Context: an optimization exercise on an open-source flow, tuned for small area and a short achievable clock period. The choices shown serve that exercise and are no tape-out recipe.
Function was checked by simulation only, so behaviour that the tests miss may differ from the original.
Some runs may be left out. An edit can pass the tests and still lose a function that they never use.
Power is estimated from default activity; no workload was simulated.

===== config.mk =====
export PLATFORM = sky130hd
export DESIGN_NAME = alu_top
export DESIGN_NICKNAME = alu_top
export VERILOG_FILES = /design/flow/design.v
export SDC_FILE = /design/flow/constraint.sdc
export NUM_CORES = 4
export LEC_CHECK = 0
export CAP_MARGIN = 20
export CORE_MARGIN = 2
export CORE_UTILIZATION = 40
export SLEW_MARGIN = 20

===== constraint.sdc =====
create_clock -name core_clock -period 8.0 [get_ports {clk}]
set_input_delay 1.6000 -clock core_clock [delete_from_list [all_inputs] [get_ports {clk}]]
set_output_delay 1.6000 -clock core_clock [all_outputs]
set_load 0.01 [all_outputs]

===== design.v =====
module alu(output reg [31:0] Y, output reg vout, zout, nout, cout, input [31:0] a, b, input [3:0] opcode, input vin, zin, nin, cin);
	always @(*)
		case(opcode)
			4'b0000:  
				begin
					Y = a & b;
					nout = Y[31];
					cout = cin;
					vout = vin;
					if (Y == 32'b0) zout = 1;
					else zout = 0;
				end
			4'b0001:  
				begin
					Y = a ^ b;
					nout = Y[31];
					cout = cin;
					vout = vin;
					if (Y == 32'b0) zout =1;
					else zout = 0;
				end
			4'b0010:  
				begin
					{cout, Y} = {1'b0, a} + {1'b0, ~b} + 33'd1;
					nout = Y[31];
					vout = (a[31] != b[31]) && (Y[31] != a[31]);
					if (Y==32'b0) zout = 1;
					else zout = 0;
				end
			4'b0011:  
				begin
					{cout, Y} = {1'b0, b} + {1'b0, ~a} + 33'd1;
					nout = Y[31];
					vout = (a[31] != b[31]) && (Y[31] != b[31]);
					if (Y ==32'b0) zout = 1;
					else zout = 0;
				end
			4'b0100:  
				begin
					{cout, Y} = {1'b0, a} + {1'b0, b};
					nout = Y[31];
					vout = (a[31] == b[31]) && (Y[31] != a[31]);
					if (Y==32'b0) zout = 1;
					else zout = 0;
				end
			4'b0101:  
				begin
					{cout, Y} = {1'b0, a} + {1'b0, b} + {32'b0, cin};
					nout = Y[31];
					vout = (a[31] == b[31]) && (Y[31] != a[31]);
					if (Y==32'b0) zout = 1;
					else zout = 0;
				end
			4'b0110:  
				begin
					{cout, Y} = {1'b0, a} + {1'b0, ~b} + {32'b0, cin};
					nout = Y[31];
					vout = (a[31] != b[31]) && (Y[31] != a[31]);
					if (Y==32'b0) zout = 1;
					else zout = 0;
				end
			4'b0111:  
				begin
					{cout, Y} = {1'b0, b} + {1'b0, ~a} + {32'b0, cin};
					nout = Y[31];
					vout = (a[31] != b[31]) && (Y[31] != b[31]);
					if (Y==32'b0) zout = 1;
					else zout = 0;
				end
			4'b1000:  
				begin
					Y = a & b;
					nout = Y[31];
					vout = vin;
					if (Y==32'b0) zout = 1;
					else zout = 0;
					cout = cin;
				end
			4'b1001:  
				begin
					Y = a ^ b;
					nout = Y[31];
					cout = cin;
					vout = vin;
					if (Y == 32'b0) zout =1;
					else zout = 0;
				end
			4'b1010:  
				begin
					{cout, Y} = {1'b0, a} + {1'b0, ~b} + 33'd1;
					nout = Y[31];
					vout = (a[31] != b[31]) && (Y[31] != a[31]);
					if (Y==32'b0) zout = 1;
					else zout = 0;
				end
			4'b1011:  
				begin
					{cout, Y} = {1'b0, a} + {1'b0, b};
					nout = Y[31];
					vout = (a[31] == b[31]) && (Y[31] != a[31]);
					if (Y==32'b0) zout = 1;
					else zout = 0;
				end
			4'b1100:  
				begin
					Y = a | b;
					nout = Y[31];
					cout = cin;
					vout = vin;
					if (Y == 32'b0) zout = 1;
					else zout = 0;
				end
			4'b1101:  
				begin
					Y = b;
					nout = Y[31];
					cout = cin;
					vout = vin;
					if (Y == 32'b0) zout = 1;
					else zout = 0;
				end
			4'b1110:  
				begin
					Y = a & ~b;
					nout = Y[31];
					cout = cin;
					vout = vin;
					if (Y == 32'b0) zout = 1;
					else zout = 0;
				end
			4'b1111:  
				begin
					Y = ~b;
					nout = Y[31];
					cout = cin;
					vout = vin;
					if (Y == 32'b0) zout = 1;
					else zout = 0;
				end
		endcase
endmodule
module alu_top(
	input             clk,
	input      [31:0] a,
	input      [31:0] b,
	input      [3:0]  opcode,
	input             vin,
	input             zin,
	input             nin,
	input             cin,
	output reg [31:0] Y,
	output reg        vout,
	output reg        zout,
	output reg        nout,
	output reg        cout
);
	wire [31:0] y_c;
	wire v_c, z_c, n_c, c_c;
	alu alu1(y_c, v_c, z_c, n_c, c_c, a, b, opcode, vin, zin, nin, cin);
	always @(posedge clk) begin
		Y    <= y_c;
		vout <= v_c;
		zout <= z_c;
		nout <= n_c;
		cout <= c_c;
	end
endmodule

===== run.sh =====
#!/bin/bash
# synth_recipe.tcl (not shown) runs the flow's synth.tcl, then flattens the netlist and writes it again
# the make line also repeats each setting of config.mk as NAME=value (left out here)
make -C /OpenROAD-flow-scripts/flow DESIGN_CONFIG=/design/flow/config.mk WORK_HOME=/design/flow/orfs CLKGATE_MAP_FILE= SYNTH_SCRIPT=/design/flow/synth_recipe.tcl finish

==> flow_summary.ini, run 1 <==
[outcome]
status = timing/DRC/antenna clean

[clock_tree]
cts_resized = 0
clkTransAtPathRegs_ps = 60
cts.path.max_buffers = 2
clock_tree.root_cell = clkbuf_16
cts_max_level = 2
cts_sinks = 35

[final_layout]
final.fill_count = 4188
seq_area_um2 = 700.7
layout.cells.non_filler = 3070
multi_input_area_mm2 = 0.01452
final_nets = 2755
final_common_cell = nor2_1
final_cell_mix = nor2_1, nand2_1, a21oi_1

[grt]
grt-ovfl-total = 0
grt_use_met3_pct = 8.686
grt_max_degree = 49

[timing]
slew_violations = 0
period_minus_slack_ps = 7211
relSlewSlack_pct = 20.25
grt_setup_unrepaired = false
fin_tns_setup_ps = 0

[yosys]
yosys_warnings = 2
postSynthCellCount = 2399
synth_edf_count = 0
synthesis.nets = 2611

[worst_setup_path]
cp-end-kind = flop
crit_arrival_ps = 7440
crit_type = in2reg
cp_top_family = simple AND/OR/NAND/NOR gates

[floorplanning]
initial_core_util_pct = 40.54
ios = 109

[detailed_routing]
via_per_inst = 6.965

[power_and_ir_drop]
ir_drop_uv = 85.03
power.total_uw = 2394

[placed_design]
dp_hpwl_um = 77370
## run 1: flip-flops by register name, indices dropped and copies added, names as in the netlist
signal and flops:
cout 1, zout 1, vout 1, Y 32
## run 1: power breakdown
| group | switching (uW) | total, uW | internal (uW) |
|---|---|---|---|
| registers | 8.71 | 219 | 210 |
| clock network | 81.8 | 197 | 115 |
| logic | 1300 | 1980 | 678 |
| total | 1390 | 2390 | 1000 |
## run 1: cell usage after synthesis (all sizes together) (37+ instances only)
| cell type | n |
|---|---|
| ha | 136 |
| nor4 | 91 |
| o21ai | 135 |
| nor2 | 216 |
| nor2b | 37 |
| a21oi | 174 |
| nand2 | 194 |
| o211ai | 37 |
| nor3 | 93 |
| clkbuf | 82 |
| a221oi | 42 |
| nand4 | 78 |
| xnor2 | 164 |
| nand3 | 101 |
| a31oi | 43 |
| buf | 42 |
| xor2 | 47 |
| inv | 108 |
## run 1: per-layer routing
layer	vias to the layer above	wire length (um)
met5	-	0
met1	10200	37430
met4	0	5361
li1	9419	-
met2	1504	38780
met3	263	11760
## run 1: worst paths after layout
check / to / cells past startpoint / startpoint
worst max-delay path: zout$_DFF_P_ / 18 / b[14]
worst min-delay path: Y[0]$_DFF_P_ / 3 / opcode[0]
## run 1: worst min-delay path, cell delays in order
cell and delay (ps):
buf_2 200, nand2_1 90, nand3_1 140
## run 1: metrics by stage
stage,instance area [um^2],hold WS [ps],worst slack [ps]
floorplan,16140,1800,2534
global placement,18520,2096,775.5
global route,18650,1842,629.7
finish,18660,1840,788.6
detailed placement,18520,2094,754.4
CTS,18650,1794,1040
## run 1: cell type report
cell class              instances  share of cell area [%]
clock buffers                   7                  0.7109
flip-flops and latches         35                   3.756
diodes                          1                 0.01341
well taps                     525                   3.521
multi-input cells            2127                   77.82
inverters                     113                   2.287
clock inverters                 1                 0.02683
repair buffers                261                   11.87
## run 1: logic make-up (layout without fill, tap and decap cells)
logic type | after synthesis | after routing | synth area share (%)
xor+xnor | 211 | 211 | 11.49
mux | 17 | 17 | 1.070
compound gates | 756 | 756 | 32.87
buf+inv | 237 | 382 | 5.929
fa+ha+maj | 139 | 139 | 10.91
other cells | 0 | 1 | 0
flops | 35 | 35 | 4.340
simple gates | 1004 | 1004 | 33.38
Figure 1. Wire density map (run 1).
20 x 20 tiles, from dark blue (low) to red (high), scaled to the fullest tile. Values are wire area over tile area, all layers added.
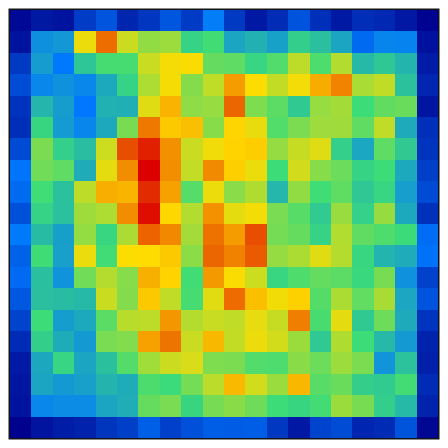
fullest tile = 0.79
densest ninth of the die = middle
nearly empty tiles = 1.0%
via count: 21.38k
DR WL/cell: 30.40 um

Figure 2. PDN straps and rails (run 1).
Pins as bars on the die edge. Tap cells in gray.
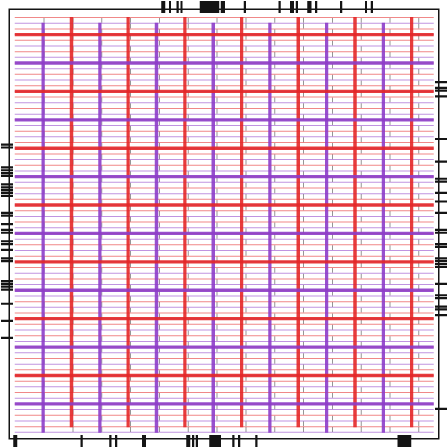
red -> VDD
purple -> VSS
rows = 73
tap cells = 525
DIE WIDTH: 204.9 um
core area: 0.03982 mm^2

Figure 3. Congestion heat map (run 1).
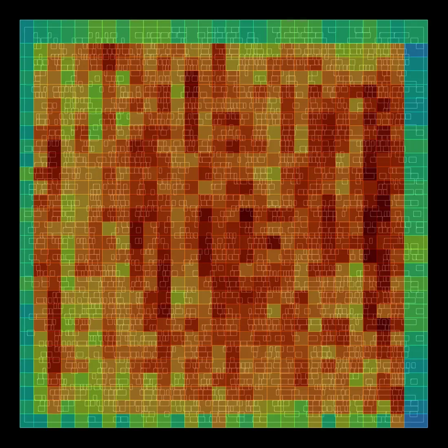
All-Layer GR Usage: 43.01%
Finished Core Util: 46.85%
met2 global-route usage: 65.26%
met1 GRT Util: 57.96%

Figure 4. Port wiring (run 1).
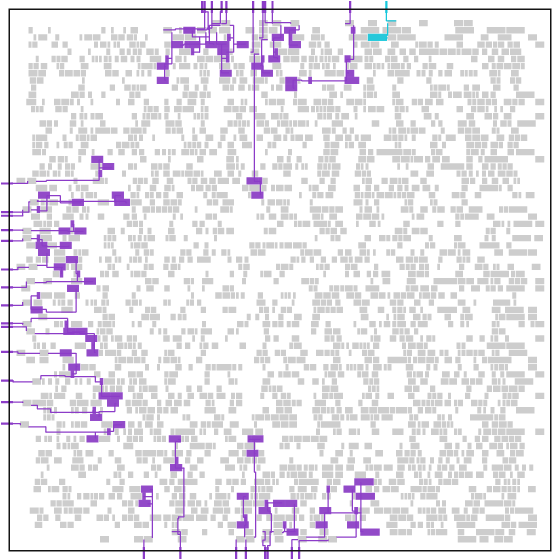

--- run 2 (changed files replaced; the others as in run 1) ---
removed: run.sh
==> design.v <==
module alu(output [31:0] Y, output vout, zout, nout, cout, input [31:0] a, b, input [3:0] opcode, input vin, zin, nin, cin);
	wire op_and = (opcode[2:0] == 3'b000);                                 
	wire op_eor = (opcode[2:0] == 3'b001);                                 
	wire op_sub = (opcode == 4'b0010) | (opcode == 4'b0110) | (opcode == 4'b1010);  
	wire op_rsb = (opcode == 4'b0011) | (opcode == 4'b0111);               
	wire op_add = (opcode == 4'b0100) | (opcode == 4'b0101) | (opcode == 4'b1011);  
	wire op_orr = (opcode == 4'b1100);
	wire op_mov = (opcode == 4'b1101);
	wire op_bic = (opcode == 4'b1110);
	wire op_mvn = (opcode == 4'b1111);
	wire arith  = op_sub | op_rsb | op_add;
	wire invb   = op_sub | op_rsb | op_bic | op_mvn;
	wire ma     = ~(op_mov | op_mvn);
	wire kp     = op_eor | op_sub | op_add | op_orr | op_mov | op_mvn;
	wire kg     = op_and | op_orr | op_bic | op_rsb;
	wire kn     = op_rsb;
	wire c0     = (opcode == 4'b0010) | (opcode == 4'b1010) | (cin & ((opcode == 4'b0101) | (opcode == 4'b0110))) |
	              (~cin & (opcode == 4'b0111));
	wire c0n    = ~c0;
	wire [31:0] y, g, qn, p, tn;
	wire gn0_0;
	wire gn0_1;
	wire gn0_2;
	wire gn0_3;
	wire gn0_4;
	wire gn0_5;
	wire gn0_6;
	wire gn0_7;
	wire gn0_8;
	wire gn0_9;
	wire gn0_10;
	wire gn0_11;
	wire gn0_12;
	wire gn0_13;
	wire gn0_14;
	wire gn0_15;
	wire gn0_16;
	wire gn0_17;
	wire gn0_18;
	wire gn0_19;
	wire gn0_20;
	wire gn0_21;
	wire gn0_22;
	wire gn0_23;
	wire gn0_24;
	wire gn0_25;
	wire gn0_26;
	wire gn0_27;
	wire gn0_28;
	wire gn0_29;
	wire gn0_30;
	wire gn0_31;
	wire G1_1;
	wire G1_3;
	wire P1_3;
	wire G1_5;
	wire P1_5;
	wire G1_7;
	wire P1_7;
	wire G1_9;
	wire P1_9;
	wire G1_11;
	wire P1_11;
	wire G1_13;
	wire P1_13;
	wire G1_15;
	wire P1_15;
	wire G1_17;
	wire P1_17;
	wire G1_19;
	wire P1_19;
	wire G1_21;
	wire P1_21;
	wire G1_23;
	wire P1_23;
	wire G1_25;
	wire P1_25;
	wire G1_27;
	wire P1_27;
	wire G1_29;
	wire P1_29;
	wire G1_31;
	wire P1_31;
	wire G2_3n;
	wire G2_7n;
	wire P2_7n;
	wire G2_11n;
	wire P2_11n;
	wire G2_15n;
	wire P2_15n;
	wire G2_19n;
	wire P2_19n;
	wire G2_23n;
	wire P2_23n;
	wire G2_27n;
	wire P2_27n;
	wire G2_31n;
	wire P2_31n;
	wire G3_7;
	wire G3_15;
	wire P3_15;
	wire G3_23;
	wire P3_23;
	wire G3_31;
	wire P3_31;
	wire G4_15n;
	wire G4_31n;
	wire P4_31n;
	wire G5_31;
	wire G4_15n_i;
	wire G6_23n;
	wire G3_7_i;
	wire G7_11;
	wire G7_19;
	wire G7_27;
	wire G2_3n_i;
	wire G8_5n;
	wire G8_9n;
	wire G8_13n;
	wire G8_17n;
	wire G8_21n;
	wire G6_23n_i;
	wire G8_25n;
	wire G8_29n;
	wire G1_1_i;
	wire G9_2;
	wire G9_4;
	wire G9_6;
	wire G9_8;
	wire G9_10;
	wire G7_11_i;
	wire G9_12;
	wire G9_14;
	wire G9_16;
	wire G9_18;
	wire G7_19_i;
	wire G9_20;
	wire G9_22;
	wire G9_24;
	wire G9_26;
	wire G7_27_i;
	wire G9_28;
	wire G9_30;
	genvar i;
	generate for (i = 0; i < 32; i = i + 1) begin : sl
		alu_xor2   ux (.y(y[i]),  .a(b[i]), .b(invb));
		alu_and3   ug (.y(g[i]),  .a(a[i]), .b(ma), .c(y[i]));
		alu_a21oi  uq (.y(qn[i]), .a1(a[i]), .a2(ma), .b(y[i]));
		alu_nor2   up (.y(p[i]),  .a(qn[i]), .b(g[i]));
		alu_a222oi ut (.y(tn[i]), .a1(p[i]), .a2(kp), .b1(g[i]), .b2(kg), .c1(qn[i]), .c2(kn));
	end endgenerate
	alu_a2bb2oi u1 (.y(gn0_0), .a1n(qn[0]), .a2n(c0n), .b1(g[0]), .b2(arith));
	alu_nand2 u2 (.y(gn0_1), .a(g[1]), .b(arith));
	alu_nand2 u3 (.y(gn0_2), .a(g[2]), .b(arith));
	alu_nand2 u4 (.y(gn0_3), .a(g[3]), .b(arith));
	alu_nand2 u5 (.y(gn0_4), .a(g[4]), .b(arith));
	alu_nand2 u6 (.y(gn0_5), .a(g[5]), .b(arith));
	alu_nand2 u7 (.y(gn0_6), .a(g[6]), .b(arith));
	alu_nand2 u8 (.y(gn0_7), .a(g[7]), .b(arith));
	alu_nand2 u9 (.y(gn0_8), .a(g[8]), .b(arith));
	alu_nand2 u10 (.y(gn0_9), .a(g[9]), .b(arith));
	alu_nand2 u11 (.y(gn0_10), .a(g[10]), .b(arith));
	alu_nand2 u12 (.y(gn0_11), .a(g[11]), .b(arith));
	alu_nand2 u13 (.y(gn0_12), .a(g[12]), .b(arith));
	alu_nand2 u14 (.y(gn0_13), .a(g[13]), .b(arith));
	alu_nand2 u15 (.y(gn0_14), .a(g[14]), .b(arith));
	alu_nand2 u16 (.y(gn0_15), .a(g[15]), .b(arith));
	alu_nand2 u17 (.y(gn0_16), .a(g[16]), .b(arith));
	alu_nand2 u18 (.y(gn0_17), .a(g[17]), .b(arith));
	alu_nand2 u19 (.y(gn0_18), .a(g[18]), .b(arith));
	alu_nand2 u20 (.y(gn0_19), .a(g[19]), .b(arith));
	alu_nand2 u21 (.y(gn0_20), .a(g[20]), .b(arith));
	alu_nand2 u22 (.y(gn0_21), .a(g[21]), .b(arith));
	alu_nand2 u23 (.y(gn0_22), .a(g[22]), .b(arith));
	alu_nand2 u24 (.y(gn0_23), .a(g[23]), .b(arith));
	alu_nand2 u25 (.y(gn0_24), .a(g[24]), .b(arith));
	alu_nand2 u26 (.y(gn0_25), .a(g[25]), .b(arith));
	alu_nand2 u27 (.y(gn0_26), .a(g[26]), .b(arith));
	alu_nand2 u28 (.y(gn0_27), .a(g[27]), .b(arith));
	alu_nand2 u29 (.y(gn0_28), .a(g[28]), .b(arith));
	alu_nand2 u30 (.y(gn0_29), .a(g[29]), .b(arith));
	alu_nand2 u31 (.y(gn0_30), .a(g[30]), .b(arith));
	alu_nand2 u32 (.y(gn0_31), .a(g[31]), .b(arith));
	alu_o21ai u33 (.y(G1_1), .a1(qn[1]), .a2(gn0_0), .b(gn0_1));
	alu_o21ai u34 (.y(G1_3), .a1(qn[3]), .a2(gn0_2), .b(gn0_3));
	alu_nor2 u35 (.y(P1_3), .a(qn[3]), .b(qn[2]));
	alu_o21ai u36 (.y(G1_5), .a1(qn[5]), .a2(gn0_4), .b(gn0_5));
	alu_nor2 u37 (.y(P1_5), .a(qn[5]), .b(qn[4]));
	alu_o21ai u38 (.y(G1_7), .a1(qn[7]), .a2(gn0_6), .b(gn0_7));
	alu_nor2 u39 (.y(P1_7), .a(qn[7]), .b(qn[6]));
	alu_o21ai u40 (.y(G1_9), .a1(qn[9]), .a2(gn0_8), .b(gn0_9));
	alu_nor2 u41 (.y(P1_9), .a(qn[9]), .b(qn[8]));
	alu_o21ai u42 (.y(G1_11), .a1(qn[11]), .a2(gn0_10), .b(gn0_11));
	alu_nor2 u43 (.y(P1_11), .a(qn[11]), .b(qn[10]));
	alu_o21ai u44 (.y(G1_13), .a1(qn[13]), .a2(gn0_12), .b(gn0_13));
	alu_nor2 u45 (.y(P1_13), .a(qn[13]), .b(qn[12]));
	alu_o21ai u46 (.y(G1_15), .a1(qn[15]), .a2(gn0_14), .b(gn0_15));
	alu_nor2 u47 (.y(P1_15), .a(qn[15]), .b(qn[14]));
	alu_o21ai u48 (.y(G1_17), .a1(qn[17]), .a2(gn0_16), .b(gn0_17));
	alu_nor2 u49 (.y(P1_17), .a(qn[17]), .b(qn[16]));
	alu_o21ai u50 (.y(G1_19), .a1(qn[19]), .a2(gn0_18), .b(gn0_19));
	alu_nor2 u51 (.y(P1_19), .a(qn[19]), .b(qn[18]));
	alu_o21ai u52 (.y(G1_21), .a1(qn[21]), .a2(gn0_20), .b(gn0_21));
	alu_nor2 u53 (.y(P1_21), .a(qn[21]), .b(qn[20]));
	alu_o21ai u54 (.y(G1_23), .a1(qn[23]), .a2(gn0_22), .b(gn0_23));
	alu_nor2 u55 (.y(P1_23), .a(qn[23]), .b(qn[22]));
	alu_o21ai u56 (.y(G1_25), .a1(qn[25]), .a2(gn0_24), .b(gn0_25));
	alu_nor2 u57 (.y(P1_25), .a(qn[25]), .b(qn[24]));
	alu_o21ai u58 (.y(G1_27), .a1(qn[27]), .a2(gn0_26), .b(gn0_27));
	alu_nor2 u59 (.y(P1_27), .a(qn[27]), .b(qn[26]));
	alu_o21ai u60 (.y(G1_29), .a1(qn[29]), .a2(gn0_28), .b(gn0_29));
	alu_nor2 u61 (.y(P1_29), .a(qn[29]), .b(qn[28]));
	alu_o21ai u62 (.y(G1_31), .a1(qn[31]), .a2(gn0_30), .b(gn0_31));
	alu_nor2 u63 (.y(P1_31), .a(qn[31]), .b(qn[30]));
	alu_a21oi u64 (.y(G2_3n), .a1(P1_3), .a2(G1_1), .b(G1_3));
	alu_a21oi u65 (.y(G2_7n), .a1(P1_7), .a2(G1_5), .b(G1_7));
	alu_nand2 u66 (.y(P2_7n), .a(P1_7), .b(P1_5));
	alu_a21oi u67 (.y(G2_11n), .a1(P1_11), .a2(G1_9), .b(G1_11));
	alu_nand2 u68 (.y(P2_11n), .a(P1_11), .b(P1_9));
	alu_a21oi u69 (.y(G2_15n), .a1(P1_15), .a2(G1_13), .b(G1_15));
	alu_nand2 u70 (.y(P2_15n), .a(P1_15), .b(P1_13));
	alu_a21oi u71 (.y(G2_19n), .a1(P1_19), .a2(G1_17), .b(G1_19));
	alu_nand2 u72 (.y(P2_19n), .a(P1_19), .b(P1_17));
	alu_a21oi u73 (.y(G2_23n), .a1(P1_23), .a2(G1_21), .b(G1_23));
	alu_nand2 u74 (.y(P2_23n), .a(P1_23), .b(P1_21));
	alu_a21oi u75 (.y(G2_27n), .a1(P1_27), .a2(G1_25), .b(G1_27));
	alu_nand2 u76 (.y(P2_27n), .a(P1_27), .b(P1_25));
	alu_a21oi u77 (.y(G2_31n), .a1(P1_31), .a2(G1_29), .b(G1_31));
	alu_nand2 u78 (.y(P2_31n), .a(P1_31), .b(P1_29));
	alu_o21ai u79 (.y(G3_7), .a1(P2_7n), .a2(G2_3n), .b(G2_7n));
	alu_o21ai u80 (.y(G3_15), .a1(P2_15n), .a2(G2_11n), .b(G2_15n));
	alu_nor2 u81 (.y(P3_15), .a(P2_15n), .b(P2_11n));
	alu_o21ai u82 (.y(G3_23), .a1(P2_23n), .a2(G2_19n), .b(G2_23n));
	alu_nor2 u83 (.y(P3_23), .a(P2_23n), .b(P2_19n));
	alu_o21ai u84 (.y(G3_31), .a1(P2_31n), .a2(G2_27n), .b(G2_31n));
	alu_nor2 u85 (.y(P3_31), .a(P2_31n), .b(P2_27n));
	alu_a21oi u86 (.y(G4_15n), .a1(P3_15), .a2(G3_7), .b(G3_15));
	alu_a21oi u87 (.y(G4_31n), .a1(P3_31), .a2(G3_23), .b(G3_31));
	alu_nand2 u88 (.y(P4_31n), .a(P3_31), .b(P3_23));
	alu_o21ai u89 (.y(G5_31), .a1(P4_31n), .a2(G4_15n), .b(G4_31n));
	alu_inv u90 (.y(G4_15n_i), .a(G4_15n));
	alu_a21oi u91 (.y(G6_23n), .a1(P3_23), .a2(G4_15n_i), .b(G3_23));
	alu_inv u92 (.y(G3_7_i), .a(G3_7));
	alu_o21ai u93 (.y(G7_11), .a1(P2_11n), .a2(G3_7_i), .b(G2_11n));
	alu_o21ai u94 (.y(G7_19), .a1(P2_19n), .a2(G4_15n), .b(G2_19n));
	alu_o21ai u95 (.y(G7_27), .a1(P2_27n), .a2(G6_23n), .b(G2_27n));
	alu_inv u96 (.y(G2_3n_i), .a(G2_3n));
	alu_a21oi u97 (.y(G8_5n), .a1(P1_5), .a2(G2_3n_i), .b(G1_5));
	alu_a21oi u98 (.y(G8_9n), .a1(P1_9), .a2(G3_7), .b(G1_9));
	alu_a21oi u99 (.y(G8_13n), .a1(P1_13), .a2(G7_11), .b(G1_13));
	alu_a21oi u100 (.y(G8_17n), .a1(P1_17), .a2(G4_15n_i), .b(G1_17));
	alu_a21oi u101 (.y(G8_21n), .a1(P1_21), .a2(G7_19), .b(G1_21));
	alu_inv u102 (.y(G6_23n_i), .a(G6_23n));
	alu_a21oi u103 (.y(G8_25n), .a1(P1_25), .a2(G6_23n_i), .b(G1_25));
	alu_a21oi u104 (.y(G8_29n), .a1(P1_29), .a2(G7_27), .b(G1_29));
	alu_inv u105 (.y(G1_1_i), .a(G1_1));
	alu_o21ai u106 (.y(G9_2), .a1(qn[2]), .a2(G1_1_i), .b(gn0_2));
	alu_o21ai u107 (.y(G9_4), .a1(qn[4]), .a2(G2_3n), .b(gn0_4));
	alu_o21ai u108 (.y(G9_6), .a1(qn[6]), .a2(G8_5n), .b(gn0_6));
	alu_o21ai u109 (.y(G9_8), .a1(qn[8]), .a2(G3_7_i), .b(gn0_8));
	alu_o21ai u110 (.y(G9_10), .a1(qn[10]), .a2(G8_9n), .b(gn0_10));
	alu_inv u111 (.y(G7_11_i), .a(G7_11));
	alu_o21ai u112 (.y(G9_12), .a1(qn[12]), .a2(G7_11_i), .b(gn0_12));
	alu_o21ai u113 (.y(G9_14), .a1(qn[14]), .a2(G8_13n), .b(gn0_14));
	alu_o21ai u114 (.y(G9_16), .a1(qn[16]), .a2(G4_15n), .b(gn0_16));
	alu_o21ai u115 (.y(G9_18), .a1(qn[18]), .a2(G8_17n), .b(gn0_18));
	alu_inv u116 (.y(G7_19_i), .a(G7_19));
	alu_o21ai u117 (.y(G9_20), .a1(qn[20]), .a2(G7_19_i), .b(gn0_20));
	alu_o21ai u118 (.y(G9_22), .a1(qn[22]), .a2(G8_21n), .b(gn0_22));
	alu_o21ai u119 (.y(G9_24), .a1(qn[24]), .a2(G6_23n), .b(gn0_24));
	alu_o21ai u120 (.y(G9_26), .a1(qn[26]), .a2(G8_25n), .b(gn0_26));
	alu_inv u121 (.y(G7_27_i), .a(G7_27));
	alu_o21ai u122 (.y(G9_28), .a1(qn[28]), .a2(G7_27_i), .b(gn0_28));
	alu_o21ai u123 (.y(G9_30), .a1(qn[30]), .a2(G8_29n), .b(gn0_30));
	assign Y[0] = ~(tn[0] ^ c0);
	alu_xor2 u124 (.y(Y[1]), .a(tn[1]), .b(gn0_0));
	alu_xnor2 u125 (.y(Y[2]), .a(tn[2]), .b(G1_1));
	alu_xnor2 u126 (.y(Y[3]), .a(tn[3]), .b(G9_2));
	alu_xor2 u127 (.y(Y[4]), .a(tn[4]), .b(G2_3n));
	alu_xnor2 u128 (.y(Y[5]), .a(tn[5]), .b(G9_4));
	alu_xor2 u129 (.y(Y[6]), .a(tn[6]), .b(G8_5n));
	alu_xnor2 u130 (.y(Y[7]), .a(tn[7]), .b(G9_6));
	alu_xnor2 u131 (.y(Y[8]), .a(tn[8]), .b(G3_7));
	alu_xnor2 u132 (.y(Y[9]), .a(tn[9]), .b(G9_8));
	alu_xor2 u133 (.y(Y[10]), .a(tn[10]), .b(G8_9n));
	alu_xnor2 u134 (.y(Y[11]), .a(tn[11]), .b(G9_10));
	alu_xnor2 u135 (.y(Y[12]), .a(tn[12]), .b(G7_11));
	alu_xnor2 u136 (.y(Y[13]), .a(tn[13]), .b(G9_12));
	alu_xor2 u137 (.y(Y[14]), .a(tn[14]), .b(G8_13n));
	alu_xnor2 u138 (.y(Y[15]), .a(tn[15]), .b(G9_14));
	alu_xor2 u139 (.y(Y[16]), .a(tn[16]), .b(G4_15n));
	alu_xnor2 u140 (.y(Y[17]), .a(tn[17]), .b(G9_16));
	alu_xor2 u141 (.y(Y[18]), .a(tn[18]), .b(G8_17n));
	alu_xnor2 u142 (.y(Y[19]), .a(tn[19]), .b(G9_18));
	alu_xnor2 u143 (.y(Y[20]), .a(tn[20]), .b(G7_19));
	alu_xnor2 u144 (.y(Y[21]), .a(tn[21]), .b(G9_20));
	alu_xor2 u145 (.y(Y[22]), .a(tn[22]), .b(G8_21n));
	alu_xnor2 u146 (.y(Y[23]), .a(tn[23]), .b(G9_22));
	alu_xor2 u147 (.y(Y[24]), .a(tn[24]), .b(G6_23n));
	alu_xnor2 u148 (.y(Y[25]), .a(tn[25]), .b(G9_24));
	alu_xor2 u149 (.y(Y[26]), .a(tn[26]), .b(G8_25n));
	alu_xnor2 u150 (.y(Y[27]), .a(tn[27]), .b(G9_26));
	alu_xnor2 u151 (.y(Y[28]), .a(tn[28]), .b(G7_27));
	alu_xnor2 u152 (.y(Y[29]), .a(tn[29]), .b(G9_28));
	alu_xor2 u153 (.y(Y[30]), .a(tn[30]), .b(G8_29n));
	alu_xnor2 u154 (.y(Y[31]), .a(tn[31]), .b(G9_30));
	wire c32 = G5_31;
	wire c31 = G9_30;
	assign nout = Y[31];
	assign cout = arith ? (c32 ^ kn) : cin;
	assign vout = arith ? (c32 ^ c31) : vin;
	assign zout = ~|Y;
endmodule
module alu_a21oi(output y, input a1, a2, b);
	assign y = ~((a1 & a2) | b);
endmodule
module alu_a222oi(output y, input a1, a2, b1, b2, c1, c2);
	assign y = ~((a1 & a2) | (b1 & b2) | (c1 & c2));
endmodule
module alu_a2bb2oi(output y, input a1n, a2n, b1, b2);
	assign y = ~((~a1n & ~a2n) | (b1 & b2));
endmodule
module alu_and3(output y, input a, b, c);
	assign y = a & b & c;
endmodule
module alu_inv(output y, input a);
	assign y = ~a;
endmodule
module alu_nand2(output y, input a, b);
	assign y = ~(a & b);
endmodule
module alu_nor2(output y, input a, b);
	assign y = ~(a | b);
endmodule
module alu_o21ai(output y, input a1, a2, b);
	assign y = ~((a1 | a2) & b);
endmodule
module alu_xnor2(output y, input a, b);
	assign y = ~(a ^ b);
endmodule
module alu_xor2(output y, input a, b);
	assign y = a ^ b;
endmodule
module alu_top(
	input             clk,
	input      [31:0] a,
	input      [31:0] b,
	input      [3:0]  opcode,
	input             vin,
	input             zin,
	input             nin,
	input             cin,
	output reg [31:0] Y,
	output reg        vout,
	output reg        zout,
	output reg        nout,
	output reg        cout
);
	wire [31:0] y_c;
	wire v_c, z_c, n_c, c_c;
	alu alu1(y_c, v_c, z_c, n_c, c_c, a, b, opcode, vin, zin, nin, cin);
	always @(posedge clk) begin
		Y    <= y_c;
		vout <= v_c;
		zout <= z_c;
		nout <= n_c;
		cout <= c_c;
	end
endmodule
==> flow/run.sh <==
#!/bin/bash
# The standard layout, except that the port buffers are sky130_fd_sc_hd__buf_2 cells
# (buffer_ports otherwise picks a delay cell, clkdlybuf4s50_1, for every port).
set -euo pipefail
bash standard.sh synth > synth.log 2>&1
bash standard.sh "BUFFER_PORTS_ARGS=-buffer_cell sky130_fd_sc_hd__buf_2" finish > layout.log 2>&1
==> standard.sh <==
#!/bin/bash
# synth_recipe.tcl (not shown) runs the flow's synth.tcl, then flattens the netlist and writes it again
# the make line also repeats each setting of config.mk as NAME=value (left out here)
make -C /OpenROAD-flow-scripts/flow DESIGN_CONFIG=/design/flow/config.mk WORK_HOME=/design/flow/orfs CLKGATE_MAP_FILE= SYNTH_SCRIPT=/design/flow/synth_recipe.tcl "${@:-finish}"
==> config.mk <==
export PLATFORM = sky130hd
export DESIGN_NAME = alu_top
export DESIGN_NICKNAME = alu_top
export VERILOG_FILES = /design/flow/design.v
export SDC_FILE = /design/flow/constraint.sdc
export NUM_CORES = 4
export LEC_CHECK = 0
export CAP_MARGIN = 20
export CORE_MARGIN = 2
export CORE_UTILIZATION = 40
export SLEW_MARGIN = 20
export SYNTH_HIERARCHICAL = 1
Figure 5. Port wiring (run 2).
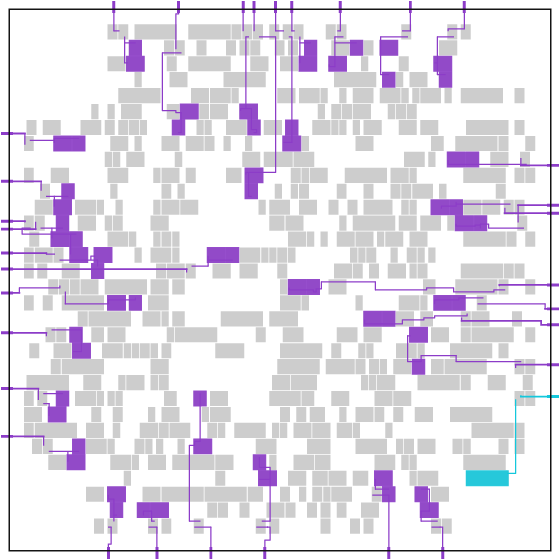
purple -> `a`  # bits 32, direction input, edge 10 left, 9 top, 7 right, 6 bottom, end cells 64, buffers 32, wire 666 um
cyan -> `nout`  # bits 1, direction output, edge right, end cells 1, buffers 1, wire 18.5 um
port bufs: 106
I/O pin count: 109

Figure 6. Supply voltage drop heat map (run 2).
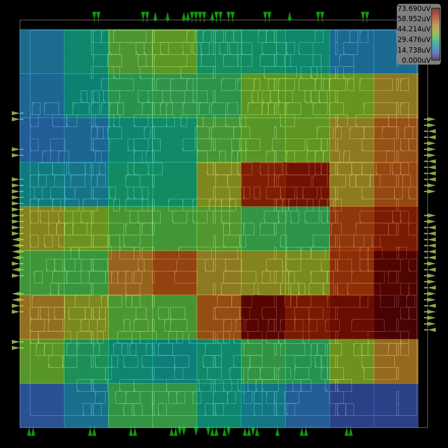
total power: 812.9 uW
net switching power: 333.1 uW
Int Pwr: 479.8 uW

Figure 7. Signal wires by layer (run 2).
Two of the layers only.
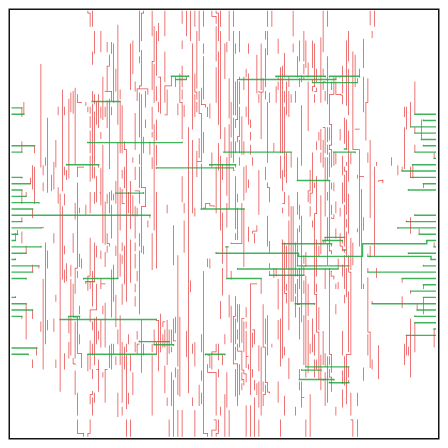
green -> met3  # wire length 635 um
red -> met2  # wire length 4120 um
DR WL/cell: 14.26 um
via count: 3447
All-Layer GR Usage: 19.65%
final WL: 8727 um

==> flow_summary.ini, run 2 <==
[outcome]
status = timing/DRC/antenna clean

[floorplanning]
initial_core_util_pct = 40.84
die_w_um = 92.13

[timing]
slew_violations = 0
relSlewSlack_pct = 51.76
fin_tns_setup_ps = 0
period_minus_slack_ps = 5320
grt_setup_unrepaired = false
fin_crit_sh_pct = 66.50

[hold_path]
holdPathEnd = vout$_DFF_P_
holdPathStages = 3
holdCritStartpoint = vin

[final_layout]
antennaDiodeCount = 0
regMostFlops = Y
final_nets = 582

[power_and_ir_drop]
power.share.combinational_pct = 51.6
p_sw_share_pct = 40.98
seqPwrFrac_pct = 32.3
ir_drop_uv = 104.7
clock_power_share_pct = 16.1

[yosys]
ys_top_cells_by_count = nor2_1, a21oi_2, xor2_1
synth_mux_area_share_pct = 0.3222
synthAdderAreaFrac_pct = 0
synth_compound_area_share_pct = 33.79
yosysMostFrequentCell = nor2_1
postSynthCellCount = 395
synth_edf_count = 0
synth_top_family_by_area = compound AO/OA/AOI/OAI gates
yosys.area_share.simple_pct = 22.03
synthXorXnorAreaFrac_pct = 18.32
synthesis.nets = 468
yosys_warnings = 7

[detailed_routing]
via_per_inst = 5.632
firstDrtPassIters = 8

[placed_design]
dp_hpwl_um = 6340

[grt]
grt_max_degree = 39
antenna_found_initial = 0
grt-ovfl-total = 0

[worst_setup_path]
max_stage_delay_ps = 430
crit_arrival_ps = 5540

[clock_tree]
cts_resized = 0
cts_sinks = 36
clkTransAtPathRegs_ps = 70
cts.path.max_buffers = 2
cts_max_level = 2
clock_tree.root_cell = clkbuf_8
==> run 2: cell count changes in the layout (fill, tap and decap cells not counted), sizes merged, moves of 84 or more <==
| cell | before | now |
|---|---|---|
| a21oi | 174 | 55 |
| nand2 | 194 | 41 |
| nor4 | 91 | 7 |
| ha | 136 | 0 |
| o21ai | 135 | 41 |
| nor3 | 93 | 3 |
| inv | 108 | 10 |
| nand3 | 101 | 1 |
| clkdlybuf4s50 | 104 | 0 |
| xnor2 | 164 | 21 |
| nor2 | 216 | 53 |
==> run 2: worst max-delay path by stage <==
stage                     startpoint           end  slack (ps)  cells after the start
after floorplan            opcode[3]  zout$_DFF_P_        1800                     17
final                      opcode[3]  zout$_DFF_P_        2680                     19
after global routing       opcode[3]  zout$_DFF_P_        2330                     19
after CTS                  opcode[0]  zout$_DFF_P_        2650                     19
after detailed placement   opcode[0]  zout$_DFF_P_        2370                     19
after global placement     opcode[3]  zout$_DFF_P_        2410                     19
==> run 2: cells by family after synthesis <==
logic type                Yosys count
and+or+nand+nor                   145
xor gates and xnor gates           65
muxes                               1
DFF                                36
AOI/OAI and AO/OA                 133
buffers and inverters              15
==> run 2: area by class of cell <==
class	instances	area, um^2
fillers	786	3724
multi-input cells	344	2327
flip-flops and latches	36	720.7
repair buffers	112	583.1
well taps	102	127.6
clock buffers	5	68.82
inverters	10	37.54
clock inverters	3	18.77
==> run 2: worst max-delay path: cells and delay by family <==
family                 cells  cell delay [ps]
buffers and inverters      2              300
XOR/XNOR                   2              410
AND/OR/NAND/NOR            5              890
AO/OA/AOI/OAI             10             2320
==> run 2: Yosys stat by module, one instance, submodules excluded, excerpt <==
module | flops+latches | times used | cells | area [um^2]
alu | 0 | 1 | 45 | 301.5
alu_a2bb2oi | 0 | 1 | 1 | 15.01
alu_a222oi | 0 | 32 | 1 | 10.01
alu_xnor2 | 0 | 20 | 1 | 8.758
alu_xor2 | 0 | 43 | 1 | 8.758
alu_o21ai | 0 | 39 | 1 | 5.005
alu_inv | 0 | 8 | 1 | 3.754
alu_nor2 | 0 | 50 | 1 | 3.754
==> run 2: power groups by stage <==
stage	Sequential (uW)	Combinational (uW)	Clock, uW
3_3_place_gp	265	414	0
4_1_cts	263	421	134
3_5_place_dp	266	419	0
5_1_grt	268	461	141
6_report	263	419	131
2_1_floorplan	303	246	0
==> run 2: through the flow <==
stage / instances / area (um^2) / hold WS, ps / worst slack, ps / utilization, %
final: 612 / 3884 / 1560 / 2680 / 51.05
after global placement: 603 / 3781 / 1855 / 2411 / 49.70
after detailed placement: 603 / 3781 / 1854 / 2375 / 49.70
after floorplan: 395 / 3107 / 1752 / 1796 / -
after CTS: 611 / 3869 / 1558 / 2654 / 50.86
after global routing: 612 / 3884 / 1593 / 2335 / 51.05
==> run 2: metal layers <==
| layer | vias to the layer above | GRT usage, % | wire (um) |
|---|---|---|---|
| met1 | 1587 | 25.28 | 3930 |
| met5 | - | 0 | 0 |
| met4 | 0 | 4.353 | 42 |
| li1 | 1713 | - | - |
| met3 | 4 | 3.533 | 635 |
| met2 | 143 | 34.19 | 4119 |
Figure 8. Wire density map (run 2).
18 x 18 tiles, from dark blue (low) to red (high), scaled to the fullest tile. Values are wire area over tile area, all layers added.
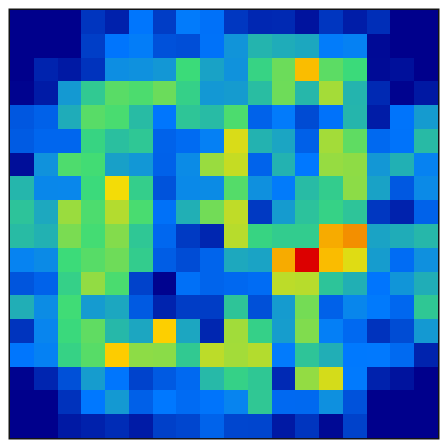

## Run 3: files that changed since run 2, shown whole
==> design.v <==
module alu(output [31:0] Y, output vout, zout, nout, cout, input [31:0] a, b, input [3:0] opcode, input vin, zin, nin, cin);
	wire [3:0] invb, ma, arith, kp, kg, kn;
	genvar k;
	generate for (k = 0; k < 4; k = k + 1) begin : dec
		alu_dec ud (.opcode(opcode), .invb(invb[k]), .ma(ma[k]), .arith(arith[k]), .kp(kp[k]), .kg(kg[k]), .kn(kn[k]));
	end endgenerate
	wire c0  = (opcode == 4'b0010) | (opcode == 4'b1010) | (cin & ((opcode == 4'b0101) | (opcode == 4'b0110))) |
	           (~cin & (opcode == 4'b0111));
	wire c0n = ~c0;
	wire ar  = (opcode[3:2] == 2'b01) | (opcode[3:1] == 3'b001) | (opcode[3:1] == 3'b101);
	wire rs  = (opcode == 4'b0011) | (opcode == 4'b0111);
	wire [31:0] y, g, qn, p, tn, gn;
	wire gn0_0;
	wire G1_1;
	wire G1_3;
	wire P1_3;
	wire G1_5;
	wire P1_5;
	wire G1_7;
	wire P1_7;
	wire G1_9;
	wire P1_9;
	wire G1_11;
	wire P1_11;
	wire G1_13;
	wire P1_13;
	wire G1_15;
	wire P1_15;
	wire G1_17;
	wire P1_17;
	wire G1_19;
	wire P1_19;
	wire G1_21;
	wire P1_21;
	wire G1_23;
	wire P1_23;
	wire G1_25;
	wire P1_25;
	wire G1_27;
	wire P1_27;
	wire G1_29;
	wire P1_29;
	wire G1_31;
	wire P1_31;
	wire G2_3n;
	wire G2_5n;
	wire P2_5n;
	wire G2_7n;
	wire P2_7n;
	wire G2_9n;
	wire P2_9n;
	wire G2_11n;
	wire P2_11n;
	wire G2_13n;
	wire P2_13n;
	wire G2_15n;
	wire P2_15n;
	wire G2_17n;
	wire P2_17n;
	wire G2_19n;
	wire P2_19n;
	wire G2_21n;
	wire P2_21n;
	wire G2_23n;
	wire P2_23n;
	wire G2_25n;
	wire P2_25n;
	wire G2_27n;
	wire P2_27n;
	wire G2_29n;
	wire P2_29n;
	wire G2_31n;
	wire P2_31n;
	wire G1_1_i;
	wire G3_5;
	wire G3_7;
	wire G3_9;
	wire P3_9;
	wire G3_11;
	wire P3_11;
	wire G3_13;
	wire P3_13;
	wire G3_15;
	wire P3_15;
	wire G3_17;
	wire P3_17;
	wire G3_19;
	wire P3_19;
	wire G3_21;
	wire P3_21;
	wire G3_23;
	wire P3_23;
	wire G3_25;
	wire P3_25;
	wire G3_27;
	wire P3_27;
	wire G3_29;
	wire P3_29;
	wire G3_31;
	wire P3_31;
	wire G4_9n;
	wire G2_3n_i;
	wire G4_11n;
	wire G4_13n;
	wire G4_15n;
	wire G4_17n;
	wire P4_17n;
	wire G4_19n;
	wire P4_19n;
	wire G4_21n;
	wire P4_21n;
	wire G4_23n;
	wire P4_23n;
	wire G4_25n;
	wire P4_25n;
	wire G4_27n;
	wire P4_27n;
	wire G4_29n;
	wire P4_29n;
	wire G4_31n;
	wire P4_31n;
	wire G5_17;
	wire G5_19;
	wire G3_5_i;
	wire G5_21;
	wire G3_7_i;
	wire G5_23;
	wire G5_25;
	wire G5_27;
	wire G5_29;
	wire G5_31;
	wire gn_2_i;
	wire qn_2_i;
	wire G6_2n;
	wire G6_4;
	wire gn_6_i;
	wire qn_6_i;
	wire G6_6n;
	wire gn_8_i;
	wire qn_8_i;
	wire G6_8n;
	wire G6_10;
	wire G6_12;
	wire G6_14;
	wire G6_16;
	wire gn_18_i;
	wire qn_18_i;
	wire G6_18n;
	wire gn_20_i;
	wire qn_20_i;
	wire G6_20n;
	wire gn_22_i;
	wire qn_22_i;
	wire G6_22n;
	wire gn_24_i;
	wire qn_24_i;
	wire G6_24n;
	wire gn_26_i;
	wire qn_26_i;
	wire G6_26n;
	wire gn_28_i;
	wire qn_28_i;
	wire G6_28n;
	wire gn_30_i;
	wire qn_30_i;
	wire G6_30n;
	genvar i;
	generate for (i = 0; i < 32; i = i + 1) begin : sl
		localparam integer K = i / 8;
		alu_xor2   ux (.y(y[i]),  .a(b[i]), .b(invb[K]));
		alu_and3   ug (.y(g[i]),  .a(a[i]), .b(ma[K]), .c(y[i]));
		alu_a21oi  uq (.y(qn[i]), .a1(a[i]), .a2(ma[K]), .b(y[i]));
		alu_nor2   up (.y(p[i]),  .a(qn[i]), .b(g[i]));
		alu_a222oi ut (.y(tn[i]), .a1(p[i]), .a2(kp[K]), .b1(g[i]), .b2(kg[K]), .c1(qn[i]), .c2(kn[K]));
		alu_nand3  un (.y(gn[i]), .a(a[i]), .b(y[i]), .c(arith[K]));
	end endgenerate
	alu_a2bb2oi u1 (.y(gn0_0), .a1n(qn[0]), .a2n(c0n), .b1(g[0]), .b2(arith[0]));
	alu_o21ai u2 (.y(G1_1), .a1(qn[1]), .a2(gn0_0), .b(gn[1]));
	alu_o21ai u3 (.y(G1_3), .a1(qn[3]), .a2(gn[2]), .b(gn[3]));
	alu_nor2 u4 (.y(P1_3), .a(qn[3]), .b(qn[2]));
	alu_o21ai u5 (.y(G1_5), .a1(qn[5]), .a2(gn[4]), .b(gn[5]));
	alu_nor2 u6 (.y(P1_5), .a(qn[5]), .b(qn[4]));
	alu_o21ai u7 (.y(G1_7), .a1(qn[7]), .a2(gn[6]), .b(gn[7]));
	alu_nor2 u8 (.y(P1_7), .a(qn[7]), .b(qn[6]));
	alu_o21ai u9 (.y(G1_9), .a1(qn[9]), .a2(gn[8]), .b(gn[9]));
	alu_nor2 u10 (.y(P1_9), .a(qn[9]), .b(qn[8]));
	alu_o21ai u11 (.y(G1_11), .a1(qn[11]), .a2(gn[10]), .b(gn[11]));
	alu_nor2 u12 (.y(P1_11), .a(qn[11]), .b(qn[10]));
	alu_o21ai u13 (.y(G1_13), .a1(qn[13]), .a2(gn[12]), .b(gn[13]));
	alu_nor2 u14 (.y(P1_13), .a(qn[13]), .b(qn[12]));
	alu_o21ai u15 (.y(G1_15), .a1(qn[15]), .a2(gn[14]), .b(gn[15]));
	alu_nor2 u16 (.y(P1_15), .a(qn[15]), .b(qn[14]));
	alu_o21ai u17 (.y(G1_17), .a1(qn[17]), .a2(gn[16]), .b(gn[17]));
	alu_nor2 u18 (.y(P1_17), .a(qn[17]), .b(qn[16]));
	alu_o21ai u19 (.y(G1_19), .a1(qn[19]), .a2(gn[18]), .b(gn[19]));
	alu_nor2 u20 (.y(P1_19), .a(qn[19]), .b(qn[18]));
	alu_o21ai u21 (.y(G1_21), .a1(qn[21]), .a2(gn[20]), .b(gn[21]));
	alu_nor2 u22 (.y(P1_21), .a(qn[21]), .b(qn[20]));
	alu_o21ai u23 (.y(G1_23), .a1(qn[23]), .a2(gn[22]), .b(gn[23]));
	alu_nor2 u24 (.y(P1_23), .a(qn[23]), .b(qn[22]));
	alu_o21ai u25 (.y(G1_25), .a1(qn[25]), .a2(gn[24]), .b(gn[25]));
	alu_nor2 u26 (.y(P1_25), .a(qn[25]), .b(qn[24]));
	alu_o21ai u27 (.y(G1_27), .a1(qn[27]), .a2(gn[26]), .b(gn[27]));
	alu_nor2 u28 (.y(P1_27), .a(qn[27]), .b(qn[26]));
	alu_o21ai u29 (.y(G1_29), .a1(qn[29]), .a2(gn[28]), .b(gn[29]));
	alu_nor2 u30 (.y(P1_29), .a(qn[29]), .b(qn[28]));
	alu_o21ai u31 (.y(G1_31), .a1(qn[31]), .a2(gn[30]), .b(gn[31]));
	alu_nor2 u32 (.y(P1_31), .a(qn[31]), .b(qn[30]));
	alu_a21oi u33 (.y(G2_3n), .a1(P1_3), .a2(G1_1), .b(G1_3));
	alu_a21oi u34 (.y(G2_5n), .a1(P1_5), .a2(G1_3), .b(G1_5));
	alu_nand2 u35 (.y(P2_5n), .a(P1_5), .b(P1_3));
	alu_a21oi u36 (.y(G2_7n), .a1(P1_7), .a2(G1_5), .b(G1_7));
	alu_nand2 u37 (.y(P2_7n), .a(P1_7), .b(P1_5));
	alu_a21oi u38 (.y(G2_9n), .a1(P1_9), .a2(G1_7), .b(G1_9));
	alu_nand2 u39 (.y(P2_9n), .a(P1_9), .b(P1_7));
	alu_a21oi u40 (.y(G2_11n), .a1(P1_11), .a2(G1_9), .b(G1_11));
	alu_nand2 u41 (.y(P2_11n), .a(P1_11), .b(P1_9));
	alu_a21oi u42 (.y(G2_13n), .a1(P1_13), .a2(G1_11), .b(G1_13));
	alu_nand2 u43 (.y(P2_13n), .a(P1_13), .b(P1_11));
	alu_a21oi u44 (.y(G2_15n), .a1(P1_15), .a2(G1_13), .b(G1_15));
	alu_nand2 u45 (.y(P2_15n), .a(P1_15), .b(P1_13));
	alu_a21oi u46 (.y(G2_17n), .a1(P1_17), .a2(G1_15), .b(G1_17));
	alu_nand2 u47 (.y(P2_17n), .a(P1_17), .b(P1_15));
	alu_a21oi u48 (.y(G2_19n), .a1(P1_19), .a2(G1_17), .b(G1_19));
	alu_nand2 u49 (.y(P2_19n), .a(P1_19), .b(P1_17));
	alu_a21oi u50 (.y(G2_21n), .a1(P1_21), .a2(G1_19), .b(G1_21));
	alu_nand2 u51 (.y(P2_21n), .a(P1_21), .b(P1_19));
	alu_a21oi u52 (.y(G2_23n), .a1(P1_23), .a2(G1_21), .b(G1_23));
	alu_nand2 u53 (.y(P2_23n), .a(P1_23), .b(P1_21));
	alu_a21oi u54 (.y(G2_25n), .a1(P1_25), .a2(G1_23), .b(G1_25));
	alu_nand2 u55 (.y(P2_25n), .a(P1_25), .b(P1_23));
	alu_a21oi u56 (.y(G2_27n), .a1(P1_27), .a2(G1_25), .b(G1_27));
	alu_nand2 u57 (.y(P2_27n), .a(P1_27), .b(P1_25));
	alu_a21oi u58 (.y(G2_29n), .a1(P1_29), .a2(G1_27), .b(G1_29));
	alu_nand2 u59 (.y(P2_29n), .a(P1_29), .b(P1_27));
	alu_a21oi u60 (.y(G2_31n), .a1(P1_31), .a2(G1_29), .b(G1_31));
	alu_nand2 u61 (.y(P2_31n), .a(P1_31), .b(P1_29));
	alu_inv u62 (.y(G1_1_i), .a(G1_1));
	alu_o21ai u63 (.y(G3_5), .a1(P2_5n), .a2(G1_1_i), .b(G2_5n));
	alu_o21ai u64 (.y(G3_7), .a1(P2_7n), .a2(G2_3n), .b(G2_7n));
	alu_o21ai u65 (.y(G3_9), .a1(P2_9n), .a2(G2_5n), .b(G2_9n));
	alu_nor2 u66 (.y(P3_9), .a(P2_9n), .b(P2_5n));
	alu_o21ai u67 (.y(G3_11), .a1(P2_11n), .a2(G2_7n), .b(G2_11n));
	alu_nor2 u68 (.y(P3_11), .a(P2_11n), .b(P2_7n));
	alu_o21ai u69 (.y(G3_13), .a1(P2_13n), .a2(G2_9n), .b(G2_13n));
	alu_nor2 u70 (.y(P3_13), .a(P2_13n), .b(P2_9n));
	alu_o21ai u71 (.y(G3_15), .a1(P2_15n), .a2(G2_11n), .b(G2_15n));
	alu_nor2 u72 (.y(P3_15), .a(P2_15n), .b(P2_11n));
	alu_o21ai u73 (.y(G3_17), .a1(P2_17n), .a2(G2_13n), .b(G2_17n));
	alu_nor2 u74 (.y(P3_17), .a(P2_17n), .b(P2_13n));
	alu_o21ai u75 (.y(G3_19), .a1(P2_19n), .a2(G2_15n), .b(G2_19n));
	alu_nor2 u76 (.y(P3_19), .a(P2_19n), .b(P2_15n));
	alu_o21ai u77 (.y(G3_21), .a1(P2_21n), .a2(G2_17n), .b(G2_21n));
	alu_nor2 u78 (.y(P3_21), .a(P2_21n), .b(P2_17n));
	alu_o21ai u79 (.y(G3_23), .a1(P2_23n), .a2(G2_19n), .b(G2_23n));
	alu_nor2 u80 (.y(P3_23), .a(P2_23n), .b(P2_19n));
	alu_o21ai u81 (.y(G3_25), .a1(P2_25n), .a2(G2_21n), .b(G2_25n));
	alu_nor2 u82 (.y(P3_25), .a(P2_25n), .b(P2_21n));
	alu_o21ai u83 (.y(G3_27), .a1(P2_27n), .a2(G2_23n), .b(G2_27n));
	alu_nor2 u84 (.y(P3_27), .a(P2_27n), .b(P2_23n));
	alu_o21ai u85 (.y(G3_29), .a1(P2_29n), .a2(G2_25n), .b(G2_29n));
	alu_nor2 u86 (.y(P3_29), .a(P2_29n), .b(P2_25n));
	alu_o21ai u87 (.y(G3_31), .a1(P2_31n), .a2(G2_27n), .b(G2_31n));
	alu_nor2 u88 (.y(P3_31), .a(P2_31n), .b(P2_27n));
	alu_a21oi u89 (.y(G4_9n), .a1(P3_9), .a2(G1_1), .b(G3_9));
	alu_inv u90 (.y(G2_3n_i), .a(G2_3n));
	alu_a21oi u91 (.y(G4_11n), .a1(P3_11), .a2(G2_3n_i), .b(G3_11));
	alu_a21oi u92 (.y(G4_13n), .a1(P3_13), .a2(G3_5), .b(G3_13));
	alu_a21oi u93 (.y(G4_15n), .a1(P3_15), .a2(G3_7), .b(G3_15));
	alu_a21oi u94 (.y(G4_17n), .a1(P3_17), .a2(G3_9), .b(G3_17));
	alu_nand2 u95 (.y(P4_17n), .a(P3_17), .b(P3_9));
	alu_a21oi u96 (.y(G4_19n), .a1(P3_19), .a2(G3_11), .b(G3_19));
	alu_nand2 u97 (.y(P4_19n), .a(P3_19), .b(P3_11));
	alu_a21oi u98 (.y(G4_21n), .a1(P3_21), .a2(G3_13), .b(G3_21));
	alu_nand2 u99 (.y(P4_21n), .a(P3_21), .b(P3_13));
	alu_a21oi u100 (.y(G4_23n), .a1(P3_23), .a2(G3_15), .b(G3_23));
	alu_nand2 u101 (.y(P4_23n), .a(P3_23), .b(P3_15));
	alu_a21oi u102 (.y(G4_25n), .a1(P3_25), .a2(G3_17), .b(G3_25));
	alu_nand2 u103 (.y(P4_25n), .a(P3_25), .b(P3_17));
	alu_a21oi u104 (.y(G4_27n), .a1(P3_27), .a2(G3_19), .b(G3_27));
	alu_nand2 u105 (.y(P4_27n), .a(P3_27), .b(P3_19));
	alu_a21oi u106 (.y(G4_29n), .a1(P3_29), .a2(G3_21), .b(G3_29));
	alu_nand2 u107 (.y(P4_29n), .a(P3_29), .b(P3_21));
	alu_a21oi u108 (.y(G4_31n), .a1(P3_31), .a2(G3_23), .b(G3_31));
	alu_nand2 u109 (.y(P4_31n), .a(P3_31), .b(P3_23));
	alu_o21ai u110 (.y(G5_17), .a1(P4_17n), .a2(G1_1_i), .b(G4_17n));
	alu_o21ai u111 (.y(G5_19), .a1(P4_19n), .a2(G2_3n), .b(G4_19n));
	alu_inv u112 (.y(G3_5_i), .a(G3_5));
	alu_o21ai u113 (.y(G5_21), .a1(P4_21n), .a2(G3_5_i), .b(G4_21n));
	alu_inv u114 (.y(G3_7_i), .a(G3_7));
	alu_o21ai u115 (.y(G5_23), .a1(P4_23n), .a2(G3_7_i), .b(G4_23n));
	alu_o21ai u116 (.y(G5_25), .a1(P4_25n), .a2(G4_9n), .b(G4_25n));
	alu_o21ai u117 (.y(G5_27), .a1(P4_27n), .a2(G4_11n), .b(G4_27n));
	alu_o21ai u118 (.y(G5_29), .a1(P4_29n), .a2(G4_13n), .b(G4_29n));
	alu_o21ai u119 (.y(G5_31), .a1(P4_31n), .a2(G4_15n), .b(G4_31n));
	alu_inv u120 (.y(gn_2_i), .a(gn[2]));
	alu_inv u121 (.y(qn_2_i), .a(qn[2]));
	alu_a21oi u122 (.y(G6_2n), .a1(qn_2_i), .a2(G1_1), .b(gn_2_i));
	alu_o21ai u123 (.y(G6_4), .a1(qn[4]), .a2(G2_3n), .b(gn[4]));
	alu_inv u124 (.y(gn_6_i), .a(gn[6]));
	alu_inv u125 (.y(qn_6_i), .a(qn[6]));
	alu_a21oi u126 (.y(G6_6n), .a1(qn_6_i), .a2(G3_5), .b(gn_6_i));
	alu_inv u127 (.y(gn_8_i), .a(gn[8]));
	alu_inv u128 (.y(qn_8_i), .a(qn[8]));
	alu_a21oi u129 (.y(G6_8n), .a1(qn_8_i), .a2(G3_7), .b(gn_8_i));
	alu_o21ai u130 (.y(G6_10), .a1(qn[10]), .a2(G4_9n), .b(gn[10]));
	alu_o21ai u131 (.y(G6_12), .a1(qn[12]), .a2(G4_11n), .b(gn[12]));
	alu_o21ai u132 (.y(G6_14), .a1(qn[14]), .a2(G4_13n), .b(gn[14]));
	alu_o21ai u133 (.y(G6_16), .a1(qn[16]), .a2(G4_15n), .b(gn[16]));
	alu_inv u134 (.y(gn_18_i), .a(gn[18]));
	alu_inv u135 (.y(qn_18_i), .a(qn[18]));
	alu_a21oi u136 (.y(G6_18n), .a1(qn_18_i), .a2(G5_17), .b(gn_18_i));
	alu_inv u137 (.y(gn_20_i), .a(gn[20]));
	alu_inv u138 (.y(qn_20_i), .a(qn[20]));
	alu_a21oi u139 (.y(G6_20n), .a1(qn_20_i), .a2(G5_19), .b(gn_20_i));
	alu_inv u140 (.y(gn_22_i), .a(gn[22]));
	alu_inv u141 (.y(qn_22_i), .a(qn[22]));
	alu_a21oi u142 (.y(G6_22n), .a1(qn_22_i), .a2(G5_21), .b(gn_22_i));
	alu_inv u143 (.y(gn_24_i), .a(gn[24]));
	alu_inv u144 (.y(qn_24_i), .a(qn[24]));
	alu_a21oi u145 (.y(G6_24n), .a1(qn_24_i), .a2(G5_23), .b(gn_24_i));
	alu_inv u146 (.y(gn_26_i), .a(gn[26]));
	alu_inv u147 (.y(qn_26_i), .a(qn[26]));
	alu_a21oi u148 (.y(G6_26n), .a1(qn_26_i), .a2(G5_25), .b(gn_26_i));
	alu_inv u149 (.y(gn_28_i), .a(gn[28]));
	alu_inv u150 (.y(qn_28_i), .a(qn[28]));
	alu_a21oi u151 (.y(G6_28n), .a1(qn_28_i), .a2(G5_27), .b(gn_28_i));
	alu_inv u152 (.y(gn_30_i), .a(gn[30]));
	alu_inv u153 (.y(qn_30_i), .a(qn[30]));
	alu_a21oi u154 (.y(G6_30n), .a1(qn_30_i), .a2(G5_29), .b(gn_30_i));
	assign Y[0] = ~(tn[0] ^ c0);
	alu_xor2 u155 (.y(Y[1]), .a(tn[1]), .b(gn0_0));
	alu_xnor2 u156 (.y(Y[2]), .a(tn[2]), .b(G1_1));
	alu_xor2 u157 (.y(Y[3]), .a(tn[3]), .b(G6_2n));
	alu_xor2 u158 (.y(Y[4]), .a(tn[4]), .b(G2_3n));
	alu_xnor2 u159 (.y(Y[5]), .a(tn[5]), .b(G6_4));
	alu_xnor2 u160 (.y(Y[6]), .a(tn[6]), .b(G3_5));
	alu_xor2 u161 (.y(Y[7]), .a(tn[7]), .b(G6_6n));
	alu_xnor2 u162 (.y(Y[8]), .a(tn[8]), .b(G3_7));
	alu_xor2 u163 (.y(Y[9]), .a(tn[9]), .b(G6_8n));
	alu_xor2 u164 (.y(Y[10]), .a(tn[10]), .b(G4_9n));
	alu_xnor2 u165 (.y(Y[11]), .a(tn[11]), .b(G6_10));
	alu_xor2 u166 (.y(Y[12]), .a(tn[12]), .b(G4_11n));
	alu_xnor2 u167 (.y(Y[13]), .a(tn[13]), .b(G6_12));
	alu_xor2 u168 (.y(Y[14]), .a(tn[14]), .b(G4_13n));
	alu_xnor2 u169 (.y(Y[15]), .a(tn[15]), .b(G6_14));
	alu_xor2 u170 (.y(Y[16]), .a(tn[16]), .b(G4_15n));
	alu_xnor2 u171 (.y(Y[17]), .a(tn[17]), .b(G6_16));
	alu_xnor2 u172 (.y(Y[18]), .a(tn[18]), .b(G5_17));
	alu_xor2 u173 (.y(Y[19]), .a(tn[19]), .b(G6_18n));
	alu_xnor2 u174 (.y(Y[20]), .a(tn[20]), .b(G5_19));
	alu_xor2 u175 (.y(Y[21]), .a(tn[21]), .b(G6_20n));
	alu_xnor2 u176 (.y(Y[22]), .a(tn[22]), .b(G5_21));
	alu_xor2 u177 (.y(Y[23]), .a(tn[23]), .b(G6_22n));
	alu_xnor2 u178 (.y(Y[24]), .a(tn[24]), .b(G5_23));
	alu_xor2 u179 (.y(Y[25]), .a(tn[25]), .b(G6_24n));
	alu_xnor2 u180 (.y(Y[26]), .a(tn[26]), .b(G5_25));
	alu_xor2 u181 (.y(Y[27]), .a(tn[27]), .b(G6_26n));
	alu_xnor2 u182 (.y(Y[28]), .a(tn[28]), .b(G5_27));
	alu_xor2 u183 (.y(Y[29]), .a(tn[29]), .b(G6_28n));
	alu_xnor2 u184 (.y(Y[30]), .a(tn[30]), .b(G5_29));
	alu_xor2 u185 (.y(Y[31]), .a(tn[31]), .b(G6_30n));
	wire c32 = G5_31;
	wire c31 = ~G6_30n;
	assign nout = Y[31];
	assign cout = ar ? (c32 ^ rs) : cin;
	assign vout = ar ? (c32 ^ c31) : vin;
	assign zout = ~|Y;
endmodule
module alu_dec(input [3:0] opcode, output invb, ma, arith, kp, kg, kn);
	wire op_and = (opcode[2:0] == 3'b000);                                 
	wire op_eor = (opcode[2:0] == 3'b001);                                 
	wire op_sub = (opcode == 4'b0010) | (opcode == 4'b0110) | (opcode == 4'b1010);  
	wire op_rsb = (opcode == 4'b0011) | (opcode == 4'b0111);               
	wire op_add = (opcode == 4'b0100) | (opcode == 4'b0101) | (opcode == 4'b1011);  
	wire op_orr = (opcode == 4'b1100);
	wire op_mov = (opcode == 4'b1101);
	wire op_bic = (opcode == 4'b1110);
	wire op_mvn = (opcode == 4'b1111);
	assign arith = op_sub | op_rsb | op_add;
	assign invb  = op_sub | op_rsb | op_bic | op_mvn;
	assign ma    = ~(op_mov | op_mvn);
	assign kp    = op_eor | op_sub | op_add | op_orr | op_mov | op_mvn;
	assign kg    = op_and | op_orr | op_bic | op_rsb;
	assign kn    = op_rsb;
endmodule
module alu_a21oi(output y, input a1, a2, b);
	assign y = ~((a1 & a2) | b);
endmodule
module alu_a222oi(output y, input a1, a2, b1, b2, c1, c2);
	assign y = ~((a1 & a2) | (b1 & b2) | (c1 & c2));
endmodule
module alu_a2bb2oi(output y, input a1n, a2n, b1, b2);
	assign y = ~((~a1n & ~a2n) | (b1 & b2));
endmodule
module alu_and3(output y, input a, b, c);
	assign y = a & b & c;
endmodule
module alu_inv(output y, input a);
	assign y = ~a;
endmodule
module alu_nand2(output y, input a, b);
	assign y = ~(a & b);
endmodule
module alu_nand3(output y, input a, b, c);
	assign y = ~(a & b & c);
endmodule
module alu_nor2(output y, input a, b);
	assign y = ~(a | b);
endmodule
module alu_o21ai(output y, input a1, a2, b);
	assign y = ~((a1 | a2) & b);
endmodule
module alu_xnor2(output y, input a, b);
	assign y = ~(a ^ b);
endmodule
module alu_xor2(output y, input a, b);
	assign y = a ^ b;
endmodule
module alu_top(
	input             clk,
	input      [31:0] a,
	input      [31:0] b,
	input      [3:0]  opcode,
	input             vin,
	input             zin,
	input             nin,
	input             cin,
	output reg [31:0] Y,
	output reg        vout,
	output reg        zout,
	output reg        nout,
	output reg        cout
);
	wire [31:0] y_c;
	wire v_c, z_c, n_c, c_c;
	alu alu1(y_c, v_c, z_c, n_c, c_c, a, b, opcode, vin, zin, nin, cin);
	always @(posedge clk) begin
		Y    <= y_c;
		vout <= v_c;
		zout <= z_c;
		nout <= y_c[31];
		cout <= c_c;
	end
endmodule
==> flow/run.sh <==
#!/bin/bash
# The standard layout, except that the port buffers are sky130_fd_sc_hd__buf_1 cells
# (buffer_ports otherwise picks a delay cell, clkdlybuf4s50_1, for every port).
set -euo pipefail
bash standard.sh synth > synth.log 2>&1
bash standard.sh "BUFFER_PORTS_ARGS=-buffer_cell sky130_fd_sc_hd__buf_1" finish > layout.log 2>&1
==> config.mk <==
export PLATFORM = sky130hd
export DESIGN_NAME = alu_top
export DESIGN_NICKNAME = alu_top
export VERILOG_FILES = /design/flow/design.v
export SDC_FILE = /design/flow/constraint.sdc
export NUM_CORES = 4
export LEC_CHECK = 0
export CAP_MARGIN = 20
export CORE_MARGIN = 2
export CORE_UTILIZATION = 40
export SETUP_SLACK_MARGIN = 3.6
export SLEW_MARGIN = 20
export SYNTH_HIERARCHICAL = 1
Figure 9. Wire density map (run 3).
20 x 20 tiles, from dark blue (low) to red (high), scaled to the fullest tile. Values are wire area over tile area, all layers added.
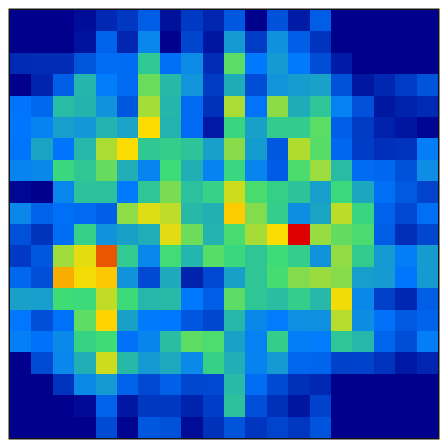
DR WL/cell: 15.72 um
final WL: 11250 um
via count: 4213
All-Layer GR Usage: 21.54%

Figure 10. Signal wires by layer (run 3).
Two of the layers only.
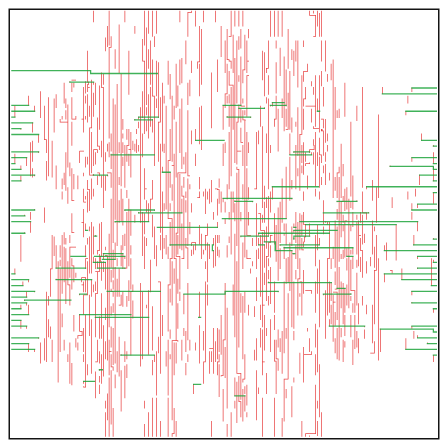
red -> met2  # wire length 5350 um
green -> met3  # wire length 776 um

Figure 11. Congestion heat map (run 3).
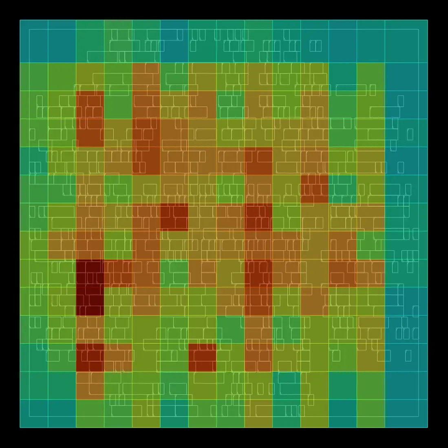
met1 GRT Util: 28.65%
GRT Max-Usage Layer: met2
met2 global-route usage: 36.34%
met3 GRT Util: 3.482%
Finished Core Util: 51.22%

==> flow_summary.ini, run 3 <==
[worst_setup_path]
crit_type = in2reg

[grt]
grt-ovfl-total = 0
antenna_found_initial = 0

[final_layout]
final.fill_count = 929
post-route-cell-area_mm2 = 0.004666
multi_input_area_mm2 = 0.003161
final_nets = 678
regMostFlops = Y
final_cell_mix = buf_1, a21oi_2, nor2_1

[floorplanning]
ios = 109
initial_core_util_pct = 40.65
core_area_mm2 = 0.009109
die_w_um = 100.2

[detailed_routing]
via_per_inst = 5.884

[yosys]
ys_top_cells_by_count = a21oi_2, nor2_1, xor2_1
yosysMostFrequentCell = a21oi_2

[timing]
relSlewSlack_pct = 50.11
final.setup.worst_slack_ps = 3725
hold_slack_ps = 1535
period_minus_slack_ps = 4275

[power_and_ir_drop]
seqPwrFrac_pct = 28.3
p_sw_share_pct = 44.84

[placed_design]
dp_slack_ps = 2007
place_area_mm2 = 0.004228

[outcome]
status = timing/DRC/antenna clean

[hold_path]
holdCritStartpoint = vin
==> run 3: worst max-delay path by stage <==
| stage | from | end | slack (ps) |
|---|---|---|---|
| after floorplan | opcode[3] | zout$_DFF_P_ | 3700 |
| after global placement | opcode[0] | zout$_DFF_P_ | 2110 |
| after detailed placement | opcode[0] | zout$_DFF_P_ | 2010 |
| after CTS | opcode[3] | zout$_DFF_P_ | 3610 |
| after global routing | opcode[3] | zout$_DFF_P_ | 3580 |
| final | opcode[3] | zout$_DFF_P_ | 3720 |
==> run 3: layout make-up <==
class	instances	share of cell area (%)
Clock buffer	6	1.770
Clock inverter	1	0.1073
Inverter	26	2.092
Multi-Input combinational cell	425	67.74
Sequential cell	35	15.02
Tap cell	111	2.977
Timing Repair Buffer	112	10.30
==> run 3: logic make-up after synthesis <==
kind of cell / count (synthesis) / share of synthesized area, %
flops: 35 / 18.93
buf+inv: 28 / 3.041
xor+xnor: 65 / 15.38
compound gates: 166 / 35.32
mux: 1 / 0.3041
simple gates: 193 / 27.04
==> run 3: repair_timing <==
action | CTS | global route
pin swaps | 2 | 8
gates resized for setup | 37 | 43
setup buffers | 2 | 4
endpoints found under the setup margin | 28 | 1
hold buffers | 0 | 0
endpoints found under the hold margin | 0 | 0
==> run 3: critical path, stage by stage <==
cell	delay, ps
buf_8	180
nand2_1	100
o21a_4	280
xor2_2	200
and3_1	270
a2bb2oi_4	100
o21ai_4	230
inv_1	130
o21ai_4	200
a21oi_4	100
o21ai_2	200
buf_4	140
xnor2_1	100
nor4_2	290
nand4_1	220
nor3_2	140
==> run 3: Yosys stat by module, one instance, submodules excluded, excerpt <==
module	flops+latches	cells inside	times used	cell area, um^2
alu_o21ai	0	1	43	5.005
alu	0	36	1	252.7
alu_nor2	0	1	59	3.754
alu_dec	0	10	4	71.32
alu_xnor2	0	1	15	8.758
alu_xor2	0	1	48	8.758
alu_top	35	36	1	708.2
alu_nand3	0	1	31	5.005
alu_a21oi	0	1	69	8.758
alu_and3	0	1	32	6.256
alu_inv	0	1	24	3.754
alu_a2bb2oi	0	1	1	15.01
==> run 3: layer usage <==
metal	vias to the layer above	GRT usage, %	wire, um
met4	0	5.374	196
met2	184	36.34	5354
met1	1945	28.65	4925
met3	20	3.482	776
li1	2064	-	-
met5	-	0	0
==> run 3: per-stage QoR <==
stage	std cells	util, %	total power [uW]
floorplan	488	-	589.5
global placement	703	46.41	714.6
detailed placement	703	46.41	722.0
CTS	712	48.52	874.4
global route	716	51.22	966.1
finish	716	51.22	903.6
==> run 3: power by group through the flow <==
| stage | combinational (uW) | sequential (uW) | clock, uW |
|---|---|---|---|
| final | 513 | 256 | 135 |
| after global routing | 559 | 261 | 146 |
| after CTS | 479 | 256 | 140 |
| after detailed placement | 463 | 259 | 0 |
| after global placement | 456 | 259 | 0 |
| after floorplan | 293 | 297 | 0 |

==> separate check: timing with driven ports <==
Ports are ideal in the flow. The routed layouts listed here were re-timed in OpenROAD.
Step 1 (the two cells are an assumption about what drives the block):
set clk [get_ports {clk}]
set_driving_cell -lib_cell sky130_fd_sc_hd__clkbuf_16 $clk
set_driving_cell -lib_cell sky130_fd_sc_hd__buf_2 [delete_from_list [all_inputs] $clk]
Step 2 times the ports against the registers' clock, not the clock port: input delays grow and output delays shrink by t, the midpoint of the rising clock arrivals with the driver on.
Three values: no drivers, after step 1, after step 2; two values: the first two.
run	shift t [ns]	setup slack, ns	worst setup path after step 2	worst slew at a driven data input, ns
run 1	0.334	0.789 / 0.807 / 0.474	input to register	0.04
run 2	0.314	2.680 / 2.684 / 2.370	input to register	0.04
run 3	0.326	3.725 / 3.709 / 3.383	input to register	0.05
After both steps setup and hold are still met in every run listed. For run 3, which loses most, drivers alone change the setup slack by -0.016 ns; drivers and shift together by -0.342 ns.
